This is an optimization exercise on Yosys and OpenROAD, whose aim is small area and a short achievable clock period, not a production implementation.
Where RTL was checked, it was by simulation tests only, not by an equivalence proof against the original.
The series may have gaps, and a smaller design here may also do less where the tests do not look.
No functional check of the RTL was part of runs 2 and 3.
Power and IR drop assume default switching activity.

$ cat run.sh
#!/bin/bash
# synth_recipe.tcl (not shown) runs the flow's synth.tcl, then flattens the netlist and writes it again
# the make line also repeats each setting of config.mk as NAME=value (left out here)
make -C /OpenROAD-flow-scripts/flow DESIGN_CONFIG=/design/flow/config.mk WORK_HOME=/design/flow/orfs CLKGATE_MAP_FILE= SYNTH_SCRIPT=/design/flow/synth_recipe.tcl finish
$ cat config.mk
export PLATFORM = sky130hd
export DESIGN_NAME = mipspipelined
export DESIGN_NICKNAME = mipspipelined
export VERILOG_FILES = /design/flow/design.v
export SDC_FILE = /design/flow/constraint.sdc
export NUM_CORES = 4
export LEC_CHECK = 0
export CAP_MARGIN = 20
export CORE_MARGIN = 2
export CORE_UTILIZATION = 40
export SLEW_MARGIN = 20
$ cat constraint.sdc
create_clock -name core_clock -period 10.0 [get_ports {clk}]
set_input_delay 2.0000 -clock core_clock [delete_from_list [all_inputs] [get_ports {clk}]]
set_output_delay 2.0000 -clock core_clock [all_outputs]
set_load 0.01 [all_outputs]
$ cat design.v
module ALU(
	   input      [31:0]	 a, b,
	   input      [2:0]	 alucont,
	   output reg [31:0]     result
);
	wire [31:0] b2, sum, slt;
	assign b2 = alucont[2] ? ~b : b;
	assign sum = a + b2 + alucont[2];
	assign slt = sum[31];
	always @(*)
		case(alucont[1:0])
		  2'b00: result = a & b;
		  2'b01: result = a | b;
		  2'b10: result = sum;
		  2'b11: result = slt;
		endcase
endmodule
module adder(input  [31:0] a, b,
	     output reg [31:0] sum);
	     always @(*) 
                   sum = a + b;
endmodule
module shift_left_2(input  [31:0] a,
		    output reg [31:0] b);
	always @(*)
              b = {a[29:0], 2'b00};
endmodule
module sign_ext(input  [15:0] a,
		output reg [31:0] b);
	always @(*)
              b = {{16{a[15]}}, a};
endmodule
module mux2_32
	(input  [31 : 0] d0, d1,
	 input              s,
	 output reg [31 : 0] y);
	always @(*)
              if (s == 1) y = d1;
              else y = d0;
endmodule
module mux2_5
	(input  [4 : 0] d0, d1,
	 input              s,
	 output reg [4 : 0] y);
	always @(*)
              if (s == 1) y = d1;
              else y = d0;
endmodule
module mux3_32
	(input [31 : 0] d0, d1, d2,
	 input [1:0] s,
	 output reg [31 : 0] y);
	always @(*)
              if (s[1] == 1) y = d2;
              else if (s[0] == 1) y = d1;
              else y = d0;
endmodule
module mux4_32
	(input [31 : 0] d0, d1, d2, d3,
	 input [1:0] s,
	 input stall,
	 output reg [31 : 0] y);
	always @(*)
              if (stall == 1) y = d3;
              else if (s[1] == 1) y = d2;
              else if (s[0] == 1) y = d1;
              else y = d0;
endmodule
module reg_file(input        clk,
		input [4:0]  addr1, addr2,
		output reg [31:0] rd_data1, rd_data2,
		input        write_en,
		input [4:0]  addr3,
		input [31:0] write_data);
	reg [31:0] regfile[31:0];
	always @(*)
              begin
                if (addr1 != 0) rd_data1 = regfile[addr1];
                else rd_data1 = 0;
                if (addr2 != 0) rd_data2 = regfile[addr2];
                else rd_data2 = 0;
              end
	always @(negedge clk)   
		if (write_en) regfile[addr3] <= write_data;
endmodule
module flopr_32
(
	input			clk, reset,
	input	    [31 : 0]	d,
	output  reg [31 : 0]	q);
	always @(posedge clk, posedge reset)
		if(reset) q <= 0;
		else q <= d;
endmodule
module flopr_5
(
	input			clk, reset,
	input	    [4 : 0]	d,
	output  reg [4 : 0]	q);
	always @(posedge clk, posedge reset)
		if(reset) q <= 0;
		else q <= d;
endmodule
module flopr_4
(
	input			clk, reset,
	input	    [3 : 0]	d,
	output  reg [3 : 0]	q);
	always @(posedge clk, posedge reset)
		if(reset) q <= 0;
		else q <= d;
endmodule
module flopr_2
(
	input			clk, reset,
	input	    [1 : 0]	d,
	output  reg [1 : 0]	q);
	always @(posedge clk, posedge reset)
		if(reset) q <= 0;
		else q <= d;
endmodule
module floprc_32
	(input clk, reset, clear,
	 input [31 : 0] d,
	 output reg [31 : 0] q);
	 always @(posedge clk, posedge reset)
	     begin
	         if(reset) q <= 0;
		 else if(clear) q <= 0;
		 else q <= d;
	     end
endmodule
module floprc_10
	(input clk, reset, clear,
	 input [9 : 0] d,
	 output reg [9 : 0] q);
	 always @(posedge clk, posedge reset)
	     begin
	         if(reset) q <= 0;
		 else if(clear) q <= 0;
		 else q <= d;
	     end
endmodule
module floprc_5
	(input clk, reset, clear,
	 input [4 : 0] d,
	 output reg [4 : 0] q);
	 always @(posedge clk, posedge reset)
	     begin
	         if(reset) q <= 0;
		 else if(clear) q <= 0;
		 else q <= d;
	     end
endmodule
module flopenr_32
	(input clk, reset, en,
	 input [31 : 0] d,
	 output reg [31 : 0] q);
	 always @(posedge clk, posedge reset)
	     begin
	         if(reset) q <= 0;
		 else if(en) q <= d;
	     end
endmodule
module flopenrc_32
	(input clk, reset, en, clear,
	 input [31 : 0] d,
	 output reg [31 : 0] q);
	always @(posedge clk, posedge reset)
	    begin
	        if(reset) q <= 0;
		else if(clear) q <= 0;
		else if(en) q <= d;
	    end
endmodule
module eqcmp
(
     input [31 : 0] a, b,
     output reg y
);
     always @(*)
           if (a == b) y = 1;
           else y = 0;
endmodule
module hazard
(
	input [4:0] rsD, rtD, rsE, rtE,
	input memtoregE, memtoregM,
	input regwriteE, regwriteM, regwriteW,
	input [4:0] writeregE, writeregM, writeregW,
	input branchD,
	output stallF, stallD, 
	output reg forwardAD, forwardBD,
	output reg [1:0] forwardAE, forwardBE,
	output flushE
);
	wire lwstallD, branchstallD;
	always @(*)
		begin						
			if ((rsE != 0) & (rsE == writeregM) & regwriteM) forwardAE = 2'b10;
			else if ((rsE != 0) & (rsE == writeregW) & regwriteW) forwardAE = 2'b01;
			else forwardAE = 2'b00;
			if ((rtE != 0) & (rtE == writeregM) & regwriteM) forwardBE = 2'b10;
			else if ((rtE != 0) & (rtE == writeregW) & regwriteW) forwardBE = 2'b01;
			else forwardBE = 2'b00;
                        if (rsD != 0 & rsD == writeregM & regwriteM) forwardAD = 1;
                        else forwardAD = 0;
                        if (rtD != 0 & rtD == writeregM & regwriteM) forwardBD = 1;
                        else forwardBD = 0;
		end
	assign lwstallD = (rsD == rtE | rtD == rtE) & memtoregE;
	assign branchstallD = branchD & (((rsD == writeregE | rtD == writeregE) & regwriteE) | ((rsD == writeregM | rtD == writeregM) & memtoregM)); 
	assign flushE = lwstallD | branchstallD;   
	assign stallD = flushE;  
	assign stallF = flushE;  
endmodule
module datapath
(	input clk, reset, accbypass, loadstartaddrW, loaddatasizeW,
	input [31:0] instrF,
	input [31:0] readdataM,
	input jumpD,
	input memtoregE, memtoregM, memtoregW,
	input pcsrcD,
	input branchD,
	input [2:0] alucontrolE,
	input alusrcE,
	input regdstE,
	input regwriteE, regwriteM, regwriteW,
	output equalD,
	output [31:0] pcF,
	output [31:0] aluoutM,
	output [31:0] writedataM,
	output [5:0] opD,
	output [5:0] functD,
	output flushE,
        output [31:0] fullinstruction,
        output reg [31:0] startaddr,
        output reg [31:0] datasize
);
	wire [31:0] pcplus4F, pcplus4D, pcbranchD, pcshD, pcnext;
	wire [31:0] instrD;
	wire [31:0] readdata1, readdata2;
	wire [31:0] resultW;
	wire [31:0] signimmD, signimmshD, signimmE;
	wire [31:0] aluoutE, aluoutW, srcaD, srcbD;
	wire [4:0] writeregE, writeregM, writeregW;
	wire [31:0] writedataE;
	wire [31:0] readdataW;
	wire [4:0] rsD, rtD, rdD, rsE, rtE, rdE;
	wire [31:0]srcaE, srcbE, srca2E, srcb2E, srcb3E;
	wire stallF, stallD;
	wire forwardAD, forwardBD;
	wire [1:0] forwardAE, forwardBE;
	wire flushD;
	assign rsD = instrD[25:21];
	assign rtD = instrD[20:16];
	assign rdD = instrD[15:11];
	assign opD = instrD[31:26];
	assign functD = instrD[5:0];
        assign fullinstruction = instrD[31:0];
	hazard h(rsD, rtD, rsE, rtE, memtoregE, memtoregM, regwriteE, regwriteM, regwriteW, 
	         writeregE, writeregM, writeregW, branchD, stallF, stallD, forwardAD, forwardBD,
		 forwardAE, forwardBE, flushE);
	reg_file rg(clk, rsD, rtD, readdata1, readdata2, regwriteW, writeregW, resultW);
	flopenr_32 pcreg(clk, reset, ~stallF, pcnext, pcF);
	assign flushD = jumpD | pcsrcD | accbypass;
	flopenrc_32 r1D(clk, reset, ~stallD, flushD, pcplus4F, pcplus4D);
	flopenrc_32 r2D(clk, reset, ~stallD, flushD, instrF, instrD);
	sign_ext se(instrD[15:0], signimmD);
	shift_left_2 sl1(signimmD, signimmshD);
	mux2_32 equalforwarda(readdata1, aluoutM, forwardAD, srcaD);
	mux2_32 equalforwardb(readdata2, aluoutM, forwardBD, srcbD);
	eqcmp eq(srcaD, srcbD, equalD);
	shift_left_2 sl2({6'b000000, instrD[25:0]}, pcshD);
	adder pcadder1(signimmshD, pcplus4D, pcbranchD);
	adder pcadder2(pcF, 32'b100, pcplus4F);
	mux4_32 pcmux(pcplus4F, pcbranchD, {pcplus4D[31:28], pcshD[27:0]}, pcF, {jumpD, pcsrcD}, accbypass, pcnext);
	floprc_32 r1E(clk, reset, flushE, readdata1, srcaE);
	floprc_32 r2E(clk, reset, flushE, readdata2, srcbE);
	floprc_5 r3E(clk, reset, flushE, rsD, rsE);
	floprc_5 r4E(clk, reset, flushE, rtD, rtE);
	floprc_5 r5E(clk, reset, flushE, rdD, rdE);
	floprc_32 r6E(clk, reset, flushE, signimmD, signimmE);
	mux2_5 writedst(rtE, rdE, regdstE, writeregE);
	mux3_32 srcamux(srcaE, resultW, aluoutM, forwardAE, srca2E);
	mux3_32 srcbmux1(srcbE, resultW, aluoutM, forwardBE, srcb2E);
	mux2_32 srcbmux2(srcb2E, signimmE, alusrcE, srcb3E);
	ALU alu(srca2E, srcb3E, alucontrolE, aluoutE);
	flopr_32 r1M(clk, reset, aluoutE, aluoutM);
	flopr_32 r2M(clk, reset, srcb2E, writedataM);
	flopr_5 r3M(clk, reset, writeregE, writeregM);
	flopr_32 r1W(clk, reset, readdataM, readdataW);
	flopr_32 r2W(clk, reset, aluoutM, aluoutW);
	flopr_5 r3W(clk, reset, writeregM, writeregW);
	mux2_32 relsultmux(aluoutW, readdataW, memtoregW, resultW);
        always @(posedge clk, posedge reset)
              if (reset)
              begin 
                startaddr <= 0;
                datasize <= 0;
              end
              else if (loadstartaddrW) startaddr <= readdataW;
              else if (loaddatasizeW) datasize <= readdataW;
endmodule
module controller
(
	input clk, reset, accdone,
	input [5:0] functD, opD,
	input flushE,
	input equalD,
        input [31:0] fullinstruction,
	output jumpD,
	output memtoregE, memtoregM, memtoregW,
	output memwriteM,
	output pcsrcD,
	output branchD,
	output [2:0] alucontrolE,
	output alusrcE,
	output regdstE,
	output regwriteE, regwriteM, regwriteW, accbypass,
        output [31:0] accfullinstruction,
        output loadstartaddrW,
        output loaddatasizeW
);
	wire [1:0] aluopD;
	wire regwriteD, memtoregD, memwriteD, alusrcD, regdstD;
	wire [2:0] alucontrolD;
	wire memwriteE;
        wire loadstartaddrD, loadstartaddrE, loadstartaddrM;
        wire loaddatasizeD, loaddatasizeE, loaddatasizeM;
	main_decode md(clk, reset, opD, accdone, fullinstruction, jumpD, memtoregD, memwriteD, branchD, aluopD, alusrcD, regdstD, regwriteD, accbypass, accfullinstruction, loadstartaddrD, loaddatasizeD);
	alu_decode  ad(functD, aluopD, alucontrolD);
	assign pcsrcD = branchD & equalD;
	floprc_10 regE(clk, reset, flushE, 
			{regwriteD, memtoregD, memwriteD, alucontrolD, alusrcD, regdstD, loadstartaddrD, loaddatasizeD}, 
			{regwriteE, memtoregE, memwriteE, alucontrolE, alusrcE, regdstE, loadstartaddrE, loaddatasizeE});
	flopr_5 regM(clk, reset, {regwriteE, memtoregE, memwriteE, loadstartaddrE, loaddatasizeE}, {regwriteM, memtoregM, memwriteM, loadstartaddrM, loaddatasizeM});
	flopr_4 regW(clk, reset, {regwriteM, memtoregM, loadstartaddrM, loaddatasizeM}, {regwriteW, memtoregW, loadstartaddrW, loaddatasizeW});
endmodule
module main_decode(input clk, reset,
                   input [5:0] op,
                   input accdone,
                   input [31:0] fullinstruction,
		   output jump,
		   output memtoreg,
		   output memwrite,
		   output branch,
		   output [1:0] aluop,
		   output alusrc,
		   output regdst,
		   output regwrite,
                   output reg accbypass,
                   output reg [31:0] accfullinstruction,
                   output reg loadstartaddr,
                   output reg loaddatasize);
	reg [8:0] controls;
	assign {regwrite, regdst, alusrc, branch, 
		memwrite,memtoreg, jump, aluop} = controls;
	always @(*)
              begin
		if (op == 6'b000000) 
                begin
                  controls = 9'b110000010;   
                  loadstartaddr = 0;
                  loaddatasize = 0;
                end
		else if (op == 6'b001000) 
                begin
                  controls = 9'b101000000;   
                  loadstartaddr = 0;
                  loaddatasize = 0;
                end
                else if (op == 6'b100011)
                begin
                  controls = 9'b101001000;   
                  loadstartaddr = 0;
                  loaddatasize = 0;
                end
                else if (op == 6'b101011)
                begin
                  controls = 9'b001010000;   
                  loadstartaddr = 0;
                  loaddatasize = 0;
                end
                else if (op == 6'b000100)
                begin
                  controls = 9'b000100001;   
                  loadstartaddr = 0;
                  loaddatasize = 0;
                end
                else if (op == 6'b000010)
                begin
                  controls = 9'b000000111;   
                  loadstartaddr = 0;
                  loaddatasize = 0;
                end
                else if (op == 6'b111110) 
                begin
                  controls = 9'b001001000;   
                  loadstartaddr = 1;
                  loaddatasize = 0;
                end
                else if (op == 6'b111101) 
                begin 
                  controls = 9'b001001000;   
                  loadstartaddr = 0;
                  loaddatasize = 1;
                end
                else if (op == 6'b111111)
                begin
                  controls = 9'b000000000;   
                  loadstartaddr = 0;
                  loaddatasize = 0;
                end
                else
                begin
                  controls = 9'b000000000;   
                  loadstartaddr = 0;
                  loaddatasize = 0;
                end
               end
         always @(negedge clk)
               begin
                 if (reset | accdone == 1)
                 begin
                   accbypass <= 0;
                   accfullinstruction <= 0;
                 end
                 else if (op == 6'b111111)
                 begin
                   accbypass <= 1;
                   accfullinstruction <= fullinstruction;
                 end
               end
endmodule
module alu_decode
(
	input  [5:0] funct,
	input  [1:0] aluop,
	output reg [2:0] alucontrol);
	always @(*)
		case(aluop)
		          2'b00 : alucontrol <= 3'b010;   
			  2'b01 : alucontrol <= 3'b110;   
			  default: 
			      case(funct)		  
			          6'b100000 : alucontrol <= 3'b010;   
			          6'b100010 : alucontrol <= 3'b110;   
			          6'b100100 : alucontrol <= 3'b000;   
			          6'b100101 : alucontrol <= 3'b001;   
			          6'b101010 : alucontrol <= 3'b111;   
			          default :   alucontrol <= 3'b010;   
			      endcase
		  endcase
endmodule
module acc
(
	input clk, reset,
        input accbypass,
        input [31:0] fullinstruction,
        output reg accbypassA,
        output reg [31:0] fullinstructionA
);
	reg countflag;
 	reg [1:0] count;
	always @(posedge clk)
	begin
	  if (reset | ~accbypass) 
          begin
            count <= 0;
	  end
	  else
          begin
            if (countflag) count <= count + 1;
            else count <= count;
          end
	end
        always @(posedge clk)
        if (reset | ~accbypass)
        begin
          fullinstructionA <= 0;
          accbypassA <= 0;
        end
        else if (countflag == 0)
        begin
          fullinstructionA <= fullinstruction;
          accbypassA <= accbypass;
        end
        else
        begin
          fullinstructionA <= 0;
          accbypassA <= 0;
        end
        always @(*)
        begin
          if (reset | ~accbypass) countflag = 1;
          else if (count == 2'b11) countflag = 0;
          else countflag = 1;
        end
endmodule
module mipspipelined
(
	input clk, reset, accdone,
	input [31:0] instrF,
	input [31:0] readdataM,
	output memwriteM,
	output [31:0] pcF,
	output [31:0] aluoutM,
	output [31:0] writedataM,
        output accbypassA,
        output [31:0] fullinstructionA,
        output [31:0] startaddrA,
        output [31:0] datasizeA
);	
	wire [5:0] opD, functD;
	wire flushE, equalD;
	wire memtoregE, memtoregM, memtoregW;
	wire pcsrcD, branchD;
	wire [2:0] alucontrolE;
	wire jumpD;
	wire alusrcE, regdstE, regwriteE, regwriteM, regwriteW;
        wire accbypass;
        wire [31:0] accfullinstruction;
        wire [31:0] fullinstruction;
        wire loadstartaddrW;
        wire loaddatasizeW;
	controller c(clk, reset, accdone, functD, opD, flushE, equalD, fullinstruction,
		     jumpD, memtoregE, memtoregM, memtoregW, memwriteM, 
                     pcsrcD, branchD, alucontrolE, alusrcE, 
                     regdstE, regwriteE, regwriteM, regwriteW, accbypass, accfullinstruction, loadstartaddrW, loaddatasizeW);
	datapath dp(clk, reset, accbypass, loadstartaddrW, loaddatasizeW, instrF, readdataM, jumpD, memtoregE, memtoregM, memtoregW,
		    pcsrcD, branchD, alucontrolE, alusrcE, regdstE, regwriteE, regwriteM, regwriteW,
		    equalD, pcF, aluoutM, writedataM, opD, functD, flushE, fullinstruction, startaddrA, datasizeA);
        acc a(clk, reset, accbypass, accfullinstruction, accbypassA, fullinstructionA);
endmodule
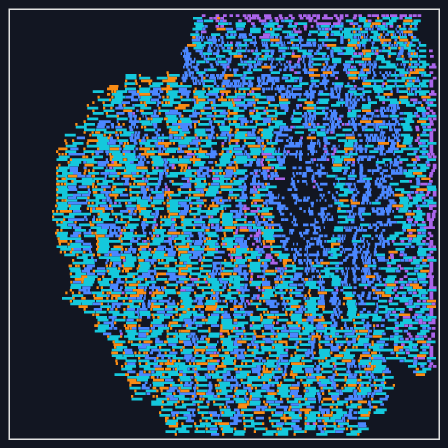
Run 1: placed cells, one colour a class
(1 px per µm)
Cyan shows registers, cells 1499, share of their area 50%. Blue shows remaining logic cells, cells 3190, share of their area 34%. Orange shows clock drivers and dummy loads, cells 1357, share of their area 11%. Purple shows remaining buffers and delay cells, cells 430, share of their area 4.9%.
core box area: 179000 µm²
Final Cell Area: 87300 µm²
Seq/total area: 48.5%
fin util: 48.8%
Core Rows: 155

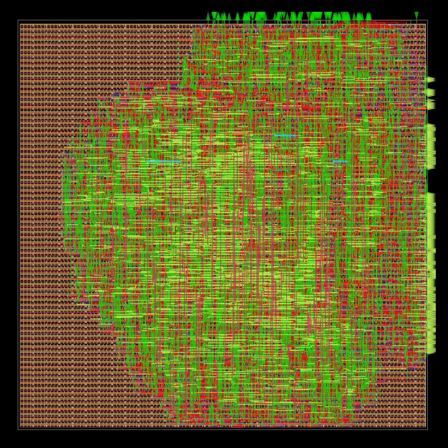
Run 1: the routed nets
Via Count: 53400
Top Layer Used: met5
met3 WL: 27700 µm

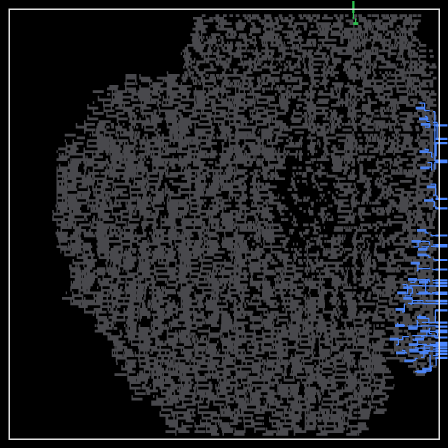
Run 1: wires at chosen ports, followed through buffers
(1 px per µm)
Blue shows datasizeA, bits 32, direction output, edge east, end cells 32, buffers 32, wire 917 µm. Green shows reset, bits 1, direction input, edge north, end cells 2, buffers 1, wire 14.0 µm.
# port buffers: 260
Boundary Pins: 261

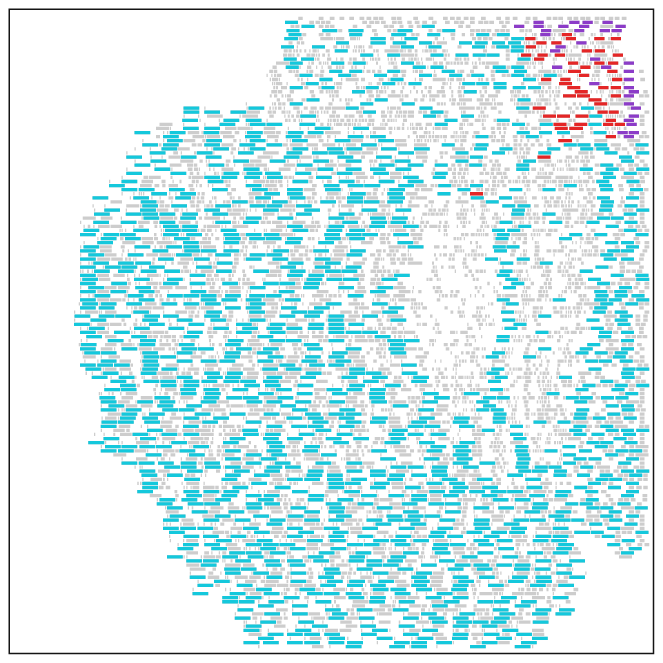
Run 1: flops by top-level scope
(1.5 px per µm) Other cells in grey.
Cyan shows dp, flops 1412, where all over the die. Red shows c, flops 52, where north-east. Purple shows a, flops 35, where north-east.
area of the die: 184000 µm²
fin cells: 8840

==> run notes, run 1 <==
clk_buf instances=~190; grt peak-use layer=met2; met2 usage=between 40% and 50%; Critical Path RT=10750 ps; Vias/cell=about 6.0; worst hold margin=about 350 ps; CTS buffer count=about 170; die width=428 µm; final setup violation count=0; DRC errors left=0; initial antenna violation count=7; Crit path depth=12; area occupied by multi-input gates=approximately 28000 µm²; Post-Syn Instances=between 5000 and 6000; worst-path cell chain=mux4_2 -> a22oi_1 -> nand4_1 -> o22ai_1 -> a222oi_1 -> o2111a_1 -> nand4_1 -> or4_4 -> o21ai_2 -> nor3_4 -> buf_4 -> o2bb2ai_1; sequential cell count=between 1000 and 1500; final setup margin=~310 ps; slowest CP cell=nor3_4; CP Class=reg -> reg; Int Pwr=between 10000 and 15000 µW; critical path capture point type=flop; most frequent cell after synthesis=edfxtp_1; status=finished clean; share of cells above drive strength 1=around 16%; combinational cell fraction of total power=18.8%; post-synthesis sequential area ratio=just under 60%; Top Family by Delay on Critical Path=simple AND/OR/NAND/NOR gates; final hold vios=0; maxcap violations=0; root buf cell=clkbuf_16; placed cells=~7500; post-cts resize count=0; pin count of the biggest net entering global routing=155; CTS H-tree depth=4; Crit path top cell by count=nand4_1; synth unique cells=just over 100; clock latency on the worst-skew pair=between 800 and 900 ps
Run 1, sequential cells coloured by netlist name:
(1 px per µm) Other sequential cells in the stronger grey, the rest of the logic in the fainter grey.
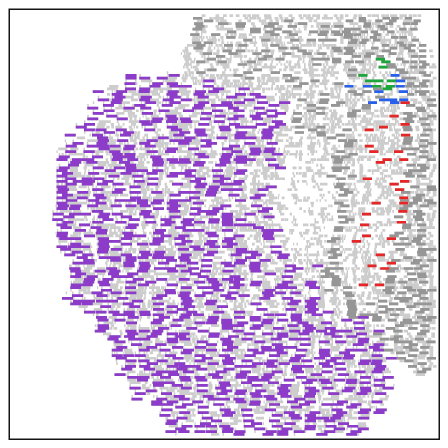

## Run 2: files that changed since run 1, shown whole
==> design.v <==
module mipspipelined
(
	input clk, reset, accdone,
	input [31:0] instrF,
	input [31:0] readdataM,
	output memwriteM,
	output [31:0] pcF,
	output [31:0] aluoutM,
	output [31:0] writedataM,
	output accbypassA,
	output [31:0] fullinstructionA,
	output [31:0] startaddrA,
	output [31:0] datasizeA
);
	reg [31:2] pc;
	reg [31:11] instrDh;
	reg [10:0]  instrDl;
	wire [31:0] instrD = {instrDh, instrDl};
	reg        accq;             
	reg [25:0] acccmd;           
	reg [1:0]  acccount;
	reg        accbypassA_r;
	reg [31:0] srcaE, srcbE;
	reg [15:0] immE;
	reg [4:0]  writeregE;
	reg        regwriteE, memtoregE, memwriteE, alusrcE, lsaE, ldsE;
	reg [2:0]  alucE;
	reg        fwdAE, fwdBE;     
	reg [31:0] aluoutM_r, writedataM_r;
	reg [4:0]  writeregM;
	reg        regwriteM, memtoregM, memwriteM_r, lsaM, ldsM;
	reg [31:0] ldW;
	reg        lsaW, ldsW;
	reg [31:0] startaddr, datasize;
	reg [31:0] rf [1:31];
	assign pcF = {pc, 2'b00};
	assign aluoutM = aluoutM_r;
	assign writedataM = writedataM_r;
	assign memwriteM = memwriteM_r;
	assign startaddrA = startaddr;
	assign datasizeA = datasize;
	assign accbypassA = accbypassA_r;
	assign fullinstructionA = {32{accbypassA_r}} & {6'b111111, acccmd};
	wire [5:0] opD = instrD[31:26];
	wire [4:0] rsD = instrD[25:21];
	wire [4:0] rtD = instrD[20:16];
	wire [4:0] rdD = instrD[15:11];
	wire [5:0] functD = instrD[5:0];
	wire isR   = opD == 6'b000000;
	wire isADDI= opD == 6'b001000;
	wire isLW  = opD == 6'b100011;
	wire isSW  = opD == 6'b101011;
	wire isBEQ = opD == 6'b000100;
	wire isJ   = opD == 6'b000010;
	wire isLSA = opD == 6'b111110;
	wire isLDS = opD == 6'b111101;
	wire isACC = opD == 6'b111111;
	wire regwriteD = isR | isADDI | isLW;
	wire memtoregD = isLW | isLSA | isLDS;
	wire alusrcD   = isADDI | isLW | isSW | isLSA | isLDS;
	wire [4:0] writeregD = isR ? rdD : rtD;
	reg  [2:0] alucD;
	always @(*)
		if (!isR) alucD = 3'b010;
		else case (functD)
			6'b100010: alucD = 3'b110;
			6'b100100: alucD = 3'b000;
			6'b100101: alucD = 3'b001;
			6'b101010: alucD = 3'b111;
			default:   alucD = 3'b010;
		endcase
	wire [31:0] rd1 = (rsD == 5'd0) ? 32'd0 : rf[rsD];
	wire [31:0] rd2 = (rtD == 5'd0) ? 32'd0 : rf[rtD];
	wire fwdAD = (rsD != 5'd0) & (rsD == writeregM) & regwriteM;
	wire fwdBD = (rtD != 5'd0) & (rtD == writeregM) & regwriteM;
	wire [31:0] srcaD = fwdAD ? aluoutM_r : rd1;
	wire [31:0] srcbD = fwdBD ? aluoutM_r : rd2;
	wire equalD = srcaD == srcbD;
	wire pcsrcD = isBEQ & equalD;
	wire lwstall = ((rsD == writeregE) | (rtD == writeregE)) & memtoregE;
	wire branchstall = isBEQ & ((((rsD == writeregE) | (rtD == writeregE)) & regwriteE) |
	                            (((rsD == writeregM) | (rtD == writeregM)) & memtoregM));
	wire stall = lwstall | branchstall;
	wire accb = ~reset & ~accdone & (isACC | accq);
	wire flushD = isJ | pcsrcD | accb;
	wire [31:2] pcplus1 = pc + 30'd1;
	wire [31:2] pcbranch = pc + {{14{instrD[15]}}, instrD[15:0]};
	wire [31:2] pcjump = {pc[31:28], instrD[25:0]};
	always @(posedge clk, posedge reset)
		if (reset) pc <= 0;
		else if (!(stall | accb))
			pc <= isJ ? pcjump : pcsrcD ? pcbranch : pcplus1;
	always @(posedge clk, posedge reset)
		if (reset) instrDh <= 0;
		else if (flushD) instrDh <= 0;
		else if (!stall) instrDh <= instrF[31:11];
	always @(posedge clk)
		if (!stall) instrDl <= instrF[10:0];
	always @(posedge clk) begin
		accq <= accb;
		if (!accq) acccmd <= instrD[25:0];
		if (!accb) begin
			acccount <= 0;
			accbypassA_r <= 0;
		end else begin
			if (acccount != 2'b11) acccount <= acccount + 2'd1;
			accbypassA_r <= acccount == 2'b11;
		end
	end
	wire [31:0] resultM = memtoregM ? readdataM : aluoutM_r;
	wire fwdWa = (rsD != 5'd0) & (rsD == writeregM) & regwriteM;
	wire fwdWb = (rtD != 5'd0) & (rtD == writeregM) & regwriteM;
	always @(posedge clk) begin
		srcaE <= fwdWa ? resultM : rd1;
		srcbE <= fwdWb ? resultM : rd2;
		immE <= instrD[15:0];
		writeregE <= writeregD;
		alusrcE <= alusrcD;
		alucE <= alucD;
		fwdAE <= (rsD != 5'd0) & (rsD == writeregE) & regwriteE;
		fwdBE <= (rtD != 5'd0) & (rtD == writeregE) & regwriteE;
	end
	always @(posedge clk, posedge reset)
		if (reset) begin
			regwriteE <= 0; memtoregE <= 0; memwriteE <= 0; lsaE <= 0; ldsE <= 0;
		end else if (stall) begin
			regwriteE <= 0; memtoregE <= 0; memwriteE <= 0; lsaE <= 0; ldsE <= 0;
		end else begin
			regwriteE <= regwriteD;
			memtoregE <= memtoregD;
			memwriteE <= isSW;
			lsaE <= isLSA;
			ldsE <= isLDS;
		end
	wire [31:0] srca2E = fwdAE ? aluoutM_r : srcaE;
	wire [31:0] srcb2E = fwdBE ? aluoutM_r : srcbE;
	wire [31:0] srcb3E = alusrcE ? {{16{immE[15]}}, immE} : srcb2E;
	wire [31:0] bb = alucE[2] ? ~srcb3E : srcb3E;
	wire [31:0] sum = srca2E + bb + {31'd0, alucE[2]};
	reg  [31:0] aluoutE;
	always @(*)
		case (alucE[1:0])
			2'b00: aluoutE = srca2E & srcb3E;
			2'b01: aluoutE = srca2E | srcb3E;
			2'b10: aluoutE = sum;
			2'b11: aluoutE = {31'd0, sum[31]};
		endcase
	always @(posedge clk) begin
		aluoutM_r <= aluoutE;
		writedataM_r <= srcb2E;
		writeregM <= writeregE;
	end
	always @(posedge clk, posedge reset)
		if (reset) begin
			regwriteM <= 0; memtoregM <= 0; memwriteM_r <= 0; lsaM <= 0; ldsM <= 0;
		end else begin
			regwriteM <= regwriteE;
			memtoregM <= memtoregE;
			memwriteM_r <= memwriteE;
			lsaM <= lsaE;
			ldsM <= ldsE;
		end
	integer i;
	always @(posedge clk)
		if (regwriteM)
			for (i = 1; i < 32; i = i + 1)
				if (writeregM == i) rf[i] <= resultM;
	always @(posedge clk) ldW <= readdataM;
	always @(posedge clk, posedge reset)
		if (reset) begin
			lsaW <= 0; ldsW <= 0;
		end else begin
			lsaW <= lsaM; ldsW <= ldsM;
		end
	always @(posedge clk, posedge reset)
		if (reset) begin
			startaddr <= 0;
			datasize <= 0;
		end else if (lsaW) startaddr <= ldW;
		else if (ldsW) datasize <= ldW;
endmodule
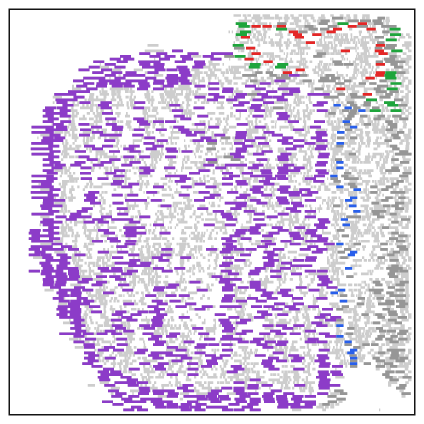
Run 2: sequential cells coloured by netlist name
(1 px per µm) Other sequential cells in the stronger grey, the rest of the logic in the fainter grey.
Red shows pc, flops 30, where north-east. Green shows acccmd, flops 26. Purple shows rf, flops 992. Blue shows srcbE, flops 32.
Another 272 sequential cells are not coloured.
register area: 38000 µm²
Sequential Power: 7320 µW
fin util: 47.4%
Seq/total area: 50.6%

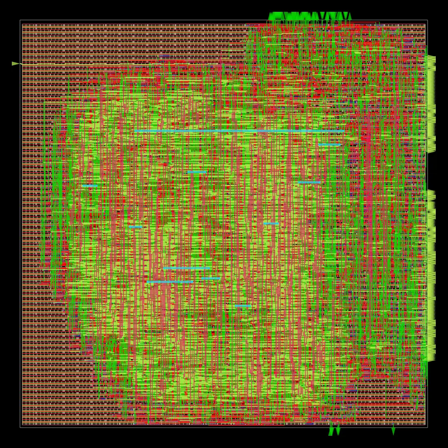
Run 2: the routed nets
Via Count: 57500
GRT Total Usage: 39.9%
met3 WL: 54000 µm
M1 WL: 116000 µm
Routed WL: 335000 µm

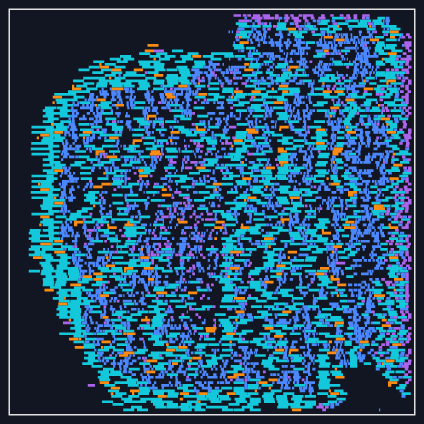
Run 2: placed cells, one colour a class
(1 px per µm)
Blue shows remaining logic cells, cells 3575, share of their area 34%. Purple shows remaining buffers and delay cells, cells 534, share of their area 6.7%. Cyan shows registers, cells 1352, share of their area 53%. Orange shows clock drivers and dummy loads, cells 274, share of their area 6.8%.
Core Rows: 146
Final Cell Area: 75100 µm²

==> run notes, run 2 <==
Crit path depth=26; Period minus WS final=between 9000 and 10000 ps; pin count of the biggest net entering global routing=94; Vias/cell=7.33; Top Family by Delay on Critical Path=simple AND/OR/NAND/NOR gates; bufs w/o clock=534; clk_buf instances=approximately 200; Multi-input comb cells=~3500; area of the die=about 160000 µm²; maxcap violations=0; ranking of synthesized cells by area=edfxtp_1 (48%), and3_1 (9.0%), dfxtp_1 (6.1%), dfrtp_1 (5.0%), a2111oi_0 (3.7%); met2 usage=a little under three fifths; critical path capture point type=flop; Starting Density=40.4%; final setup margin=approximately 750 ps; final setup violation count=0; placed cells=7527; status=finished clean; post-synthesis sequential area ratio=roughly 59%; CTS H-tree depth=4; slowest CP cell=nor2_2; Top Layer Used=met5; share of cells above drive strength 1=a little over an eighth; final hold vios=0; Worst Tran Pin Value=roughly 1300 ps; sequential cell count=~1400; clock latency on the worst-skew pair=approximately 850 ps; max-slew violation count=0; Critical Path RT=10750 ps; ys async rst share=about a tenth; core box area=about 160000 µm²; # port buffers=258; CP Class=reg -> reg; combinational cell fraction of total power=just over 20%; post-cts resize count=0; die width=roughly 400 µm; static leakage=0.0297 µW; clock-cell share of area=under 10%; Syn Area/Cell=roughly 12 µm²; worst hold margin=around 350 ps; wire length per cell=42.8 µm; met1 track demand over resource=between 40 and 50%; vias in the first global route=approximately 53000; Post-Syn Instances=between 5000 and 6000; grt peak-use layer=met2; initial antenna violation count=37; Synth Area in Compound Gates=a little over an eighth; synth unique cells=91; Post-synth EDFFs=a little over 1000; most frequent cell after synthesis=edfxtp_1; Startpoint Class=flop; Most flops, register=rf; area occupied by multi-input gates=~24000 µm²; DRC errors left=0; fin cells=7845; Int Pwr=11200 µW; global-route wire length before repair=449000 µm; Boundary Pins=approximately 260; CTS buffer count=148; Synth Flop Type=edfxtp_1
--- run 3 (changed files replaced; the others as in run 2) ---
removed: run.sh
==> design.v <==
module mipspipelined
(
	input clk, reset, accdone,
	input [31:0] instrF,
	input [31:0] readdataM,
	output memwriteM,
	output [31:0] pcF,
	output [31:0] aluoutM,
	output [31:0] writedataM,
	output accbypassA,
	output [31:0] fullinstructionA,
	output [31:0] startaddrA,
	output [31:0] datasizeA
);
	reg [31:2] pc;
	reg [31:0] instrD;           
	reg        validD;           
	reg [31:0] selA, selB;       
	reg        accq;             
	reg [1:0]  acccount;
	reg        accbypassA_r;
	reg [31:0] srcaE, srcbE;
	reg [15:0] immE;
	reg [4:0]  writeregE;
	reg        regwriteE, memtoregE, memwriteE, alusrcE, lsaE, ldsE;
	reg [2:0]  alucE;
	reg        fwdAE, fwdBE;     
	reg [31:0] aluoutM_r, writedataM_r;
	reg [4:0]  writeregM;
	reg        regwriteM, memtoregM, memwriteM_r, lsaM, ldsM;
	reg [31:0] ldW;
	reg        lsaW, ldsW;
	reg [31:0] startaddr, datasize;
	reg [31:0] rf [1:31];
	assign pcF = {pc, 2'b00};
	assign aluoutM = aluoutM_r;
	assign writedataM = writedataM_r;
	assign memwriteM = memwriteM_r;
	assign startaddrA = startaddr;
	assign datasizeA = datasize;
	assign accbypassA = accbypassA_r;
	assign fullinstructionA = {32{accbypassA_r}} & {6'b111111, instrD[25:0]};
	wire [5:0] opD = instrD[31:26] & {6{validD}};
	wire [4:0] rsD = instrD[25:21] & {5{validD}};
	wire [4:0] rtD = instrD[20:16] & {5{validD}};
	wire [4:0] rdD = instrD[15:11] & {5{validD}};
	wire [5:0] functD = instrD[5:0];
	wire isR   = opD == 6'b000000;
	wire isADDI= opD == 6'b001000;
	wire isLW  = opD == 6'b100011;
	wire isSW  = opD == 6'b101011;
	wire isBEQ = opD == 6'b000100;
	wire isJ   = opD == 6'b000010;
	wire isLSA = opD == 6'b111110;
	wire isLDS = opD == 6'b111101;
	wire isACC = opD == 6'b111111;
	wire regwriteD = isR | isADDI | isLW;
	wire memtoregD = isLW | isLSA | isLDS;
	wire alusrcD   = isADDI | isLW | isSW | isLSA | isLDS;
	wire [4:0] writeregD = isR ? rdD : rtD;
	reg  [2:0] alucD;
	always @(*)
		if (!isR) alucD = 3'b010;
		else case (functD)
			6'b100010: alucD = 3'b110;
			6'b100100: alucD = 3'b000;
			6'b100101: alucD = 3'b001;
			6'b101010: alucD = 3'b111;
			default:   alucD = 3'b010;
		endcase
	reg [31:0] rd1, rd2, srcaD, srcbD;
	integer k;
	always @(*) begin
		rd1 = 0;
		rd2 = 0;
		for (k = 1; k < 32; k = k + 1) begin
			rd1 = rd1 | ({32{selA[k]}} & rf[k]);
			rd2 = rd2 | ({32{selB[k]}} & rf[k]);
		end
		srcaD = rd1 | ({32{selA[0]}} & aluoutM_r);
		srcbD = rd2 | ({32{selB[0]}} & aluoutM_r);
	end
	wire equalD = srcaD == srcbD;
	wire pcsrcD = isBEQ & equalD;
	wire lwstall = ((rsD == writeregE) | (rtD == writeregE)) & memtoregE;
	wire branchstall = isBEQ & ((((rsD == writeregE) | (rtD == writeregE)) & regwriteE) |
	                            (((rsD == writeregM) | (rtD == writeregM)) & memtoregM));
	wire stall = lwstall | branchstall;
	wire accb = ~reset & ~accdone & (isACC | accq);
	wire flushD = isJ | pcsrcD | accb;
	wire [31:2] pcplus1 = pc + 30'd1;
	wire [31:2] pcbranch = pc + {{14{instrD[15]}}, instrD[15:0]};
	wire [31:2] pcjump = {pc[31:28], instrD[25:0]};
	wire        hold = stall | accb;
	wire [31:2] pcseq = hold ? pc : isJ ? pcjump : pcplus1;
	wire        takebranch = pcsrcD & ~hold;
	always @(posedge clk, posedge reset)
		if (reset) pc <= 0;
		else pc <= takebranch ? pcbranch : pcseq;
	always @(posedge clk, posedge reset)
		if (reset) validD <= 0;
		else validD <= ~flushD & (validD | ~stall);
	always @(posedge clk)
		if (!(stall | accb)) instrD <= instrF;
	wire [4:0] rsN = stall ? rsD : instrF[25:21];
	wire [4:0] rtN = stall ? rtD : instrF[20:16];
	wire fwdAN = (rsN != 5'd0) & (rsN == writeregE) & regwriteE;
	wire fwdBN = (rtN != 5'd0) & (rtN == writeregE) & regwriteE;
	always @(posedge clk)
		for (k = 0; k < 32; k = k + 1) begin
			selA[k] <= (k == 0) ? fwdAN : ~fwdAN & (rsN == k);
			selB[k] <= (k == 0) ? fwdBN : ~fwdBN & (rtN == k);
		end
	always @(posedge clk) begin
		accq <= accb;
		if (!accb) begin
			acccount <= 0;
			accbypassA_r <= 0;
		end else begin
			if (acccount != 2'b11) acccount <= acccount + 2'd1;
			accbypassA_r <= acccount == 2'b11;
		end
	end
	wire [31:0] resultM = memtoregM ? readdataM : aluoutM_r;
	always @(posedge clk) begin
		srcaE <= selA[0] ? resultM : rd1;
		srcbE <= selB[0] ? resultM : rd2;
		immE <= instrD[15:0];
		writeregE <= writeregD;
		alusrcE <= alusrcD;
		alucE <= alucD;
		fwdAE <= (rsD != 5'd0) & (rsD == writeregE) & regwriteE;
		fwdBE <= (rtD != 5'd0) & (rtD == writeregE) & regwriteE;
	end
	always @(posedge clk, posedge reset)
		if (reset) begin
			regwriteE <= 0; memtoregE <= 0; memwriteE <= 0; lsaE <= 0; ldsE <= 0;
		end else if (stall) begin
			regwriteE <= 0; memtoregE <= 0; memwriteE <= 0; lsaE <= 0; ldsE <= 0;
		end else begin
			regwriteE <= regwriteD;
			memtoregE <= memtoregD;
			memwriteE <= isSW;
			lsaE <= isLSA;
			ldsE <= isLDS;
		end
	wire [31:0] srca2E = fwdAE ? aluoutM_r : srcaE;
	wire [31:0] srcb2E = fwdBE ? aluoutM_r : srcbE;
	wire [31:0] srcb3E = alusrcE ? {{16{immE[15]}}, immE} : srcb2E;
	wire [31:0] bb = alucE[2] ? ~srcb3E : srcb3E;
	wire [31:0] sum = srca2E + bb + {31'd0, alucE[2]};
	reg  [31:0] aluoutE;
	always @(*)
		case (alucE[1:0])
			2'b00: aluoutE = srca2E & srcb3E;
			2'b01: aluoutE = srca2E | srcb3E;
			2'b10: aluoutE = sum;
			2'b11: aluoutE = {31'd0, sum[31]};
		endcase
	always @(posedge clk) begin
		aluoutM_r <= aluoutE;
		writedataM_r <= srcb2E;
		writeregM <= writeregE;
	end
	always @(posedge clk, posedge reset)
		if (reset) begin
			regwriteM <= 0; memtoregM <= 0; memwriteM_r <= 0; lsaM <= 0; ldsM <= 0;
		end else begin
			regwriteM <= regwriteE;
			memtoregM <= memtoregE;
			memwriteM_r <= memwriteE;
			lsaM <= lsaE;
			ldsM <= ldsE;
		end
	integer i;
	always @(posedge clk)
		if (regwriteM)
			for (i = 1; i < 32; i = i + 1)
				if (writeregM == i) rf[i] <= resultM;
	always @(posedge clk) ldW <= readdataM;
	always @(posedge clk, posedge reset)
		if (reset) begin
			lsaW <= 0; ldsW <= 0;
		end else begin
			lsaW <= lsaM; ldsW <= ldsM;
		end
	always @(posedge clk, posedge reset)
		if (reset) begin
			startaddr <= 0;
			datasize <= 0;
		end else if (lsaW) startaddr <= ldW;
		else if (ldsW) datasize <= ldW;
endmodule
==> flow/run.sh <==
#!/bin/bash
# The standard ORFS layout (standard.sh) with these changes:
#  - ports are buffered with buf_2 instead of the default delay buffer
#  - CTS does not insert dummy loads
set -euo pipefail
bash standard.sh \
  SETUP_SLACK_MARGIN=7 \
  "BUFFER_PORTS_ARGS=-buffer_cell sky130_fd_sc_hd__buf_2" \
  "CTS_ARGS=-sink_clustering_enable -repair_clock_nets -dont_use_dummy_load" \
  finish > standard_make.log 2>&1
==> standard.sh <==
#!/bin/bash
# synth_recipe.tcl (not shown) runs the flow's synth.tcl, then flattens the netlist and writes it again
# the make line also repeats each setting of config.mk as NAME=value (left out here)
make -C /OpenROAD-flow-scripts/flow DESIGN_CONFIG=/design/flow/config.mk WORK_HOME=/design/flow/orfs CLKGATE_MAP_FILE= SYNTH_SCRIPT=/design/flow/synth_recipe.tcl "${@:-finish}"
==> run notes, run 3 <==
synth unique cells=87; Vias/cell=approximately 7.2; worst-path cell chain=buf_8 -> a22oi_1 -> nand3_1 -> or4_4 -> buf_4 -> nand2_1 -> a21bo_2 -> a2111oi_4 -> o2111a_1 -> nand4_4 -> buf_12 -> or2_4 -> mux2i_1 -> xor2_1; grt peak-use layer=met2; slowest CP cell=dfxtp_2; vias in the first global route=just under 50000; root buf cell=clkbuf_16; clk_buf instances=~140; initial antenna violation count=12; Multi-input comb cells=about 2800; clock-cell share of area=under 10%; worst hold margin=342 ps; met1 track demand over resource=roughly 45%; ranking of synthesized cells by area=edfxtp_1 (51%), dfxtp_1 (8.6%), a22oi_1 (7.8%), dfrtp_1 (4.4%), a22o_1 (2.2%); ys async rst share=7.69%; static leakage=between 0.02 and 0.03 µW; Syn Area/Cell=~13 µm²; Final Cell Area=between 70000 and 80000 µm²; sequential cell count=about 1400; fin cells=7190; combinational cell fraction of total power=between 20% and 30%; Period minus WS final=4130 ps; status=finished clean; # port buffers=between 200 and 300; Starting Density=around two fifths; most frequent cell after synthesis=edfxtp_1; core box area=around 150000 µm²; Synth Flop Type=edfxtp_1; Top Layer Used=met5; maxcap violations=0; final hold vios=0; global-route wire length before repair=384000 µm; pin count of the biggest net entering global routing=84; Top Family by Delay on Critical Path=compound AO/OA/AOI/OAI gates; Post-synth EDFFs=around 1000; CP Class=reg -> reg; max-slew violation count=0; Startpoint Class=flop; final setup violation count=0; critical path capture point type=flop; Sequential Power=~7500 µW; Most flops, register=rf; CTS H-tree depth=4; Crit path depth=14
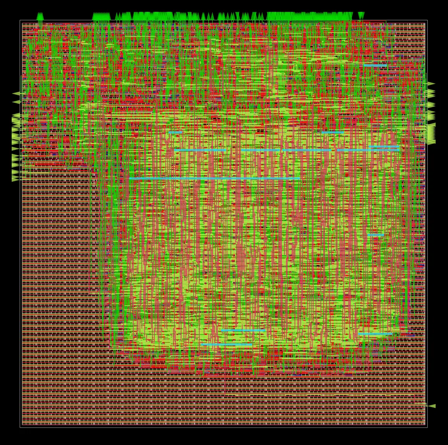
Run 3: the routed nets
M1 WL: 97900 µm
wire length per cell: 40.4 µm
GRT Total Usage: 36.1%
Via Count: 51800
Routed WL: 291000 µm

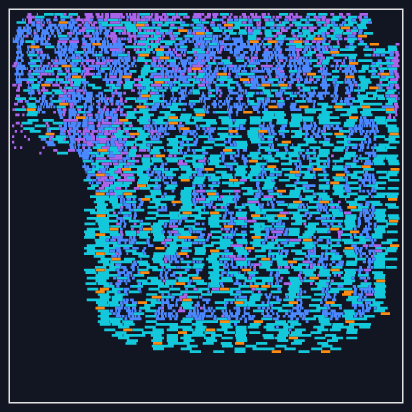
Run 3: placed cells, one colour a class
(1 px per µm)
Purple shows remaining buffers and delay cells, cells 704, share of their area 9.8%. Orange shows clock-net drivers, cells 144, share of their area 5.0%. Blue shows remaining logic cells, cells 2926, share of their area 31%. Cyan shows registers, cells 1391, share of their area 54%.
Seq/total area: 52.0%
fin util: 50.1%

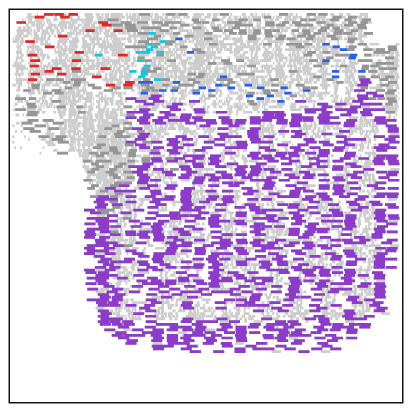
Run 3: sequential cells coloured by netlist name
(1 px per µm) Other sequential cells in the stronger grey, the rest of the logic in the fainter grey.
Purple shows rf, flops 992. Red shows pc, flops 30, where north-west. Cyan shows immE, flops 16. Blue shows srcbE, flops 32.

## Run 4: what changed since run 3
--- a/design.v
+++ b/design.v
@@ -19,6 +19,7 @@
 	reg        accq;             
 	reg [1:0]  acccount;
 	reg        accbypassA_r;
+	reg [25:0] fiA;              
 	reg [31:0] srcaE, srcbE;
 	reg [15:0] immE;
 	reg [4:0]  writeregE;
@@ -39,7 +40,7 @@
 	assign startaddrA = startaddr;
 	assign datasizeA = datasize;
 	assign accbypassA = accbypassA_r;
-	assign fullinstructionA = {32{accbypassA_r}} & {6'b111111, instrD[25:0]};
+	assign fullinstructionA = {{6{accbypassA_r}}, fiA};
 	wire [5:0] opD = instrD[31:26] & {6{validD}};
 	wire [4:0] rsD = instrD[25:21] & {5{validD}};
 	wire [4:0] rtD = instrD[20:16] & {5{validD}};
@@ -116,15 +117,17 @@
 		if (!accb) begin
 			acccount <= 0;
 			accbypassA_r <= 0;
+			fiA <= 0;
 		end else begin
 			if (acccount != 2'b11) acccount <= acccount + 2'd1;
 			accbypassA_r <= acccount == 2'b11;
+			fiA <= (acccount == 2'b11) ? instrD[25:0] : 26'd0;
 		end
 	end
 	wire [31:0] resultM = memtoregM ? readdataM : aluoutM_r;
 	always @(posedge clk) begin
-		srcaE <= selA[0] ? resultM : rd1;
-		srcbE <= selB[0] ? resultM : rd2;
+		srcaE <= rd1 | ({32{selA[0]}} & resultM);
+		srcbE <= rd2 | ({32{selB[0]}} & resultM);
 		immE <= instrD[15:0];
 		writeregE <= writeregD;
 		alusrcE <= alusrcD;
@@ -148,7 +151,18 @@
 	wire [31:0] srcb2E = fwdBE ? aluoutM_r : srcbE;
 	wire [31:0] srcb3E = alusrcE ? {{16{immE[15]}}, immE} : srcb2E;
 	wire [31:0] bb = alucE[2] ? ~srcb3E : srcb3E;
-	wire [31:0] sum = srca2E + bb + {31'd0, alucE[2]};
+	wire [31:0] pg0 = srca2E ^ bb;
+	wire [31:0] gg0 = (srca2E & bb) | {31'd0, pg0[0] & alucE[2]};
+	wire [31:0] g1 = gg0 | (pg0 & (gg0 << 1));
+	wire [31:0] p1 = pg0 & ((pg0 << 1) | 32'h1);
+	wire [31:0] g2 = g1 | (p1 & (g1 << 2));
+	wire [31:0] p2 = p1 & ((p1 << 2) | 32'h3);
+	wire [31:0] g3 = g2 | (p2 & (g2 << 4));
+	wire [31:0] p3 = p2 & ((p2 << 4) | 32'hf);
+	wire [31:0] g4 = g3 | (p3 & (g3 << 8));
+	wire [31:0] p4 = p3 & ((p3 << 8) | 32'hff);
+	wire [31:0] g5 = g4 | (p4 & (g4 << 16));
+	wire [31:0] sum = pg0 ^ {g5[30:0], alucE[2]};
 	reg  [31:0] aluoutE;
 	always @(*)
 		case (alucE[1:0])
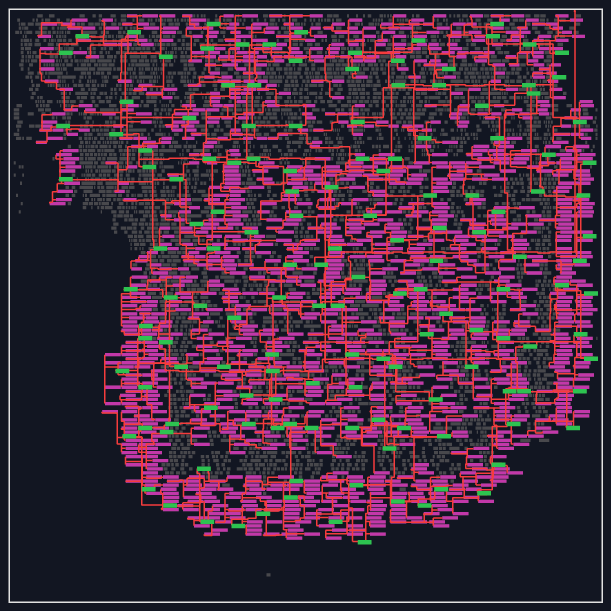
Run 4: clock network drawn from the DEF
(1.5 px per µm)
Magenta shows flip-flops, count 1417. Green shows clock-net drivers, count 147. Red shows clock wires, length 16500 µm.
There are 148 routed clock nets.
P_clk: 4730 µW
Clk pwr share: 29.4%

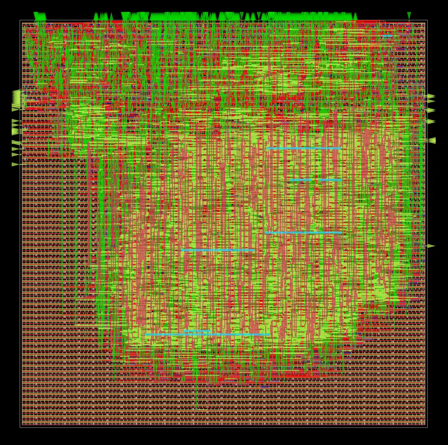
Run 4: the routed nets
GRT Total Usage: 37.5%
wire length per cell: 41.3 µm
met2 wire length: 121000 µm
Routed WL: 305000 µm

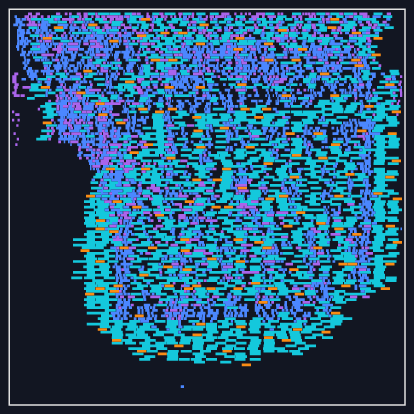
Run 4: placed cells, one colour a class
(1 px per µm)
Orange shows clock-net drivers, cells 147, share of their area 4.9%. Cyan shows registers, cells 1417, share of their area 53%. Purple shows remaining buffers and delay cells, cells 811, share of their area 11%. Blue shows remaining logic cells, cells 2961, share of their area 31%.

==> run notes, run 4 <==
Syn Area/Cell=roughly 13 µm²; static leakage=0.0277 µW; status=finished clean; initial antenna violation count=17; vias in the first global route=just over 50000; fin cells=7381; post-synthesis sequential area ratio=approximately 64%; Final Cell Area=77700 µm²; critical path capture point type=flop; Crit path depth=18; ys async rst share=under 10%; final setup violation count=0; sequential cell count=~1400; M1 WL=102000 µm; Top Family by Delay on Critical Path=compound AO/OA/AOI/OAI gates; clk_buf instances=147; pin count of the biggest net entering global routing=75; Multi-input comb cells=2888; synth unique cells=81; final setup margin=around 5900 ps; max-slew violation count=0; bufs w/o clock=approximately 800; worst-path cell chain=buf_12 -> buf_16 -> buf_12 -> mux2_4 -> mux2i_4 -> xnor2_2 -> ha_1 -> a21o_1 -> a21oi_2 -> o21ai_2 -> a31oi_2 -> a21oi_4 -> a2111oi_4 -> buf_4 -> o31ai_4 -> a21oi_4 -> xnor2_2 -> a311oi_2; fin util=between 50% and 60%; register area=between 30000 and 40000 µm²; Period minus WS final=4080 ps; Post-synth EDFFs=1024; root buf cell=clkbuf_16; # port buffers=258; final hold vios=0; die width=between 300 and 400 µm; met2 usage=51.4%; Via Count=54000; Startpoint Class=flop; grt peak-use layer=met2; post-cts resize count=between 900 and 1000; most frequent cell after synthesis=edfxtp_1; ranking of synthesized cells by area=edfxtp_1 (50%), dfxtp_1 (9.4%), a22oi_1 (9.1%), dfrtp_1 (4.4%), mux2_2 (2.5%); CTS buffer count=147
## Run 5: what changed since run 4
==> flow/run.sh (replaced) <==
#!/bin/bash
# The standard ORFS layout (standard.sh) with these changes:
#  - ports are buffered with buf_2 instead of the default delay buffer
#  - CTS uses sink clusters of up to 16 and no dummy loads
set -euo pipefail
bash standard.sh \
  SETUP_SLACK_MARGIN=7 \
  TNS_END_PERCENT=5 \
  "BUFFER_PORTS_ARGS=-buffer_cell sky130_fd_sc_hd__buf_2" \
  "CTS_ARGS=-sink_clustering_enable -repair_clock_nets -dont_use_dummy_load -buf_list sky130_fd_sc_hd__clkbuf_16 -sink_clustering_size 16 -sink_clustering_max_diameter 60" \
  finish > standard_make.log 2>&1
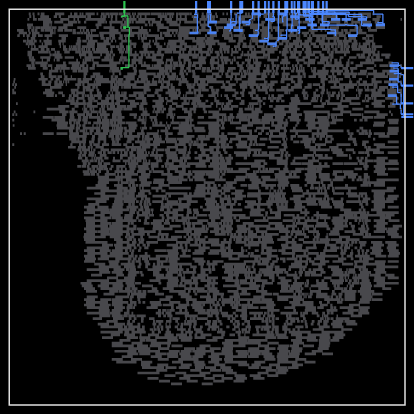
Run 5: wires at chosen ports, followed through buffers
(1 px per µm)
Blue shows datasizeA, bits 32, direction output, edge 27 north, 5 east, end cells 32, buffers 32, wire 1110 µm. Green shows reset, bits 1, direction input, edge north, end cells 2, buffers 1, wire 81.0 µm.
# port buffers: 258

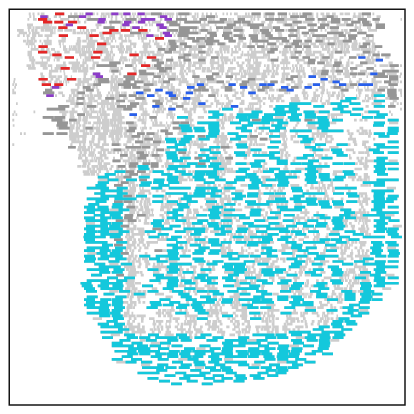
Run 5: sequential cells coloured by netlist name
(1 px per µm) Other sequential cells in the stronger grey, the rest of the logic in the fainter grey.
Red shows pc, flops 30, where north-west. Blue shows srcbE, flops 32. Cyan shows rf, flops 992. Purple shows fiA, flops 26.
Another 337 sequential cells are not coloured.

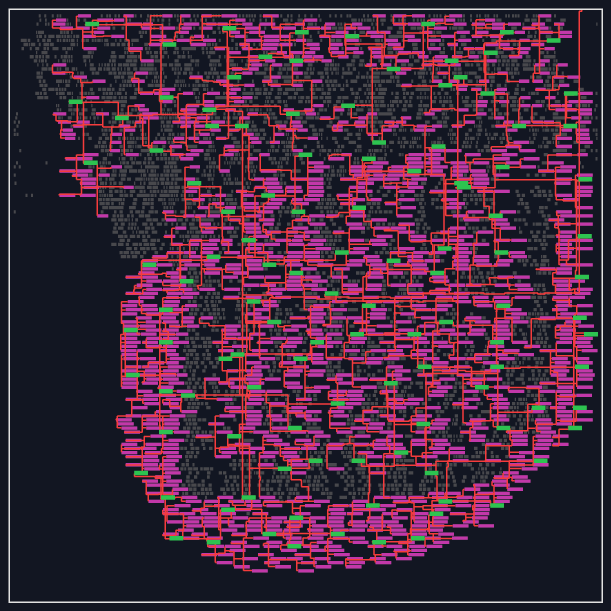
Run 5: clock network drawn from the DEF
(1.5 px per µm)
Red shows clock wires, length 15800 µm. Magenta shows flip-flops, count 1417. Green shows clock-net drivers, count 116.
Position of the flops: all over the die.

==> run notes, run 5 <==
Core Rows=143; fin cells=7080; register area=39300 µm²; max-slew violation count=0; Vias/cell=slightly above 7; Multi-input comb cells=between 2000 and 3000; met2 wire length=between 100000 and 150000 µm; Boundary Pins=between 200 and 300; CTS buffer count=116; initial antenna violation count=9; final hold vios=0; Synth Area in Compound Gates=between 15 and 20%; GRT Total Usage=36.3%; Starting Density=40.2%; status=finished clean; Via Count=51400; maxcap violations=0; Synth Flop Type=edfxtp_1; Worst Tran Pin Value=between 1000 and 1500 ps; grt peak-use layer=met2; P_clk=roughly 4000 µW; worst-path cell chain=buf_4 -> a22oi_1 -> nand4_1 -> nor2_1 -> nand3_1 -> xor2_1 -> nor4_4 -> nand4_1 -> nor4_4 -> buf_6 -> buf_12 -> nand2b_4 -> a31oi_1 -> o32a_1; sequential cell count=between 1000 and 1500; final setup violation count=0; Clk pwr share=between 20% and 30%; Most flops, register=rf; Post-synth EDFFs=just over 1000; Final Cell Area=around 70000 µm²; slowest CP cell=buf_4; met1 track demand over resource=45.3%; met2 usage=50.1%; combinational cell fraction of total power=between 20% and 30%; post-cts resize count=259; Sequential Power=7580 µW; Top Family by Delay on Critical Path=simple AND/OR/NAND/NOR gates; placed cells=between 6000 and 7000; Int Pwr=10200 µW; clk_buf instances=~120; global-route wire length before repair=393000 µm; M1 WL=between 90000 and 100000 µm; Syn Area/Cell=around 13 µm²; area occupied by multi-input gates=roughly 22000 µm²; critical path capture point type=flop; CTS H-tree depth=3; Period minus WS final=about 4400 ps; die width=approximately 390 µm; worst hold margin=between 300 and 400 ps; synth unique cells=81; post-synthesis sequential area ratio=around 64%; Post-Syn Instances=~4700; clock latency on the worst-skew pair=a little under 800 ps; vias in the first global route=47600; share of cells above drive strength 1=between 20% and 30%
## Run 6: what changed since run 5
--- a/design.v
+++ b/design.v
@@ -21,10 +21,11 @@
 	reg        accbypassA_r;
 	reg [25:0] fiA;              
 	reg [31:0] srcaE, srcbE;
-	reg [15:0] immE;
+	reg [31:0] bE;               
 	reg [4:0]  writeregE;
-	reg        regwriteE, memtoregE, memwriteE, alusrcE, lsaE, ldsE;
-	reg [2:0]  alucE;
+	reg        regwriteE, memtoregE, memwriteE, lsaE, ldsE;
+	reg        subE, andE, orE, sumE, sltE;    
+	reg        fwdBaluE;         
 	reg        fwdAE, fwdBE;     
 	reg [31:0] aluoutM_r, writedataM_r;
 	reg [4:0]  writeregM;
@@ -89,7 +90,12 @@
 	wire stall = lwstall | branchstall;
 	wire accb = ~reset & ~accdone & (isACC | accq);
 	wire flushD = isJ | pcsrcD | accb;
-	wire [31:2] pcplus1 = pc + 30'd1;
+	wire [29:0] a1 = pc & ((pc << 1) | 30'h1);
+	wire [29:0] a2 = a1 & ((a1 << 2) | 30'h3);
+	wire [29:0] a3 = a2 & ((a2 << 4) | 30'hf);
+	wire [29:0] a4 = a3 & ((a3 << 8) | 30'hff);
+	wire [29:0] a5 = a4 & ((a4 << 16) | 30'hffff);
+	wire [31:2] pcplus1 = pc ^ {a5[28:0], 1'b1};
 	wire [31:2] pcbranch = pc + {{14{instrD[15]}}, instrD[15:0]};
 	wire [31:2] pcjump = {pc[31:28], instrD[25:0]};
 	wire        hold = stall | accb;
@@ -128,10 +134,15 @@
 	always @(posedge clk) begin
 		srcaE <= rd1 | ({32{selA[0]}} & resultM);
 		srcbE <= rd2 | ({32{selB[0]}} & resultM);
-		immE <= instrD[15:0];
+		bE <= alusrcD ? {{16{instrD[15]}}, instrD[15:0]} :
+		      (rd2 | ({32{selB[0]}} & resultM)) ^ {32{alucD[2]}};
+		fwdBaluE <= ~alusrcD & (rtD != 5'd0) & (rtD == writeregE) & regwriteE;
 		writeregE <= writeregD;
-		alusrcE <= alusrcD;
-		alucE <= alucD;
+		subE <= alucD[2];
+		andE <= alucD[1:0] == 2'b00;
+		orE  <= alucD[1:0] == 2'b01;
+		sumE <= alucD[1:0] == 2'b10;
+		sltE <= alucD[1:0] == 2'b11;
 		fwdAE <= (rsD != 5'd0) & (rsD == writeregE) & regwriteE;
 		fwdBE <= (rtD != 5'd0) & (rtD == writeregE) & regwriteE;
 	end
@@ -149,10 +160,9 @@
 		end
 	wire [31:0] srca2E = fwdAE ? aluoutM_r : srcaE;
 	wire [31:0] srcb2E = fwdBE ? aluoutM_r : srcbE;
-	wire [31:0] srcb3E = alusrcE ? {{16{immE[15]}}, immE} : srcb2E;
-	wire [31:0] bb = alucE[2] ? ~srcb3E : srcb3E;
+	wire [31:0] bb = fwdBaluE ? aluoutM_r ^ {32{subE}} : bE;
 	wire [31:0] pg0 = srca2E ^ bb;
-	wire [31:0] gg0 = (srca2E & bb) | {31'd0, pg0[0] & alucE[2]};
+	wire [31:0] gg0 = (srca2E & bb) | {31'd0, pg0[0] & subE};
 	wire [31:0] g1 = gg0 | (pg0 & (gg0 << 1));
 	wire [31:0] p1 = pg0 & ((pg0 << 1) | 32'h1);
 	wire [31:0] g2 = g1 | (p1 & (g1 << 2));
@@ -162,15 +172,9 @@
 	wire [31:0] g4 = g3 | (p3 & (g3 << 8));
 	wire [31:0] p4 = p3 & ((p3 << 8) | 32'hff);
 	wire [31:0] g5 = g4 | (p4 & (g4 << 16));
-	wire [31:0] sum = pg0 ^ {g5[30:0], alucE[2]};
-	reg  [31:0] aluoutE;
-	always @(*)
-		case (alucE[1:0])
-			2'b00: aluoutE = srca2E & srcb3E;
-			2'b01: aluoutE = srca2E | srcb3E;
-			2'b10: aluoutE = sum;
-			2'b11: aluoutE = {31'd0, sum[31]};
-		endcase
+	wire [31:0] sum = pg0 ^ {g5[30:0], subE};
+	wire [31:0] aluoutE = ({32{andE}} & (srca2E & bb)) | ({32{orE}} & (srca2E | bb)) |
+	                      ({32{sumE}} & sum) | {31'd0, sltE & sum[31]};
 	always @(posedge clk) begin
 		aluoutM_r <= aluoutE;
 		writedataM_r <= srcb2E;
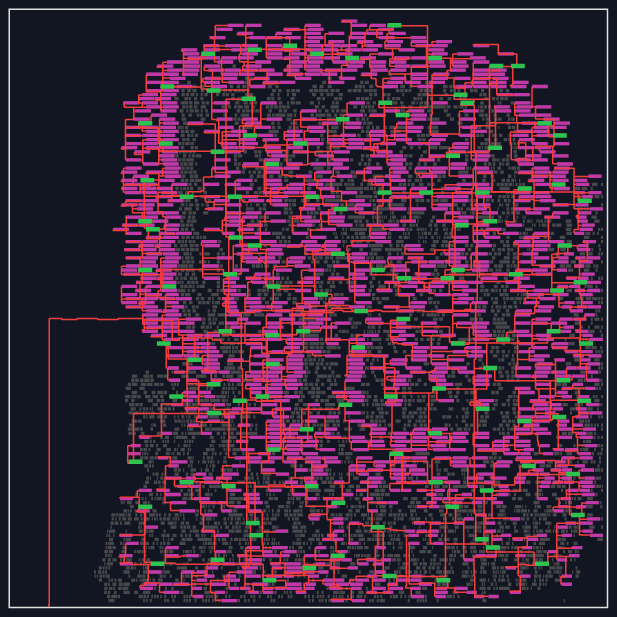
Run 6: clock network drawn from the DEF
(1.5 px per µm)
Green shows clock-net drivers, count 114. Red shows clock wires, length 16200 µm. Magenta shows flip-flops, count 1435.
There are 115 routed clock nets. Position of the flops: all over the die.
Layout Skew: 95.1 ps
Clk pwr share: 26.9%
clock latency on the worst-skew pair: 800 ps

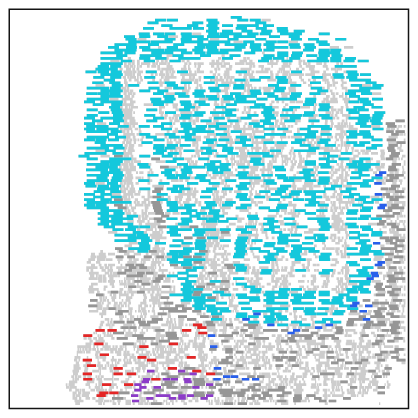
Run 6: sequential cells coloured by netlist name
(1 px per µm) Other sequential cells in the stronger grey, the rest of the logic in the fainter grey.
Red shows pc, flops 30. Cyan shows rf, flops 992. Purple shows fiA, flops 26, where south. Blue shows srcbE, flops 32.
Another 355 sequential cells are not coloured.
fin util: 47.1%
Seq/total area: 54.8%
register area: 39700 µm²
Sequential Power: 7810 µW

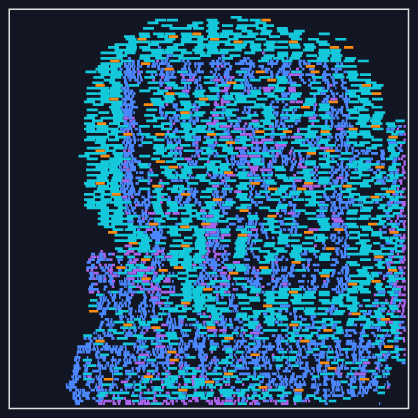
Run 6: placed cells, one colour a class
(1 px per µm)
Orange shows clock-net drivers, cells 114, share of their area 4.1%. Purple shows remaining buffers and delay cells, cells 550, share of their area 7.2%. Cyan shows registers, cells 1435, share of their area 57%. Blue shows remaining logic cells, cells 3025, share of their area 32%.

==> run notes, run 6 <==
wire length per cell=approximately 43 µm; Period minus WS final=4260 ps; initial antenna violation count=22; Core Rows=approximately 140; Multi-input comb cells=2924; root buf cell=clkbuf_16; Final Cell Area=between 70000 and 80000 µm²; Startpoint Class=flop; Int Pwr=a little over 10000 µW; # port buffers=~260; fin cells=between 7000 and 8000; Post-synth EDFFs=about 1000; static leakage=approximately 0.026 µW; ys async rst share=under 10%; status=finished clean; synth unique cells=between 70 and 80; Worst Tran Pin Value=1220 ps; M1 WL=roughly 100000 µm; worst-path cell chain=buf_16 -> buf_6 -> a22o_1 -> a221oi_1 -> nand3_1 -> or4_4 -> a211o_1 -> nand4_1 -> nand4_1 -> or4_4 -> buf_12 -> buf_16 -> a21boi_1 -> a221o_1; most frequent cell after synthesis=edfxtp_1; GRT Total Usage=37.3%; CTS H-tree depth=3; Top Family by Delay on Critical Path=simple AND/OR/NAND/NOR gates; Crit path depth=14; core box area=about 150000 µm²; met1 track demand over resource=between 40 and 50%; met2 usage=51.4%; Top Layer Used=met5; combinational cell fraction of total power=21.3%; ranking of synthesized cells by area=edfxtp_1 (50%), dfxtp_1 (9.8%), a22oi_1 (7.4%), dfrtp_1 (4.3%), mux2_2 (2.4%); Vias/cell=between 7 and 8; Synth Area in Compound Gates=approximately 18%; Boundary Pins=between 200 and 300; CP Class=reg -> reg; Synth Flop Type=edfxtp_1; CTS buffer count=114; slowest CP cell=or4_4; bufs w/o clock=550; area occupied by multi-input gates=approximately 22000 µm²; sequential cell count=1435; placed cells=6884
## Run 7: what changed since run 6
==> flow/run.sh (replaced) <==
#!/bin/bash
# The standard ORFS layout (standard.sh) with these changes:
#  - ports are buffered with buf_2 instead of the default delay buffer
#  - CTS does not insert dummy loads
set -euo pipefail
bash standard.sh \
  SETUP_SLACK_MARGIN=7 \
  "BUFFER_PORTS_ARGS=-buffer_cell sky130_fd_sc_hd__buf_2" \
  "CTS_ARGS=-sink_clustering_enable -repair_clock_nets -dont_use_dummy_load" \
  finish > standard_make.log 2>&1
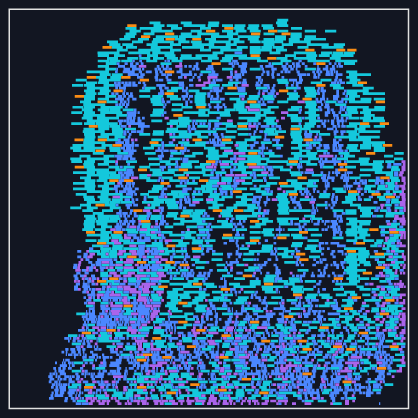
Run 7: placed cells, one colour a class
(1 px per µm)
Blue shows remaining logic cells, cells 3026, share of their area 32%. Orange shows clock-net drivers, cells 149, share of their area 5.0%. Purple shows remaining buffers and delay cells, cells 702, share of their area 9.5%. Cyan shows registers, cells 1435, share of their area 54%.

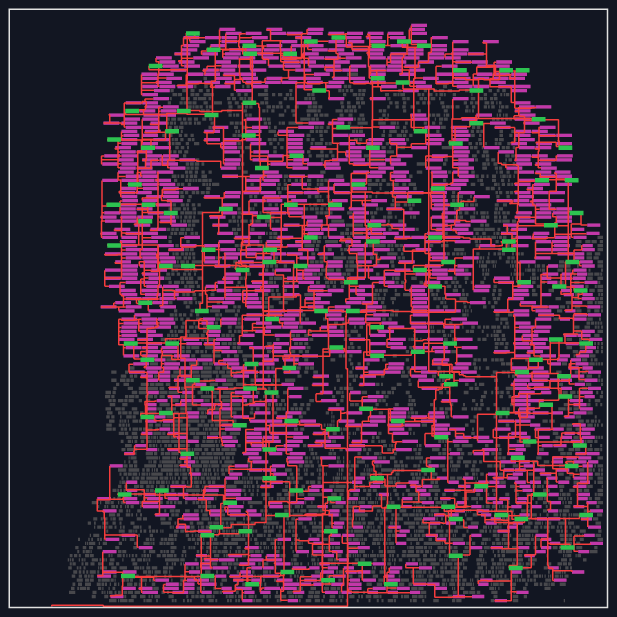
Run 7: clock network drawn from the DEF
(1.5 px per µm)
Red shows clock wires, length 16900 µm. Magenta shows flip-flops, count 1435. Green shows clock-net drivers, count 149.
Position of the flops: all over the die.

==> run notes, run 7 <==
Synth Area in Compound Gates=roughly 18%; grt peak-use layer=met2; worst hold margin=~350 ps; Final Cell Area=76800 µm²; clock-cell share of area=under 10%; post-synthesis sequential area ratio=63.7%; register area=between 30000 and 40000 µm²; final setup margin=approximately 5800 ps; Startpoint Class=flop; Crit path top cell by count=or4_4; status=finished clean; core box area=154000 µm²; Layout Skew=between 50 and 60 ps; final setup violation count=0; # port buffers=between 200 and 300; critical path capture point type=flop; combinational cell fraction of total power=between 20% and 30%; area of the die=between 150000 and 200000 µm²; Top Layer Used=met5; Post-Syn Instances=~4800; Period minus WS final=between 4000 and 5000 ps; maxcap violations=0; P_clk=roughly 4800 µW; initial antenna violation count=17; ys async rst share=under 10%; slowest CP cell=or4_4
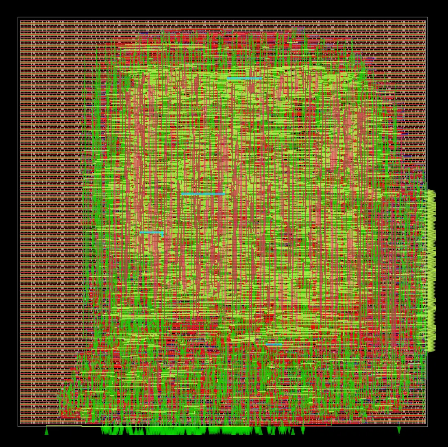
Run 7: the routed nets
Routed WL: 304000 µm
Via Count: 53300
met2 wire length: 125000 µm
M1 WL: 104000 µm
GRT Total Usage: 36.4%

-- afterwards: timing with drivers on the ports --
Ports are ideal in the flow. The routed layouts listed here were re-timed in OpenROAD.
Step 1 assumes that a clkbuf_16 drives the clock port and a buf_2 every other input.
Step 2, shift: input delay + t, output delay - t, t = (earliest + latest rising clock arrival at the registers) / 2. This alone moves slack from input paths to output paths.
a / b / c = ideal / step 1 / step 2; a / b = the first two.
run	t (ns)	slack for setup (ns)	worst setup path after step 2	worst register clock-pin slew, ns
run 2	0.911	0.746 / 0.746 / 0.746	register to register	0.07 / 0.07
run 3	0.851	5.874 / 5.874 / 5.874	register to register	0.07 / 0.07
run 4	0.863	5.917 / 5.917 / 5.917	register to register	0.07 / 0.07
run 5	0.838	5.632 / 5.632 / 5.632	register to register	0.08 / 0.08
run 6	0.841	5.739 / 5.739 / 5.739	register to register	0.08 / 0.08
run 7	0.868	5.803 / 5.803 / 5.803	register to register	0.07 / 0.07
After both steps every run listed still meets setup and hold.
